This is an optimization exercise on Yosys and OpenROAD, whose aim is small area, not a production implementation.
Where RTL was checked, it was by simulation tests only, not by an equivalence proof against the original.
Not every run is shown, and edits may drop behaviour that the tests do not exercise.
The RTL of run 5 was laid out without a check of its function.
No activity file was given, so power comes from the tool's default toggle rates.

Fig. 1: run 1, congestion heat map
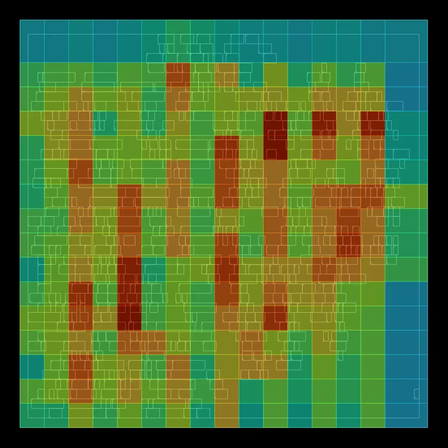
Fig. 2: run 1, sequential cells colored by netlist name
Other sequential cells in the stronger gray, the rest of the logic in the fainter gray.
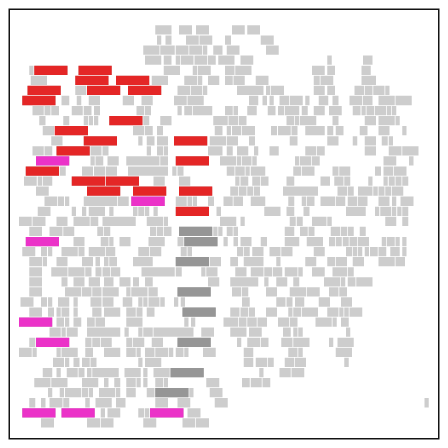
Fig. 3: run 1, M2 wires
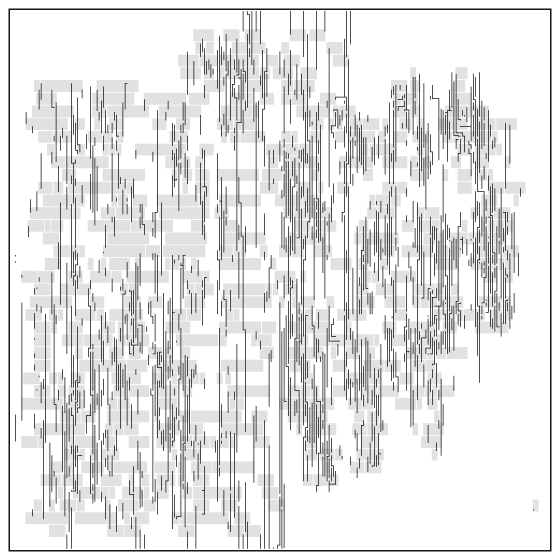
Fig. 4: run 1, clock wires, drivers and flops
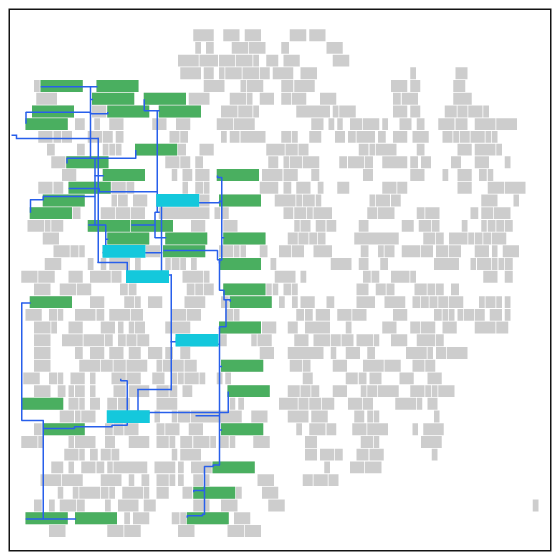
==> flow/design.v <==
`timescale 1ns / 1ps
module add3(
    input [3:0] in,
    output [3:0] out
    );
    assign out = in > 4'b0100 ? in + 4'b0011 : in;
endmodule
`timescale 1ns / 1ps
module bcd11(
    input [10:0] in,
    output [3:0] ones, tens, hundreds, thousands
    );
    assign thousands[3:2] = 2'b00;
    wire [3:0] tmpC1;
    add3 c1(
        .in({1'b0 , in[10:8]}),
        .out(tmpC1)
    );
    wire [3:0] tmpC2;
    add3 c2(
        .in({tmpC1[2:0],in[7]}),
        .out(tmpC2)
    );
    wire [3:0] tmpC3;
    add3 c3(
        .in({tmpC2[2:0],in[6]}),
        .out(tmpC3)
    );
    wire [3:0] tmpC4;
    add3 c4(
        .in({tmpC3[2:0],in[5]}),
        .out(tmpC4)
    );
    wire [3:0] tmpC5;
    add3 c5(
        .in({tmpC4[2:0],in[4]}),
        .out(tmpC5)
    );
    wire [3:0] tmpC6;
    add3 c6(
        .in({tmpC5[2:0],in[3]}),
        .out(tmpC6)
    );
    wire [3:0] tmpC7;
    add3 c7(
        .in({tmpC6[2:0],in[2]}),
        .out(tmpC7)
    );
    add3 c8(
        .in({tmpC7[2:0],in[1]}),
        .out({tens[0], ones[3:1]})
    );
    assign ones[0] = in[0];
    wire [3:0] tmpC9;
    add3 c9(
        .in({1'b0,tmpC1[3],tmpC2[3],tmpC3[3]}),
        .out(tmpC9)
    );
    wire [3:0] tmpC10;
    add3 c10(
        .in({tmpC9[2:0],tmpC4[3]}),
        .out(tmpC10)
    );
    wire [3:0] tmpC11;
    add3 c11(
        .in({tmpC10[2:0],tmpC5[3]}),
        .out(tmpC11)
    );
    wire [3:0] tmpC12;
    add3 c12(
        .in({tmpC11[2:0],tmpC6[3]}),
        .out(tmpC12)
    );
    add3 c13(
        .in({tmpC12[2:0],tmpC7[3]}),
        .out({hundreds[0], tens[3:1]})
    );
    wire [3:0] tmpC14;
    add3 c14(
        .in({1'b0,tmpC9[3],tmpC10[3],tmpC9[3]}),
        .out({thousands[1], tmpC14[2:0]})
    );
    add3 c15(
        .in({tmpC14[2:0],tmpC12[3]}),
        .out({thousands[0],hundreds[3:1]})
    );
endmodule
`timescale 1ns / 1ps
module mux2
    #(parameter BITS=4)
    (
    input sel,
    input [BITS-1:0] in0, in1,
    output [BITS-1:0] out
    );
    assign out = sel ? in1 : in0;
endmodule
`timescale 1ns / 1ps
module mux4(
    input [1:0] sel,
    input [3:0] in0, in1, in2, in3,
    output reg [3:0] out
    );
    always @*
        begin
            case (sel)
                2'b00: out = in0;
                2'b01: out = in1;
                2'b10: out = in2;
                2'b11: out = in3;
            endcase 
        end
endmodule
`timescale 1ns / 1ps
module an_decoder (
    input [1:0] in,
    output reg [3:0] out
    );
    always @*
        begin
            case (in)
                2'b00: out = 4'b1110;
                2'b01: out = 4'b1101;
                2'b10: out = 4'b1011;
                2'b11: out = 4'b0111;
            endcase
        end
endmodule
`timescale 1ns / 1ps
module sseg_decoder(
    input [3:0] num,
    output reg [6:0] sseg
    );
    always @*
        case(num)
            4'h0: sseg = 7'b1000000;
            4'h1: sseg = 7'b1111001;
            4'h2: sseg = 7'b0100100;
            4'h3: sseg = 7'b0110000;
            4'h4: sseg = 7'b0011001;
            4'h5: sseg = 7'b0010010;
            4'h6: sseg = 7'b0000010;
            4'h7: sseg = 7'b1111000;
            4'h8: sseg = 7'b0000000;
            4'h9: sseg = 7'b0010000;
            4'hA: sseg = 7'b0001000;
            4'hB: sseg = 7'b0000011;
            4'hC: sseg = 7'b1000110;
            4'hD: sseg = 7'b0100001;
            4'hE: sseg = 7'b0000110;
            4'hF: sseg = 7'b0001110;
        endcase
endmodule
`timescale 1ns / 1ps
module sseg4(
    input [15:0] data,
    input [1:0] digit_sel,
    input hex_dec, sign, 
    output [6:0] seg,
    output [3:0] an,
    output dp  
    );
    assign dp = 1'b1;
    an_decoder an_decoder_0(
        .in(digit_sel),
        .out(an)
    );
    wire sel_mux2_7;
    assign sel_mux2_7 = sign & ~an[3]; 
    wire [15:0] bcd_mux2;
    bcd11 bcd11_0(
        .in(data[10:0]),
        .ones(bcd_mux2[3:0]),
        .tens(bcd_mux2[7:4]),
        .hundreds(bcd_mux2[11:8]),
        .thousands(bcd_mux2[15:12])
    );
    wire [15:0] mux2_mux4;
    mux2 #(.BITS(16)) mux2_0(
        .sel(hex_dec),
        .in0(bcd_mux2),
        .in1(data[15:0]),
        .out(mux2_mux4)
    );
    wire [4:0] mux4_decoder;
    mux4 mux4_0(
        .sel(digit_sel),
        .in0(mux2_mux4[3:0]),
        .in1(mux2_mux4[7:4]),
        .in2(mux2_mux4[11:8]),
        .in3(mux2_mux4[15:12]),
        .out(mux4_decoder)
    );
    wire[6:0] decoder_mux2;
    sseg_decoder decoder0(
        .num(mux4_decoder),
        .sseg(decoder_mux2)
    );
    mux2 #(.BITS(7)) mux2_1(
        .sel(sel_mux2_7),
        .in0(decoder_mux2),
        .in1(7'b0111111),
        .out(seg)
    );
endmodule
`timescale 1ns / 1ps
module counter #(parameter N=1)(
    input clk, rst, en,
    output [1:0] msb
    );
    reg [N-1:0] Qnext, Qreg;
    always @(posedge clk, posedge rst)
        begin
            if(rst)
                Qreg <= 0;
            else 
                Qreg <= Qnext;
        end
     always @*
        begin
            if (en)
                Qnext = Qreg+1;
            else
                Qnext = Qreg;
        end
     assign msb = Qreg[N-1:N-2];
endmodule
`timescale 1ns / 1ps
module show_2c(
    input [7:0] Din,
    output reg [15:0] Dout,
    output sign
    );
    assign sign = Din[7];
    always @*
        begin
            if (sign)
                Dout = ~{{8{1'b1}},Din} + 1'b1;
            else
                Dout = {{8{1'b0}},Din};
        end
endmodule
`timescale 1ns / 1ps
module register #( parameter N =1)(
    input clk , rst , en ,
    input [N -1:0] D,
    output reg [N -1:0] Q
    );
    always @( posedge clk , posedge rst)
    begin
        if (rst ==1)
            Q <= 0;
        else if (en ==1)
            Q <= D;
    end
endmodule
`timescale 1ns / 1ps
module alu #( parameter N =8)(
    input [N-1:0] in0,
    input [N-1:0] in1,
    input [3:0] op,
    output reg [N-1:0] out
    );
    parameter ADD =0;
    parameter SUB =1;
    parameter AND =2;
    parameter OR =3;
    parameter XOR =4;
    always @*
        begin
            case(op)
                ADD: out = in0 + in1;
                SUB: out = in0 - in1;
                AND: out = in0 & in1;
                OR: out = in0 | in1;
                XOR: out = in0 ^ in1;
                default : out = in0 ; 
            endcase
        end
endmodule
`timescale 1ns / 1ps
module top_lab9(
        input [11:0] sw,
        input btnU, btnD, btnC, clk,
        output [15:0] led
    );
    wire [7:0] regist_alu;
    register #(.N(8)) register0(
        .D(sw[7:0]),
        .en(btnD),
        .clk(clk),
        .rst(btnC),
        .Q(regist_alu)
        );
    assign led[7:0] = regist_alu;
    wire [7:0] alu_regist;
    alu #(.N(8)) alu0(
        .in0(sw[7:0]),
        .in1(regist_alu),        
        .op(sw[11:8]),
        .out(alu_regist)
        );
    register #(.N(8)) register1(
        .D(alu_regist),
        .en(btnU),
        .clk(clk),
        .rst(btnC),
        .Q(led[15:8])
        );
endmodule
`timescale 1ns / 1ps
module calc_lab10(
        input [15:0]sw,
        input btnC, btnD, btnU, clk,
        output [15:0] led,
        output [6:0] seg,
        output [3:0] an,
        output dp
    );
    top_lab9 dut(
        .sw(sw[11:0]),
        .btnU(btnU),
        .btnD(btnD),
        .btnC(btnC),
        .clk(clk),
        .led(led)
        );
    wire [15:0] Dout_sseg4;
    wire sign_sseg4;
    show_2c show0(
        .Din(led[15:8]),
        .Dout(Dout_sseg4),
        .sign(sign_sseg4)
        );
    wire [1:0] msb_sseg4;
    counter #(.N(21)) c(
        .clk(clk),
        .en(1'b1),
        .rst(btnC),
        .msb(msb_sseg4)
        );
    sseg4 main(
        .data(Dout_sseg4),
        .sign(sign_sseg4),
        .hex_dec(sw[15]),
        .digit_sel(msb_sseg4),
        .seg(seg),
        .dp(dp),
        .an(an)
        );
endmodule
==> flow/run.sh <==
#!/bin/bash
# synth_recipe.tcl (not shown) runs the flow's synth.tcl, then flattens the netlist and writes it again
# the make line also repeats each setting of config.mk as NAME=value (left out here)
make -C /OpenROAD-flow-scripts/flow DESIGN_CONFIG=/design/flow/config.mk WORK_HOME=/design/flow/orfs CLKGATE_MAP_FILE= SYNTH_SCRIPT=/design/flow/synth_recipe.tcl finish
==> flow/config.mk <==
export PLATFORM = sky130hd
export DESIGN_NAME = calc_lab10
export DESIGN_NICKNAME = calc_lab10
export VERILOG_FILES = /design/flow/design.v
export SDC_FILE = /design/flow/constraint.sdc
export NUM_CORES = 4
export LEC_CHECK = 0
export CAP_MARGIN = 20
export CORE_MARGIN = 2
export CORE_UTILIZATION = 40
export SLEW_MARGIN = 20
==> flow/constraint.sdc <==
create_clock -name core_clock -period 20.0 [get_ports {clk}]
set_input_delay 4.0000 -clock core_clock [delete_from_list [all_inputs] [get_ports {clk}]]
set_output_delay 4.0000 -clock core_clock [all_outputs]
set_load 0.01 [all_outputs]
==> run summary, run 1 <==
layout cells sized above 1 6.875%; CP top delay family compound AO/OA/AOI/OAI gates; EDFF count, synth 0; CTS Root Cell clkbuf_16; CP endpoint seg[6]; Psw 0.0003555 W; area post-placement 5468 µm²; Top Metal Used met4; critical path's largest stage delay 0.64 ns; Synth Area in Adders 12.47%; Initial Util 41.27%; Seq group 0.0000874 W; share of the synthesized area in the top cell type 18.60%; most frequent cells in the layout 49 x nand2_1, 48 x ha_1, 43 x clkdlybuf4s50_1; PnR worst setup slack 7.523 ns; number of cells on the worst reg-to-reg path 17; Yosys cell types 94; clock buffer depth 2; mux share of post-synthesis cell area 4.072%; setup TNS 0 ns; register area share after synthesis 18.60%; TritonCTS Buffers 5; fin crit period 12.48 ns; status complete, no violations; CTS H-tree depth 2; largest family of logic cells by synthesized area simple AND/OR/NAND/NOR gates; Final Net Count 708; ys flop type dfrtp_1
Notes on Fig. 1 above:
final core occ: 46.99%
GR peak layer: met2
GRT Util Overall: 18.97%
met1 GRT Util: 25.41%
GR Layer Usage met2: 33.61%

Notes on Fig. 2 above:
legend:
  red:
    netlist_name: c.Qreg
    flops: 21
  magenta:
    netlist_name: dut.register0.Q
    flops: 8
not colored: 8

Notes on Fig. 3 above:
share of all routed wire: 49%
nets with wire on the layer: 569
longest straight run: 40.8 µm
wire length on this layer: 6020 µm

Notes on Fig. 4 above:
legend:
  blue:
    item: clock wires
    length: 546 µm
  green:
    item: flip-flops
    count: 37
  cyan:
    item: clock-net drivers
    count: 5
routed clock nets: 6

Fig. 5: run 1, routed metal per tile
The die is cut into 23 by 23 equal tiles; dark blue is low, red is high, scaled to the fullest tile. Values are wire area over tile area, all layers added.
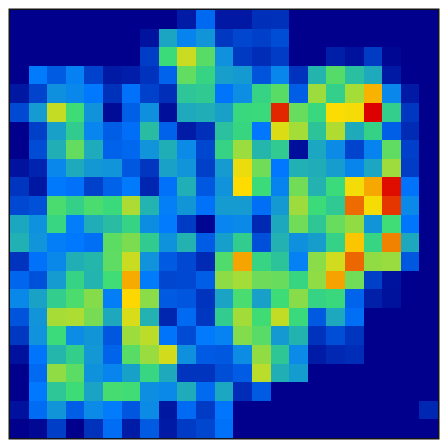

==> run 2, diff against run 1 <==
==> flow/design.v (replaced) <==
module calc_lab10(
        input [15:0] sw,
        input btnC, btnD, btnU, clk,
        output [15:0] led,
        output [6:0] seg,
        output [3:0] an,
        output dp
    );
    reg [7:0] A, R;
    reg [18:0] P;       
    reg [1:0] S;        
    wire [7:0] X = sw[7:0];
    wire [3:0] op = sw[11:8];
    wire arith = ~|op[3:1];                  
    wire o_sub = arith & op[0];
    wire o_add = arith & ~op[0];
    wire o_and = (op == 4'd2);
    wire o_or  = (op == 4'd3);
    wire o_xor = (op == 4'd4);
    wire [7:0] B = ({8{o_add | o_xor}} & A) | ({8{o_sub}} & ~A) |
                   ({8{o_and}} & X & ~A) | ({8{o_or}} & ~X & A);
    wire [8:0] c;
    assign c[0] = o_sub;
    genvar i;
    generate for (i = 0; i < 8; i = i + 1) begin : carry
        assign c[i+1] = arith & ((X[i] & B[i]) | (c[i] & (X[i] | B[i])));
    end endgenerate
    wire [7:0] alu = X ^ B ^ c[7:0];
    wire z = ~|P[17:0];
    wire fb = P[18] ^ P[4] ^ P[1] ^ P[0] ^ z;
    wire wrap = P[18] & z;                   
    always @(posedge clk, posedge btnC) begin
        if (btnC) begin
            A <= 8'd0; R <= 8'd0; P <= 19'd0; S <= 2'd0;
        end else begin
            if (btnD) A <= X;
            if (btnU) R <= alu;
            P <= {P[17:0], fb};
            if (wrap) S <= S + 2'd1;
        end
    end
    assign led = {R, A};
    assign dp = 1'b1;
    assign an = ~(4'b0001 << S);
    wire neg = R[7];
    wire [7:0] M = neg ? -R : R;
    function [11:0] bcd8(input [7:0] v);
        integer k;
        reg [11:0] b;
        begin
            b = 12'd0;
            for (k = 7; k >= 0; k = k - 1) begin
                if (b[3:0] > 4'd4) b[3:0] = b[3:0] + 4'd3;
                if (b[7:4] > 4'd4) b[7:4] = b[7:4] + 4'd3;
                b = {b[10:0], v[k]};
            end
            bcd8 = b;
        end
    endfunction
    wire [11:0] dec = bcd8(M);
    reg [3:0] d;
    always @* begin
        case (S)
            2'd0: d = sw[15] ? M[3:0] : dec[3:0];
            2'd1: d = sw[15] ? M[7:4] : dec[7:4];
            2'd2: d = sw[15] ? 4'd0 : dec[11:8];
            default: d = 4'd0;
        endcase
    end
    reg [6:0] pat;
    always @* begin
        case (d)
            4'h0: pat = 7'b1000000;
            4'h1: pat = 7'b1111001;
            4'h2: pat = 7'b0100100;
            4'h3: pat = 7'b0110000;
            4'h4: pat = 7'b0011001;
            4'h5: pat = 7'b0010010;
            4'h6: pat = 7'b0000010;
            4'h7: pat = 7'b1111000;
            4'h8: pat = 7'b0000000;
            4'h9: pat = 7'b0010000;
            4'hA: pat = 7'b0001000;
            4'hB: pat = 7'b0000011;
            4'hC: pat = 7'b1000110;
            4'hD: pat = 7'b0100001;
            4'hE: pat = 7'b0000110;
            default: pat = 7'b0001110;
        endcase
    end
    assign seg = (neg && S == 2'd3) ? 7'b0111111 : pat;
endmodule
--- a/flow/config.mk
+++ b/flow/config.mk
@@ -5,7 +5,9 @@
 export SDC_FILE = /design/flow/constraint.sdc
 export NUM_CORES = 4
 export LEC_CHECK = 0
+export ABC_AREA = 1
 export CAP_MARGIN = 20
 export CORE_MARGIN = 2
 export CORE_UTILIZATION = 40
+export CTS_BUF_LIST = sky130_fd_sc_hd__clkbuf_1 sky130_fd_sc_hd__clkbuf_2 sky130_fd_sc_hd__clkbuf_4
 export SLEW_MARGIN = 20
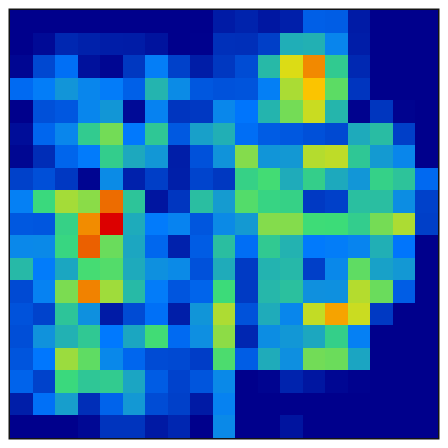
Fig. 6. Routed metal per tile (run 2).
The die is cut into 19 by 19 equal tiles; dark blue is low, red is high, scaled to the fullest tile. Values are wire area over tile area, all layers added.
nearly empty tiles: 21%
densest ninth of the die: middle left
fullest tile: 0.48
tiles over half the peak: 13%
mean over tiles: 0.12

==> run 2 against run 1 <==
- wire length shrank 44%
- highest routed layer unchanged
- clock skew grew 0.0070 ns
- combinational power shrank 34%
- first-iteration DRC count shrank 72%
- utilization grew 1.2 points
- area after synthesis shrank 33%
- count of clock-buffer cells in the layout is the same
- via count shrank 37%
- flip-flop and latch count is the same
==> run summary, run 2 <==
status complete, no violations; top cell category multi-input combinational cells; CTS sink cnt 37; met1 GRT Util 21.85% (-3.6 points); EDFF count, synth 0 (unchanged); Seq group 0.0000841 W (-3.8%); Top Metal Used met4; CP endpoint seg[6]; Yosys cell types 39 (-59%); final core occ 48.18% (+1.2 points); vias 2920; Ys Warns 1; CP top delay family buffers and inverters; clock buffer depth 2 (unchanged); total wire length 6874 µm; Slew @ Worst Pin 0.7857 ns; Hold Path Origin P[14]; fraction of power consumed by sequential logic 16.9%; setup TNS 0 ns (unchanged); GR peak layer met2; DR iter-0 viols 115; reg-to-reg critical path startpoint A[0]; crit path kind primary input to primary output; CP bufs+invs 4; PnR worst setup slack 9.357 ns (+1.834 ns); Multi-input gate area 2077 µm²; fmax 93.96 MHz; most frequent cells in the layout 100 x nand2_1, 74 x inv_1, 43 x clkdlybuf4s50_1; number of cells on the worst reg-to-reg path 24 (+7); share of the synthesized area in the top cell type 27.70% (+9.1 points); Final Net Count 555 (-22%); mux share of post-synthesis cell area 0.3370% (-3.7 points); count of state elements after synthesis 37; CTS H-tree depth 2 (unchanged); GR Layer Usage met2 26.76% (-6.8 points); layout cells sized above 1 13.92% (+7.0 points); GRT Util Overall 15.95% (-3.0 points); Initial Util 40.88% (-0.39 points); Post-CTS Hold Fix Bufs 0; critical path's largest stage delay 0.54 ns (-0.10 ns); largest family of logic cells by synthesized area simple AND/OR/NAND/NOR gates; Synth Area in Adders 13.93% (+1.5 points); TritonCTS Buffers 5 (unchanged); core footprint 8175 µm²; CP Launch Point sw[15]; area post-placement 3884 µm² (-29%); register area share after synthesis 27.70% (+9.1 points); vias in the first global route 2611; fin crit period 10.64 ns (-1.834 ns); Fill cells 830; Psw 0.0002568 W (-28%); ys flop type dfrtp_1; Pwr top combinational cells; pre-CTS setup slack 9.368 ns; Fin Hold WS 0.3758 ns; CTS Root Cell clkbuf_4
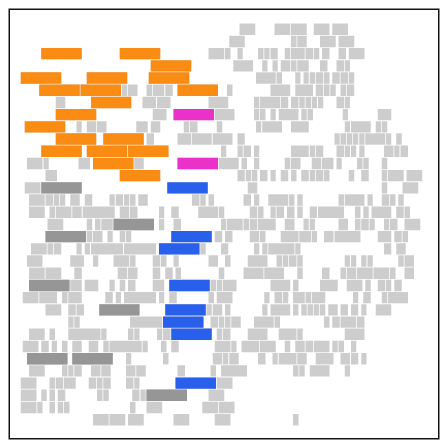
Fig. 7. Sequential cells colored by netlist name (run 2).
Other sequential cells in the stronger gray, the rest of the logic in the fainter gray.
legend:
  orange:
    netlist_name: P
    flops: 19
    where: upper left
  magenta:
    netlist_name: S
    flops: 2
  blue:
    netlist_name: R
    flops: 8
not colored: 8

Fig. 8: run 2, clock wires, drivers and flops
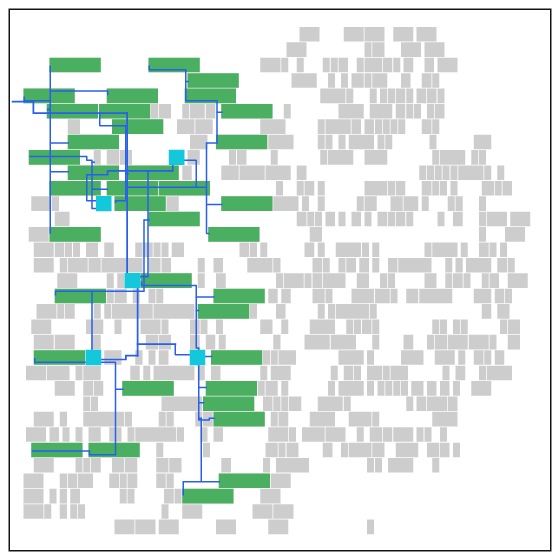

==> run 3, diff against run 2 <==
==> flow/flow/run.sh (new file) <==
#!/bin/bash
# Own layout flow: the standard ORFS flow (standard.sh) with
#  - synthesis through flow/my_synth.tcl, which is synth_recipe.tcl with an
#    area-oriented ABC script (flow/area.abc) and no adder extraction,
#  - minimum-size port buffers, small clock buffers and no CTS dummy loads,
#  - power recovery (downsizing of non-critical gates) after global routing.
# Each make step writes its full log under orfs/logs/; make's own output
# goes to flow_make.log.
set -euo pipefail
W=$PWD
export MY_ABC_SCRIPT=$W/flow/area.abc
bash standard.sh \
  SYNTH_SCRIPT=$W/flow/my_synth.tcl \
  ABC_AREA=1 \
  ADDER_MAP_FILE= \
  "BUFFER_PORTS_ARGS=-buffer_cell sky130_fd_sc_hd__buf_1" \
  "CTS_ARGS=-sink_clustering_enable -repair_clock_nets -dont_use_dummy_load -buf_list {sky130_fd_sc_hd__clkbuf_1 sky130_fd_sc_hd__clkbuf_2 sky130_fd_sc_hd__clkbuf_4}" \
  RECOVER_POWER=100 \
  finish > $W/flow_make.log 2>&1
==> flow/flow/area.abc (new file) <==
strash
&get -n
&deepsyn -T 30
&put
dch -f
amap
==> flow/flow/my_synth.tcl (new file) <==
# The standard flow's synthesis (synth_recipe.tcl) with an area-oriented ABC script:
# the abc call of ORFS's synth.tcl gets the script in MY_ABC_SCRIPT.
proc synth {args} { yosys synth -nofsm -noshare {*}$args }
proc abc {args} {
  set i [lsearch -exact $args -script]
  if { $i >= 0 && [info exists ::env(MY_ABC_SCRIPT)] } {
    lset args [expr {$i + 1}] $::env(MY_ABC_SCRIPT)
  }
  yosys abc {*}$args
}
source $::env(SCRIPTS_DIR)/synth.tcl
# left out here: clear keep_hierarchy, flatten, clean up, hide names made inside functions, write 1_2_yosys.v
==> flow/standard.sh (new file) <==
#!/bin/bash
# synth_recipe.tcl (not shown) runs the flow's synth.tcl, then flattens the netlist and writes it again
# the make line also repeats each setting of config.mk as NAME=value (left out here)
make -C /OpenROAD-flow-scripts/flow DESIGN_CONFIG=/design/flow/config.mk WORK_HOME=/design/flow/orfs CLKGATE_MAP_FILE= SYNTH_SCRIPT=/design/flow/synth_recipe.tcl "${@:-finish}"
==> flow/config.mk (replaced) <==
export PLATFORM = sky130hd
export DESIGN_NAME = calc_lab10
export DESIGN_NICKNAME = calc_lab10
export VERILOG_FILES = /design/flow/design.v
export SDC_FILE = /design/flow/constraint.sdc
export NUM_CORES = 4
export LEC_CHECK = 0
export CAP_MARGIN = 20
export CORE_MARGIN = 2
export CORE_UTILIZATION = 40
export SLEW_MARGIN = 20
removed: flow/run.sh
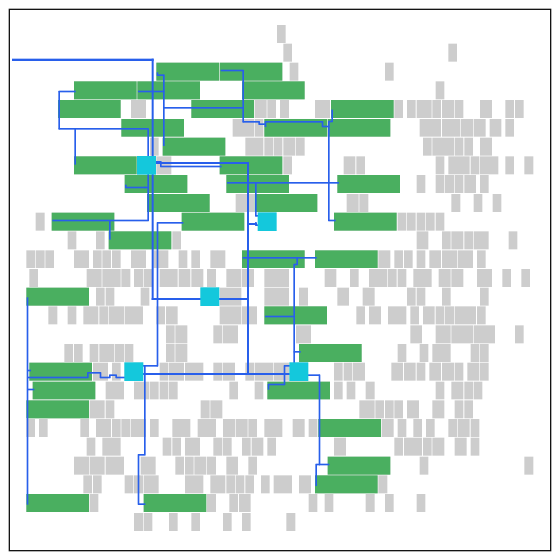
Fig. 9. Clock wires, drivers and flops (run 3).
legend:
  green:
    item: flip-flops
    count: 37
  cyan:
    item: clock-net drivers
    count: 5
  blue:
    item: clock wires
    length: 460 µm
routed clock nets: 6

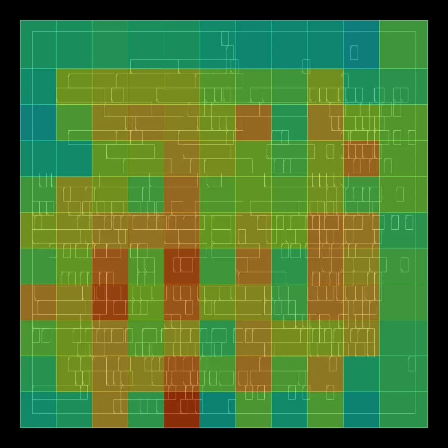
Fig. 10. Congestion heat map (run 3).
GRT Util Overall: 16.73%
GR Layer Usage met2: 26.21%
average wire per standard cell: 11.61 µm
final core occ: 45.97%
met1 GRT Util: 23.22%

==> run 3 against run 2 <==
- now fails the layout checks on max-capacitance violations, max-slew violations
- critical path depth is 4 lower
- synthesized cell count is 35% lower
- sequential power is 2.9% lower
- die area is 33% lower
- fmax is 6.9% higher
- combinational power is 78% lower
- clock power is 14% lower
- first-iteration DRC count is 50% lower
- register-to-register slack better by 0.55 ns
- power is 60% lower
- utilization is 2.2 points lower
- wire length is 30% lower
- critical path type unchanged
==> run summary, run 3 <==
ys flop type dfrtp_1; EDFF count, synth 0 (unchanged); setup TNS 0 ns (unchanged); fin crit period 9.957 ns (-0.6855 ns); CP Launch Point sw[15]; Post-CTS Hold Fix Bufs 0 (unchanged); total wire length 4843 µm (-30%); Fill cells 573 (-31%); Top Metal Used met4; Slew Limit Fails 38; largest family of logic cells by synthesized area compound AO/OA/AOI/OAI gates; count of state elements after synthesis 37 (unchanged); Psw 0.00008017 W (-69%); CTS H-tree depth 2 (unchanged); reg-to-reg critical path startpoint A[0]; Slew @ Worst Pin 1.900 ns (+1.115 ns); fraction of power consumed by sequential logic 41.2% (+24 points); area post-placement 2451 µm² (-37%); fmax 100.4 MHz (+6.9%); Multi-input gate area 1101 µm² (-47%); crit path kind primary input to primary output; register area share after synthesis 41.95% (+14 points); Hold Path Origin P[15]; most frequent cells in the layout 64 x nor2_1, 44 x clkinv_1, 42 x buf_1; CP endpoint seg[1]; Ys Warns 1 (unchanged); clock buffer depth 2 (unchanged); DR iter-0 viols 58 (-50%); vias in the first global route 1885 (-28%); core footprint 5405 µm² (-34%); Initial Util 40.83% (-0.045 points); Pwr top combinational cells; Layout Check Fails max-capacitance violations, max-slew violations; share of the synthesized area in the top cell type 41.95% (+14 points); number of cells on the worst reg-to-reg path 22 (-8.3%); layout cells sized above 1 1.449% (-12 points); CP top delay family compound AO/OA/AOI/OAI gates; Final Net Count 367 (-34%); max_cap viols 1; GR peak layer met2; Fin Hold WS 0.3507 ns (-0.02500 ns); status complete, but fails checks; vias 2129 (-27%); Yosys cell types 31 (-21%); mux share of post-synthesis cell area 0% (-0.34 points)
Fig. 11: run 3, sequential cells colored by netlist name
Other sequential cells in the stronger gray, the rest of the logic in the fainter gray.
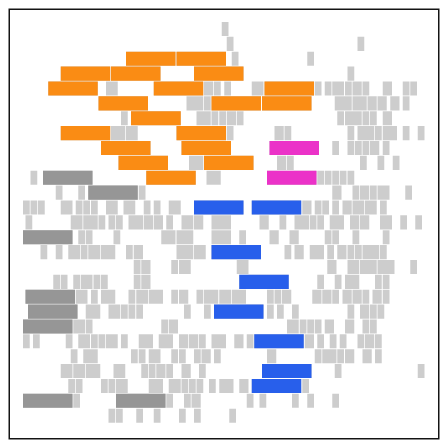

==> run 4, diff against run 3 <==
==> flow/flow/run.sh (replaced) <==
#!/bin/bash
# Own layout flow: the standard ORFS flow (standard.sh) with
#  - synthesis through flow/my_synth.tcl, which is synth_recipe.tcl with an
#    area-oriented ABC script (flow/area.abc) and no adder extraction,
#  - minimum-size port buffers, small clock buffers and no CTS dummy loads,

# Each make step writes its full log under orfs/logs/; make's own output
# goes to flow_make.log.
set -euo pipefail
W=$PWD
export MY_ABC_SCRIPT=$W/flow/area.abc
bash standard.sh \
  SYNTH_SCRIPT=$W/flow/my_synth.tcl \
  ABC_AREA=1 \
  ADDER_MAP_FILE= \
  "BUFFER_PORTS_ARGS=-buffer_cell sky130_fd_sc_hd__buf_1" \
  "CTS_ARGS=-sink_clustering_enable -repair_clock_nets -dont_use_dummy_load -buf_list {sky130_fd_sc_hd__clkbuf_1 sky130_fd_sc_hd__clkbuf_2 sky130_fd_sc_hd__clkbuf_4}" \
  finish > $W/flow_make.log 2>&1
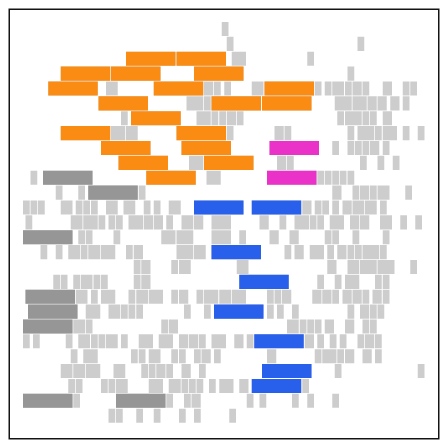
Fig. 12. Sequential cells colored by netlist name (run 4).
Other sequential cells in the stronger gray, the rest of the logic in the fainter gray.
legend:
  orange:
    netlist_name: P
    flops: 19
  magenta:
    netlist_name: S
    flops: 2
  blue:
    netlist_name: R
    flops: 8

==> run 4 against run 3 <==
- the run now finishes clean
- worst hold slack barely moved
- area after synthesis did not move
- utilization rose by 0.070 points
- first-iteration DRC count fell by 14%
- clock power barely moved
- die area did not move
- via count rose by 0.52%
- sequential share of layout area fell by 0.056 points
- global-route usage did not move
- flip-flop and latch count did not move
- critical endpoint unchanged
==> run summary, run 4 <==
total wire length 4838 µm (-0.10%); Hold Path Origin P[15]; GRT Util Overall 16.73% (unchanged); max_cap viols 0 (-1); clock buffer depth 2 (unchanged); DR iter-0 viols 50 (-14%); vias in the first global route 1885 (unchanged); area post-placement 2451 µm² (unchanged); fmax 100.5 MHz (about the same); Final Net Count 367 (unchanged); Yosys cell types 31 (unchanged); CTS H-tree depth 2 (unchanged); reg-to-reg critical path startpoint A[0]; Initial Util 40.83% (unchanged); final core occ 46.04% (+0.070 points); Fin Hold WS 0.3503 ns (-0.0004240 ns); status complete, no violations; Top Metal Used met4; met1 GRT Util 23.22% (unchanged); number of cells on the worst reg-to-reg path 22 (unchanged); register area share after synthesis 41.95% (unchanged); crit path kind primary input to primary output; vias 2140 (+0.52%); CP top delay family compound AO/OA/AOI/OAI gates; EDFF count, synth 0 (unchanged)
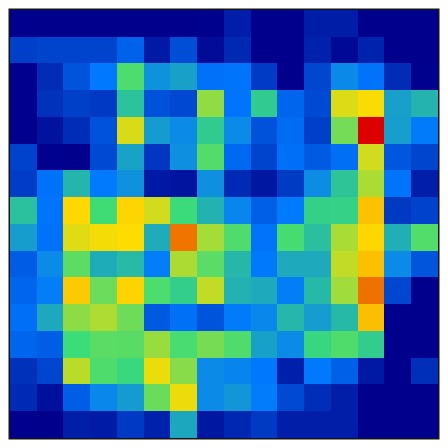
Fig. 13. Routed metal per tile (run 4).
The die is cut into 16 by 16 equal tiles; dark blue is low, red is high, scaled to the fullest tile. Values are wire area over tile area, all layers added.
mean over tiles: 0.12
nearly empty tiles: 15%
tiles over half the peak: 22%
fullest tile: 0.44
emptiest ninth of the die: upper left

Fig. 14: run 4, M2 wires
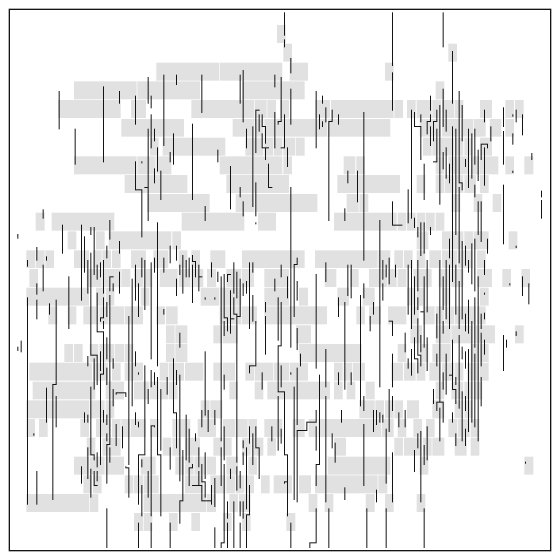

==> run 5, diff against run 4 <==
--- a/flow/design.v
+++ b/flow/design.v
@@ -11,21 +11,28 @@
     reg [1:0] S;        
     wire [7:0] X = sw[7:0];
     wire [3:0] op = sw[11:8];
-    wire arith = ~|op[3:1];                  
+    wire arith = ~|op[3:1];
     wire o_sub = arith & op[0];
-    wire o_add = arith & ~op[0];
-    wire o_and = (op == 4'd2);
-    wire o_or  = (op == 4'd3);
-    wire o_xor = (op == 4'd4);
-    wire [7:0] B = ({8{o_add | o_xor}} & A) | ({8{o_sub}} & ~A) |
-                   ({8{o_and}} & X & ~A) | ({8{o_or}} & ~X & A);
+    reg [3:0] T;    
+    always @* begin
+        case (op)
+            4'd0: T = 4'b0110;
+            4'd1: T = 4'b1001;
+            4'd2: T = 4'b1000;
+            4'd3: T = 4'b1110;
+            4'd4: T = 4'b0110;
+            default: T = 4'b1100;
+        endcase
+    end
     wire [8:0] c;
     assign c[0] = o_sub;
+    wire [7:0] alu;
     genvar i;
-    generate for (i = 0; i < 8; i = i + 1) begin : carry
-        assign c[i+1] = arith & ((X[i] & B[i]) | (c[i] & (X[i] | B[i])));
+    generate for (i = 0; i < 8; i = i + 1) begin : bits
+        wire b = A[i] ^ o_sub;
+        assign c[i+1] = arith & ((X[i] & b) | (c[i] & (X[i] | b)));
+        assign alu[i] = T[{X[i], A[i]}] ^ c[i];
     end endgenerate
-    wire [7:0] alu = X ^ B ^ c[7:0];
     wire z = ~|P[17:0];
     wire fb = P[18] ^ P[4] ^ P[1] ^ P[0] ^ z;
     wire wrap = P[18] & z;                   
@@ -43,7 +50,7 @@
     assign dp = 1'b1;
     assign an = ~(4'b0001 << S);
     wire neg = R[7];
-    wire [7:0] M = neg ? -R : R;
+    wire [7:0] M = (R ^ {8{neg}}) + neg;
     function [11:0] bcd8(input [7:0] v);
         integer k;
         reg [11:0] b;
==> flow/flow/run.sh (replaced) <==
#!/bin/bash
# Own layout flow: the standard ORFS flow (standard.sh) with
#  - synthesis through flow/my_synth.tcl, which is synth_recipe.tcl with an
#    area-oriented ABC script (flow/area.abc) and no adder extraction; the
#    script is tried with 8 deepsyn seeds and the seed giving the smallest
#    synthesized area is used for the layout,
#  - minimum-size port buffers, small clock buffers and no CTS dummy loads.
# Each make run writes its full logs under its WORK_HOME's logs/ folder
# (trial_N/ for the seed trials, orfs/ for the layout); make's own output
# goes to trial_N.log and flow_make.log.
set -euo pipefail
W=$PWD
SYN_ARGS=(SYNTH_SCRIPT=$W/flow/my_synth.tcl ABC_AREA=1 ADDER_MAP_FILE=)

best_seed=1
best_area=
for batch in "1 2 3 4" "5 6 7 8"; do
  for s in $batch; do
    sed "s/SEED/$s/" $W/flow/area.abc > $W/area_$s.abc
    MY_ABC_SCRIPT=$W/area_$s.abc bash standard.sh WORK_HOME=$W/trial_$s \
      "${SYN_ARGS[@]}" synth > $W/trial_$s.log 2>&1 &
  done
  wait
done
for s in 1 2 3 4 5 6 7 8; do
  f=$W/trial_$s/reports/sky130hd/calc_lab10/base/synth_stat.txt
  [[ -f $f ]] || continue
  a=$(grep "Chip area for module" $f | tail -1 | awk '{print $NF}')
  echo "seed $s: synth area $a" | tee -a $W/seeds.log
  if [[ -z "$best_area" ]] || awk "BEGIN{exit !($a < $best_area)}"; then
    best_area=$a; best_seed=$s
  fi
done
echo "using seed $best_seed ($best_area)" | tee -a $W/seeds.log

export MY_ABC_SCRIPT=$W/area_$best_seed.abc
bash standard.sh \
  "${SYN_ARGS[@]}" \
  "BUFFER_PORTS_ARGS=-buffer_cell sky130_fd_sc_hd__buf_1" \
  "CTS_ARGS=-sink_clustering_enable -repair_clock_nets -dont_use_dummy_load -buf_list {sky130_fd_sc_hd__clkbuf_1 sky130_fd_sc_hd__clkbuf_2 sky130_fd_sc_hd__clkbuf_4}" \
  finish > $W/flow_make.log 2>&1
grep "Chip area for module" $W/orfs/reports/sky130hd/calc_lab10/base/synth_stat.txt | tee -a $W/seeds.log
==> flow/flow/area.abc (replaced) <==
strash
balance
resub -K 6
rewrite
resub -K 6 -N 2
refactor -z
resub -K 8
rewrite -z
resub -K 10 -N 2 -z
balance
&get -n
&deepsyn -T 60 -S SEED
&put
dch -f
amap
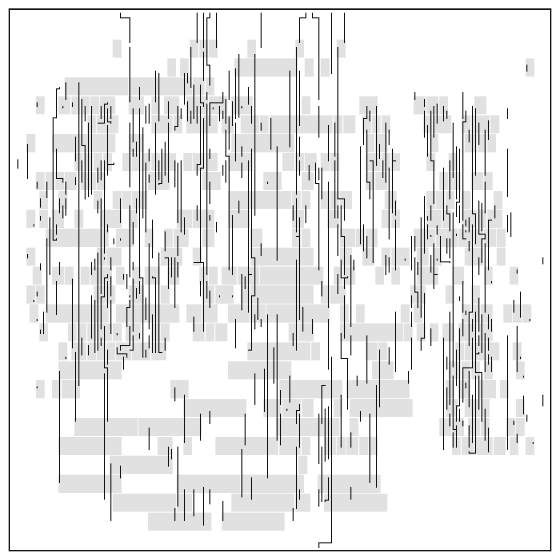
Fig. 15. M2 wires (run 5).
nets with wire on the layer: 286
share of all routed wire: 46%
longest straight run: 43.5 µm

==> run 5 against run 4 <==
- non-clock buffer count is the same
- synthesized cell count is 4.4% lower
- setup slack got worse by 0.53 ns
- largest cell class unchanged
==> run summary, run 5 <==
status complete, no violations; final core occ 47.31% (+1.3 points); FFs & Latches 37; number of cells on the worst reg-to-reg path 18 (-18%); first-pass GRT wire length 9032 µm; GRT Util Overall 18.34% (+1.6 points); met1 GRT Util 24.18% (+0.96 points); clock buffer depth 2 (unchanged); vias 2127 (-0.61%); max_cap viols 0 (unchanged); Initial Util 41.92% (+1.1 points); EDFF count, synth 0 (unchanged); Fin Hold WS 0.3634 ns (+0.01311 ns); Critical Path AT 6.48 ns; area post-placement 2410 µm² (-1.7%); vias in the first global route 1989 (+5.5%); CTS H-tree depth 2 (unchanged); DR iter-0 viols 75 (+50%); crit path kind primary input to primary output; register area share after synthesis 42.70% (+0.75 points); Setup Fix Bufs, Post-CTS 0; reg-to-reg critical path startpoint A[0]; Yosys cell types 30 (-3.2%); Hold Path Origin P[15]; fin crit period 10.48 ns; Final Net Count 354 (-3.5%); CP top delay family compound AO/OA/AOI/OAI gates; fmax 95.41 MHz (-5.0%)
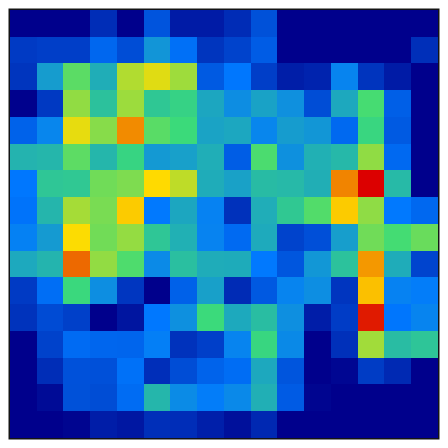
Fig. 16. Routed metal per tile (run 5).
The die is cut into 16 by 16 equal tiles; dark blue is low, red is high, scaled to the fullest tile. Values are wire area over tile area, all layers added.
emptiest ninth of the die: lower left
mean over tiles: 0.13
tiles over half the peak: 15%
densest ninth of the die: middle left

Fig. 17: run 5, congestion heat map
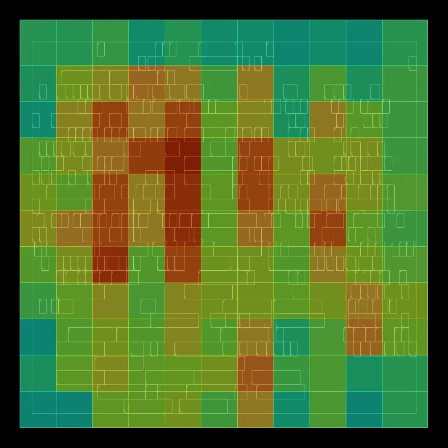

==> run 6, diff against run 5 <==
--- a/flow/design.v
+++ b/flow/design.v
@@ -50,7 +50,12 @@
     assign dp = 1'b1;
     assign an = ~(4'b0001 << S);
     wire neg = R[7];
-    wire [7:0] M = (R ^ {8{neg}}) + neg;
+    wire [7:0] t;                            
+    assign t[0] = 1'b0;
+    generate for (i = 1; i < 8; i = i + 1) begin : nz
+        assign t[i] = t[i-1] | R[i-1];
+    end endgenerate
+    wire [7:0] M = R ^ ({8{neg}} & t);       
     function [11:0] bcd8(input [7:0] v);
         integer k;
         reg [11:0] b;
--- a/flow/flow/run.sh
+++ b/flow/flow/run.sh
@@ -11,10 +11,13 @@
 set -euo pipefail
 W=$PWD
 SYN_ARGS=(SYNTH_SCRIPT=$W/flow/my_synth.tcl ABC_AREA=1 ADDER_MAP_FILE=)
+SEED_BATCHES=("1 2 3 4" "5 6 7 8")
+CTS="-sink_clustering_enable -repair_clock_nets -dont_use_dummy_load -buf_list {sky130_fd_sc_hd__clkbuf_1 sky130_fd_sc_hd__clkbuf_2 sky130_fd_sc_hd__clkbuf_4}"
+[[ -f $W/flow/settings.sh ]] && source $W/flow/settings.sh
 
 best_seed=1
 best_area=
-for batch in "1 2 3 4" "5 6 7 8"; do
+for batch in "${SEED_BATCHES[@]}"; do
   for s in $batch; do
     sed "s/SEED/$s/" $W/flow/area.abc > $W/area_$s.abc
     MY_ABC_SCRIPT=$W/area_$s.abc bash standard.sh WORK_HOME=$W/trial_$s \
@@ -22,7 +25,7 @@
   done
   wait
 done
-for s in 1 2 3 4 5 6 7 8; do
+for s in ${SEED_BATCHES[@]}; do
   f=$W/trial_$s/reports/sky130hd/calc_lab10/base/synth_stat.txt
   [[ -f $f ]] || continue
   a=$(grep "Chip area for module" $f | tail -1 | awk '{print $NF}')
@@ -37,6 +40,6 @@
 bash standard.sh \
   "${SYN_ARGS[@]}" \
   "BUFFER_PORTS_ARGS=-buffer_cell sky130_fd_sc_hd__buf_1" \
-  "CTS_ARGS=-sink_clustering_enable -repair_clock_nets -dont_use_dummy_load -buf_list {sky130_fd_sc_hd__clkbuf_1 sky130_fd_sc_hd__clkbuf_2 sky130_fd_sc_hd__clkbuf_4}" \
+  "CTS_ARGS=$CTS" \
   finish > $W/flow_make.log 2>&1
 grep "Chip area for module" $W/orfs/reports/sky130hd/calc_lab10/base/synth_stat.txt | tee -a $W/seeds.log
==> flow/flow/settings.sh (new file) <==
SEED_BATCHES=("1")
CTS="-sink_clustering_enable -repair_clock_nets -dont_use_dummy_load -buf_list {sky130_fd_sc_hd__clkbuf_8} -sink_clustering_size 40 -sink_clustering_max_diameter 300"
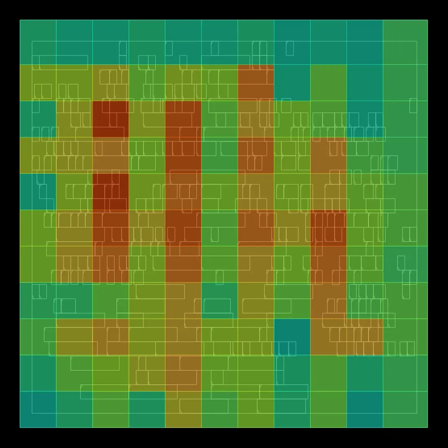
Fig. 18. Congestion heat map (run 6).
met1 GRT Util: 24.35%
GRT Util Overall: 17.64%
average wire per standard cell: 12.21 µm

==> run 6 against run 5 <==
- still clean on timing, DRC and antenna
- worst hold slack got worse by 0.0069 ns
- flip-flop and latch count unchanged
- utilization up 0.44 points
- non-clock buffer count unchanged
- wire length increased by 0.12%
- cell count is the same
- count of clock-buffer cells in the layout stayed put
- critical path depth is 19 higher
- power grew 7.3%
- clock power rose by 39%
- final area up 0.92%
- critical endpoint is now seg[5]
- largest power group unchanged
==> run summary, run 6 <==
max_cap viols 0 (unchanged); EDFF count, synth 0 (unchanged); FFs & Latches 37 (unchanged); fmax 95.56 MHz (+0.15%); status complete, no violations; number of cells on the worst reg-to-reg path 17 (-1); post-detail-place hpwl 3842 µm; clk cell area share 2.786%; Hold Path Origin P[15]; crit path kind register to primary output; Initial Util 41.75% (-0.17 points); fraction of power consumed by sequential logic 36.6%; DIE WIDTH 77.48 µm; register area share after synthesis 42.87% (+0.17 points); Setup Fix Bufs, Post-CTS 0 (unchanged); Yosys cell types 32 (+6.7%); CP max-delay cell nor3_1; Fin Hold WS 0.3565 ns (-0.006901 ns); Final Net Count 354 (unchanged); Critical Path AT 6.46 ns (-0.02 ns); clock buffer depth 2 (unchanged); fin crit period 10.46 ns (-0.01597 ns); vias in the first global route 1939 (-2.5%); area post-placement 2401 µm² (-0.36%); DR iter-0 viols 87 (+16%); first-pass GRT wire length 8714 µm (-3.5%); CTS H-tree depth 2 (unchanged); final core occ 47.75% (+0.44 points)
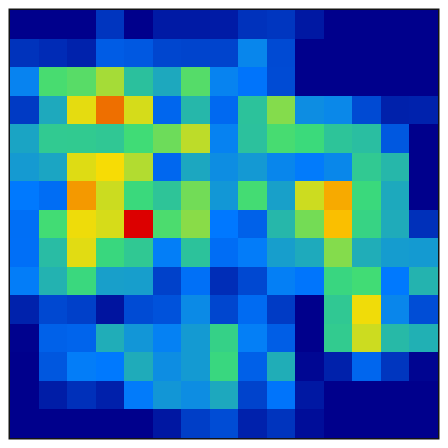
Fig. 19. Routed metal per tile (run 6).
The die is cut into 15 by 15 equal tiles; dark blue is low, red is high, scaled to the fullest tile. Values are wire area over tile area, all layers added.
nearly empty tiles: 18%
emptiest ninth of the die: upper right
mean over tiles: 0.13

Fig. 20: run 6, sequential cells colored by netlist name
Other sequential cells in the stronger gray, the rest of the logic in the fainter gray.
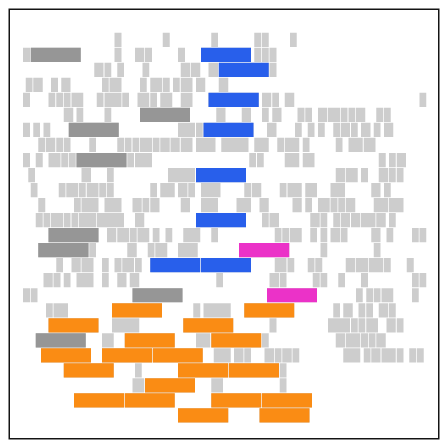

==> run 7, diff against run 6 <==
--- a/flow/flow/run.sh
+++ b/flow/flow/run.sh
@@ -13,6 +13,7 @@
 SYN_ARGS=(SYNTH_SCRIPT=$W/flow/my_synth.tcl ABC_AREA=1 ADDER_MAP_FILE=)
 SEED_BATCHES=("1 2 3 4" "5 6 7 8")
 CTS="-sink_clustering_enable -repair_clock_nets -dont_use_dummy_load -buf_list {sky130_fd_sc_hd__clkbuf_1 sky130_fd_sc_hd__clkbuf_2 sky130_fd_sc_hd__clkbuf_4}"
+EXTRA=()
 [[ -f $W/flow/settings.sh ]] && source $W/flow/settings.sh
 
 best_seed=1
@@ -41,5 +42,6 @@
   "${SYN_ARGS[@]}" \
   "BUFFER_PORTS_ARGS=-buffer_cell sky130_fd_sc_hd__buf_1" \
   "CTS_ARGS=$CTS" \
+  "${EXTRA[@]}" \
   finish > $W/flow_make.log 2>&1
 grep "Chip area for module" $W/orfs/reports/sky130hd/calc_lab10/base/synth_stat.txt | tee -a $W/seeds.log
==> flow/flow/settings.sh (replaced) <==
SEED_BATCHES=("1")
EXTRA=(CORE_UTILIZATION=65)
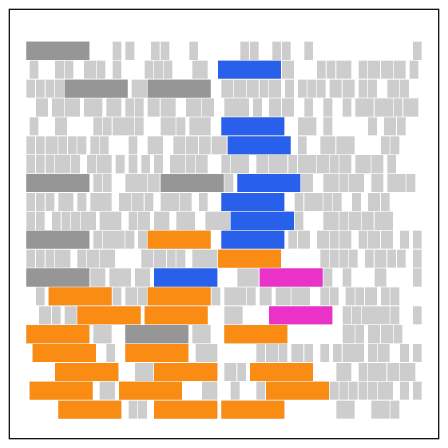
Fig. 21. Sequential cells colored by netlist name (run 7).
Other sequential cells in the stronger gray, the rest of the logic in the fainter gray.
legend:
  blue:
    netlist_name: R
    flops: 8
  magenta:
    netlist_name: S
    flops: 2
  orange:
    netlist_name: P
    flops: 19
not colored: 8

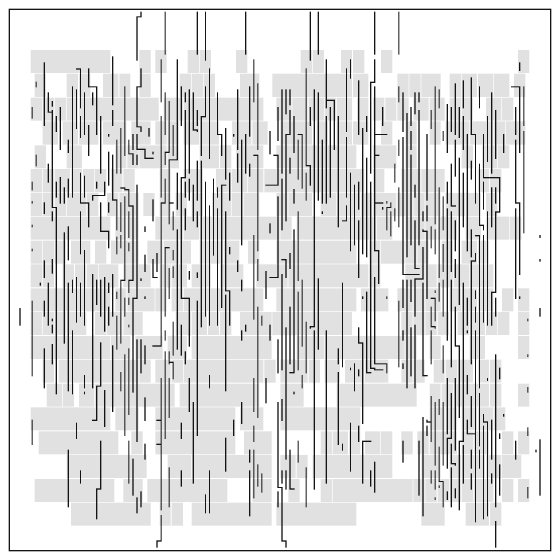
Fig. 22. M2 wires (run 7).
share of all routed wire: 49%
longest straight run: 27.0 µm
wire length on this layer: 2420 µm
main direction: vertical
nets with wire on the layer: 302

==> run 7 against run 6 <==
- count of clock-buffer cells in the layout unchanged
- wire length is 0.98% higher
- die area shrank 37%
- clock skew rose by 0.012 ns
- cell count shrank 6.5%
- critical path type unchanged
- critical endpoint unchanged
- largest power group unchanged
- highest routed layer unchanged
==> run summary, run 7 <==
DR iter-0 viols 213 (+140%); fin crit period 10.79 ns (+0.3234 ns); DIE WIDTH 61.64 µm (-20%); Critical Path AT 6.79 ns (+0.33 ns); status complete, no violations; Fin Hold WS 0.3726 ns (+0.01606 ns); average wire per standard cell 13.18 µm (+8.0%); EDFF count, synth 0 (unchanged); Yosys cell types 32 (unchanged); FFs & Latches 37 (unchanged); Setup Fix Bufs, Post-CTS 0 (unchanged); clk cell area share 1.560% (-1.2 points); Post-CTS Hold Fix Bufs 0; final core occ 77.54% (+30 points); CP max-delay cell nor3_1; CTS H-tree depth 2 (unchanged); Initial Util 69.60% (+28 points); fmax 92.69 MHz (-3.0%); largest family of logic cells by synthesized area compound AO/OA/AOI/OAI gates; multi-input combinational area share 44.88%; first-pass GRT wire length 8183 µm (-6.1%); number of cells on the worst reg-to-reg path 17 (unchanged); GRT Util Overall 29.26% (+12 points); area post-placement 2369 µm² (-1.4%); met1 GRT Util 35.34% (+11 points); crit path kind register to primary output; Hold Path Origin P[15]; Psw 0.00009336 W; post-detail-place hpwl 3782 µm (-1.5%); vias in the first global route 1977 (+2.0%)
==> run 8, diff against run 7 <==
==> flow/flow/settings.sh (replaced) <==
SEED_BATCHES=("1")
CTS="-sink_clustering_enable -repair_clock_nets -dont_use_dummy_load -buf_list {sky130_fd_sc_hd__clkbuf_4 sky130_fd_sc_hd__clkbuf_8}"
EXTRA=(CORE_UTILIZATION=65)
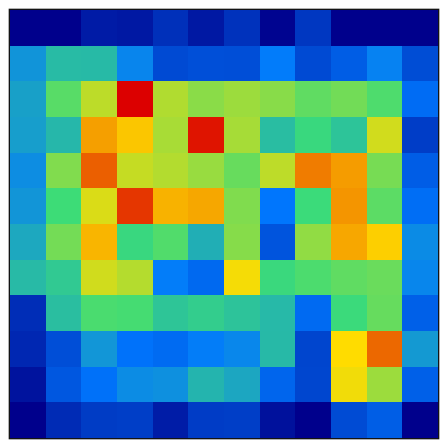
Fig. 23. Routed metal per tile (run 8).
The die is cut into 12 by 12 equal tiles; dark blue is low, red is high, scaled to the fullest tile. Values are wire area over tile area, all layers added.
nearly empty tiles: 6.2%
tiles over half the peak: 38%
mean over tiles: 0.21

==> run 8 against run 7 <==
- synthesized cell count is the same
- power is the same
- setup slack is the same
- non-clock buffer count is the same
- register-to-register slack is essentially flat
- via count is the same
==> run summary, run 8 <==
status complete, no violations; CP max-delay cell nor3_1; Slew @ Worst Pin 0.7359 ns; setup TNS 0 ns; period utilization 53.94%; fin crit period 10.79 ns (unchanged); average wire per standard cell 13.18 µm (unchanged); first-pass GRT wire length 8183 µm (unchanged); Synth Area in Adders 0%; FFs & Latches 37 (unchanged); vias in the first global route 1977 (unchanged); Hold Path Origin P[15]; fmax 92.69 MHz (unchanged); Slew Limit Fails 0; GRT Util Overall 29.26% (unchanged); Setup Fix Bufs, Post-CTS 0 (unchanged); crit path kind register to primary output; number of cells on the worst reg-to-reg path 17 (unchanged); post-detail-place hpwl 3782 µm (unchanged); clock group share of total power 15.7%; Critical Path AT 6.79 ns (about the same); Initial Util 69.60% (unchanged); CTS tree yes; CTS H-tree depth 2 (unchanged); Ys Warns 1; area post-placement 2369 µm² (unchanged); DR iter-0 viols 213 (unchanged); Post-CTS Hold Fix Bufs 0 (unchanged); reg-to-reg critical path startpoint A[1]; Yosys cell types 32 (unchanged); Psw 0.00009336 W (unchanged); EDFF count, synth 0 (unchanged); largest family of logic cells by synthesized area compound AO/OA/AOI/OAI gates; Buffers excl. clock 44; Most flops, register P; largest area contributor in the netlist dfrtp_1; Fin Hold WS 0.3726 ns (unchanged)
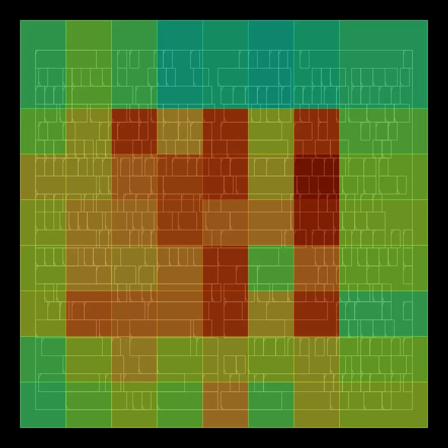
Fig. 24. Congestion heat map (run 8).
final core occ: 77.54%
met1 GRT Util: 35.34%

Fig. 25: run 8, clock wires, drivers and flops
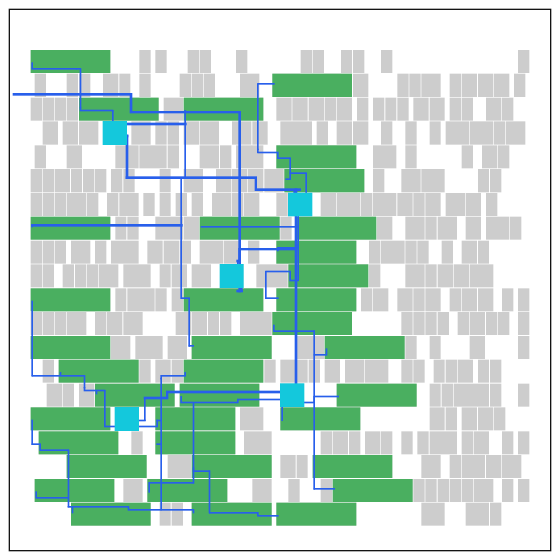

==> run 9, diff against run 8 <==
--- a/flow/flow/run.sh
+++ b/flow/flow/run.sh
@@ -2,19 +2,19 @@
 # Own layout flow: the standard ORFS flow (standard.sh) with
 #  - synthesis through flow/my_synth.tcl, which is synth_recipe.tcl with an
 #    area-oriented ABC script (flow/area.abc) and no adder extraction; the
-#    script is tried with 8 deepsyn seeds and the seed giving the smallest
+#    script is tried with 12 deepsyn seeds and the seed giving the smallest
 #    synthesized area is used for the layout,
-#  - minimum-size port buffers, small clock buffers and no CTS dummy loads.
+#  - minimum-size port buffers, small clock buffers and no CTS dummy loads,
+#  - 65% core utilization.
 # Each make run writes its full logs under its WORK_HOME's logs/ folder
 # (trial_N/ for the seed trials, orfs/ for the layout); make's own output
 # goes to trial_N.log and flow_make.log.
 set -euo pipefail
 W=$PWD
 SYN_ARGS=(SYNTH_SCRIPT=$W/flow/my_synth.tcl ABC_AREA=1 ADDER_MAP_FILE=)
-SEED_BATCHES=("1 2 3 4" "5 6 7 8")
+SEED_BATCHES=("1 2 3 4" "5 6 7 8" "9 10 11 12")
 CTS="-sink_clustering_enable -repair_clock_nets -dont_use_dummy_load -buf_list {sky130_fd_sc_hd__clkbuf_1 sky130_fd_sc_hd__clkbuf_2 sky130_fd_sc_hd__clkbuf_4}"
-EXTRA=()
-[[ -f $W/flow/settings.sh ]] && source $W/flow/settings.sh
+EXTRA=(CORE_UTILIZATION=65)
 
 best_seed=1
 best_area=
removed: flow/flow/settings.sh
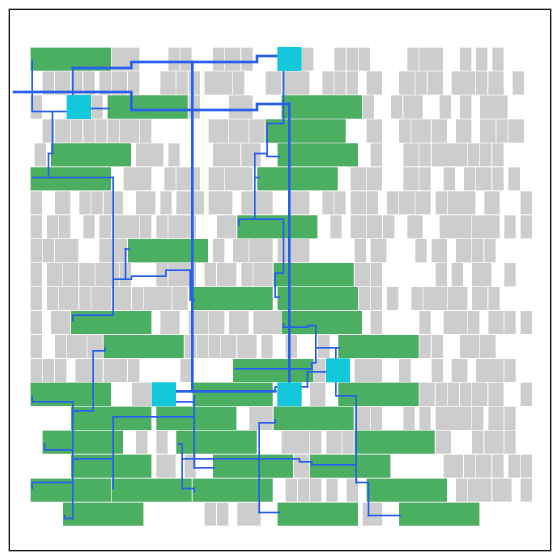
Fig. 26. Clock wires, drivers and flops (run 9).
legend:
  cyan:
    item: clock-net drivers
    count: 5
  blue:
    item: clock wires
    length: 432 µm
  green:
    item: flip-flops
    count: 37
routed clock nets: 6

==> run 9 against run 8 <==
- utilization did not move
- register-to-register slack got worse by 0.37 ns
- sequential power fell by 1%
- largest power group unchanged
- cell count fell by 2.4%
- highest routed layer unchanged
- count of clock-buffer cells in the layout did not move
- largest cell class unchanged
- combinational power fell by 6.7%
- still clean on timing, DRC and antenna
==> run summary, run 9 <==
Post-CTS Hold Fix Bufs 0 (unchanged); FFs & Latches 37 (unchanged); Hold Path Origin P[15]; vias in the first global route 1786 (-9.7%); Synth Area in Compound Gates 29.51%; area post-placement 2369 µm² (unchanged); largest area contributor in the netlist dfrtp_1; first-pass GRT wire length 7334 µm (-10%); async set or reset register ratio after synthesis 100.0%; crit path kind register to primary output; average wire per standard cell 12.74 µm (-3.3%); DR iter-0 viols 87 (-59%); number of cells on the worst reg-to-reg path 14 (-3); count of final setup violators 0; Yosys cell types 34 (+6.3%); Most flops, register P; Synth Cell Area 2137 µm²; RSZ-0062 raised after global routing no; Slew Limit Fails 0 (unchanged); met1 GRT Util 32.63% (-2.7 points); largest family of logic cells by synthesized area compound AO/OA/AOI/OAI gates; EDFF count, synth 0 (unchanged); Initial Util 68.87% (-0.73 points); Buffers excl. clock 47 (+6.8%); fmax 89.02 MHz (-4.0%); Multi-input gate area 1042 µm²; fin crit period 11.23 ns (+0.4447 ns); Critical Path AT 7.23 ns (+0.44 ns); Req. time, crit path 16.00 ns; final core occ 77.54% (unchanged); Setup Fix Bufs, Post-CTS 0 (unchanged); core footprint 3103 µm²; register area 925.9 µm²; first-pass detailed-route iteration total 4; worst reg2reg setup slack 16.53 ns; initial antenna violation count 0; CTS H-tree depth 2 (unchanged); GR Layer Usage met2 46.50%; CTS tree yes; post-synthesis simple-gate area fraction 19.09%; Ys Warns 1 (unchanged); clock group share of total power 16.1% (+0.4 points); clk slew on worst S/H paths 0.12 ns; critical-path maximum fanout 5; setup TNS 0 ns (unchanged); GP Congestion 0.8743; row count 20; Synth top cells by count 44 x nor2_1, 41 x clkinv_1, 37 x dfrtp_1, 27 x o21ai_0, 26 x nand2_1; post-detail-place hpwl 3644 µm (-3.7%); status complete, no violations; Peak VDD IR 0.06204 mV; GRT Util Overall 27.09% (-2.2 points); grt total ovfl 0; Slew @ Worst Pin 0.5814 ns (-0.1545 ns); Psw 0.00008586 W (-8.0%); CP max-delay cell dfrtp_1; period utilization 56.16% (+2.2 points); Synth Area in Adders 0% (unchanged); reg-to-reg critical path startpoint A[1]; Fin Hold WS 0.3553 ns (-0.01728 ns)
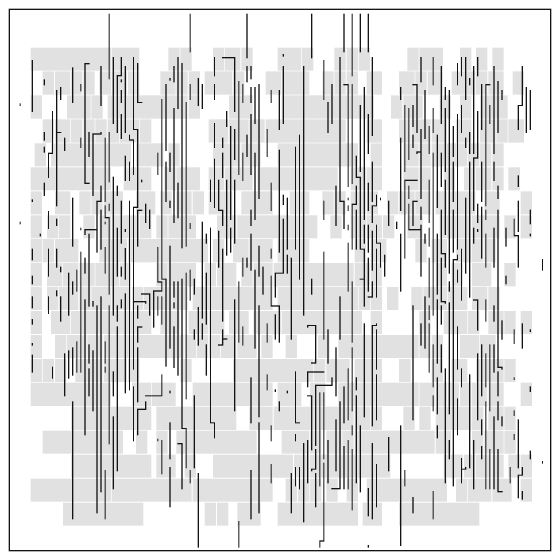
Fig. 27. M2 wires (run 9).
wire length on this layer: 2270 µm
main direction: vertical
nets with wire on the layer: 300

Fig. 28: run 9, sequential cells colored by netlist name
Other sequential cells in the stronger gray, the rest of the logic in the fainter gray.
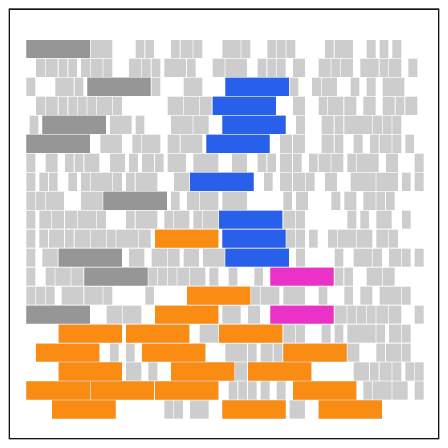

==> run 10, diff against run 9 <==
==> flow/flow/run.sh (replaced) <==
#!/bin/bash
# Own layout flow: the standard ORFS flow (standard.sh) with
#  - synthesis through flow/my_synth.tcl, which is synth_recipe.tcl with an
#    area-oriented ABC script (flow/area.abc), no adder extraction and no
#    _0 cell variants,
#  - minimum-size port buffers, small clock buffers and no CTS dummy loads,
#  - 65% core utilization.
# The ABC script's deepsyn step is tried with 12 seeds, each taken through
# placement (trial_N/); the seed whose placed design has the smallest cell
# area is then laid out in full (orfs/).
# Each make run writes its full logs under its WORK_HOME's logs/ folder;
# make's own output goes to trial_N.log and flow_make.log.
set -euo pipefail
W=$PWD
SEED_BATCHES=("1 2 3 4" "5 6 7 8" "9 10 11 12")
ARGS=(SYNTH_SCRIPT=$W/flow/my_synth.tcl ABC_AREA=1 ADDER_MAP_FILE=
  "BUFFER_PORTS_ARGS=-buffer_cell sky130_fd_sc_hd__buf_1"
  "CTS_ARGS=-sink_clustering_enable -repair_clock_nets -dont_use_dummy_load -buf_list {sky130_fd_sc_hd__clkbuf_1 sky130_fd_sc_hd__clkbuf_2 sky130_fd_sc_hd__clkbuf_4}"
  CORE_UTILIZATION=65)

best_seed=
best_area=
for batch in "${SEED_BATCHES[@]}"; do
  for s in $batch; do
    sed "s/SEED/$s/" $W/flow/area.abc > $W/area_$s.abc
    MY_ABC_SCRIPT=$W/area_$s.abc bash standard.sh WORK_HOME=$W/trial_$s \
      "${ARGS[@]}" place > $W/trial_$s.log 2>&1 &
  done
  wait || true
done
for s in ${SEED_BATCHES[@]}; do
  odb=$W/trial_$s/results/sky130hd/calc_lab10/base/3_place.odb
  [[ -f $odb ]] || { echo "seed $s: no placement" | tee -a $W/seeds.log; continue; }
  a=$(ODB=$odb openroad -no_init -exit $W/flow/cellarea.tcl 2> /dev/null | awk '/^CELLAREA/{print $2}')
  [[ -n "$a" ]] || continue
  echo "seed $s: placed cell area $a" | tee -a $W/seeds.log
  if [[ -z "$best_area" ]] || awk "BEGIN{exit !($a < $best_area)}"; then
    best_area=$a; best_seed=$s
  fi
done
best_seed=${best_seed:-1}
echo "using seed $best_seed ($best_area)" | tee -a $W/seeds.log

export MY_ABC_SCRIPT=$W/area_$best_seed.abc
bash standard.sh "${ARGS[@]}" finish > $W/flow_make.log 2>&1
ODB=$W/orfs/results/sky130hd/calc_lab10/base/6_final.odb openroad -no_init -exit $W/flow/cellarea.tcl 2> /dev/null | tee -a $W/seeds.log
==> flow/flow/cellarea.tcl (new file) <==
# prints the standard-cell area (um2) of an odb, leaving out tap cells
read_db $::env(ODB)
set a 0
foreach inst [[ord::get_db_block] getInsts] {
  set m [$inst getMaster]
  if { [string match *tapvpwrvgnd* [$m getName]] } { continue }
  set a [expr {$a + [$m getWidth] * [$m getHeight]}]
}
set dbu [[ord::get_db_tech] getDbUnitsPerMicron]
puts "CELLAREA [expr {$a / double($dbu * $dbu)}]"
==> flow/flow/my_synth.tcl (replaced) <==
proc synth {args} { yosys synth -nofsm -noshare {*}$args }
proc abc {args} {
  set i [lsearch -exact $args -script]
  if { $i >= 0 && [info exists ::env(MY_ABC_SCRIPT)] } {
    lset args [expr {$i + 1}] $::env(MY_ABC_SCRIPT)
  }
  foreach c {o21ai_0 a2111oi_0 a21boi_0 or2_0 and2_0 o311ai_0 einvn_0} {
    lappend args -dont_use sky130_fd_sc_hd__$c
  }
  yosys abc {*}$args
}
source $::env(SCRIPTS_DIR)/synth.tcl
# left out here: clear keep_hierarchy, flatten, clean up, hide names made inside functions, write 1_2_yosys.v
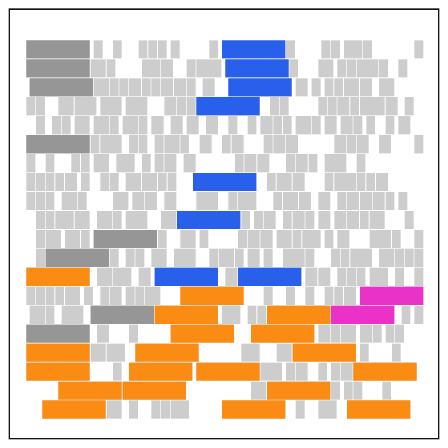
Fig. 29. Sequential cells colored by netlist name (run 10).
Other sequential cells in the stronger gray, the rest of the logic in the fainter gray.
legend:
  orange:
    netlist_name: P
    flops: 19
  blue:
    netlist_name: R
    flops: 8
  magenta:
    netlist_name: S
    flops: 2
not colored: 8

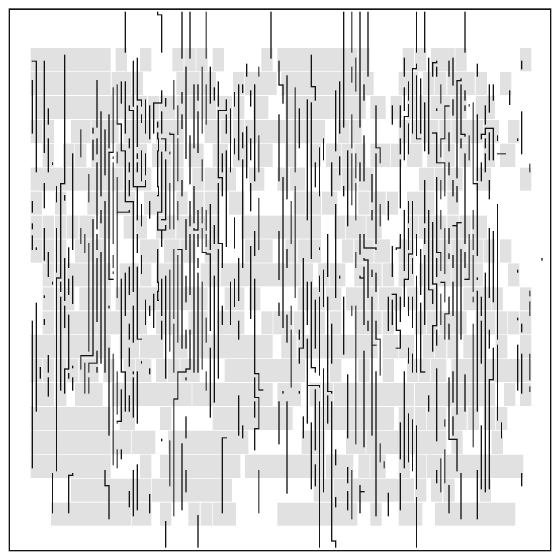
Fig. 30. M2 wires (run 10).
nets with wire on the layer: 306
longest straight run: 24.8 µm
share of all routed wire: 48%

==> run 10 against run 9 <==
- largest power group unchanged
- critical endpoint is now seg[0]
- still clean on timing, DRC and antenna
- sequential power is 0.7% higher
- fmax grew 12%
- count of clock-buffer cells in the layout is the same
- cell count is 1.9% higher
- largest cell class unchanged
- critical path type unchanged
- synthesized cell count up 3.7%
- power rose by 9.5%
==> run summary, run 10 <==
Buffers excl. clock 44 (-6.4%); Top Metal Used met4; Synth Cell Area 2142 µm² (+0.23%); Fin Hold WS 0.3447 ns (-0.01061 ns); Tap Cells 44; CP max-delay cell dfrtp_1; Post-CTS Hold Fix Bufs 0 (unchanged); Synth top cells by count 58 x nor2_1, 47 x clkinv_1, 37 x dfrtp_1, 27 x a21oi_1, 24 x o22ai_1; Slew @ Worst Pin 0.7125 ns (+0.1311 ns); post-detail-place hpwl 3784 µm (+3.8%); row count 20 (unchanged); crit path kind register to primary output; async set or reset register ratio after synthesis 100.0% (unchanged); GRT Util Overall 30.33% (+3.2 points); reg-to-reg critical path startpoint A[1]; Hold Path Origin P[15]; register area 925.9 µm² (unchanged); Psw 0.00009994 W (+16%); count of final setup violators 0 (unchanged); final count of hold timing violations 0; post-synthesis simple-gate area fraction 18.75% (-0.34 points); Layout Skew 0.03153 ns; worst reg2reg setup slack 17.00 ns (+0.47 ns); Peak VDD IR 0.06464 mV (+4.2%); Ys Warns 1 (unchanged); DR iter-0 viols 249 (+190%); first-pass GRT wire length 8349 µm (+14%); grt total ovfl 0 (unchanged); EDFF count, synth 0 (unchanged); clk slew on worst S/H paths 0.11 ns (about the same); CTS tree yes; period utilization 50.35% (-5.8 points); Req. time, crit path 16.00 ns (about the same); setup TNS 0 ns (unchanged); GR Layer Usage met2 48.63% (+2.1 points); core footprint 3103 µm² (unchanged); fmax 99.30 MHz (+12%); Most flops, register P; number of cells on the worst reg-to-reg path 18 (+4); area post-placement 2351 µm² (-0.74%); Slew Limit Fails 0 (unchanged); initial antenna violation count 0 (unchanged); status complete, no violations; Critical Path AT 6.07 ns (-1.16 ns); critical-path maximum fanout 6 (+1); fin crit period 10.07 ns (-1.163 ns); GP Congestion 0.8996 (+2.9%); CTS H-tree depth 2 (unchanged); Setup Fix Bufs, Post-CTS 0 (unchanged); Synth Area in Adders 0% (unchanged); max reg flops 19; vias in the first global route 1925 (+7.8%); clock group share of total power 14.9% (-1.2 points)

[port drivers added, routing unchanged]
The results above use ideal ports. As a check the final layouts listed here were re-extracted and re-timed, cells and wires unchanged.
Step 1, drivers: a clkbuf_16 drives clk and a buf_2 each remaining input, both assumed.
Step 2 adds t to the input delays and takes it off the output delays; t is the mean of the earliest and latest rising clock arrival at the registers after step 1. Input paths then give back, and output paths get back, about the clock's delay inside the block.
Slacks: ideal / step 1 / step 2; pairs: ideal / step 1.
| run | shift t [ns] | setup slack, ns | worst setup path at the end |
|---|---|---|---|
| run 1 | 0.308 | 7.523 / 7.492 / 7.801 | register to output |
| run 2 | 0.360 | 9.357 / 9.332 / 9.332 | input to output |
| run 3 | 0.356 | 10.043 / 10.021 / 10.021 | input to output |
| run 4 | 0.357 | 10.048 / 10.026 / 10.026 | input to output |
| run 5 | 0.352 | 9.519 / 9.495 / 9.495 | input to output |
| run 6 | 0.304 | 9.535 / 9.510 / 9.814 | register to output |
| run 7 | 0.363 | 9.212 / 9.187 / 9.551 | register to output |
| run 8 | 0.363 | 9.212 / 9.187 / 9.551 | register to output |
| run 9 | 0.361 | 8.767 / 8.740 / 9.100 | register to output |
| run 10 | 0.356 | 9.930 / 9.903 / 9.963 | input to output |
The setup slack of run 2, which loses most, moves by -0.025 ns with the drivers and by -0.025 ns with both steps.
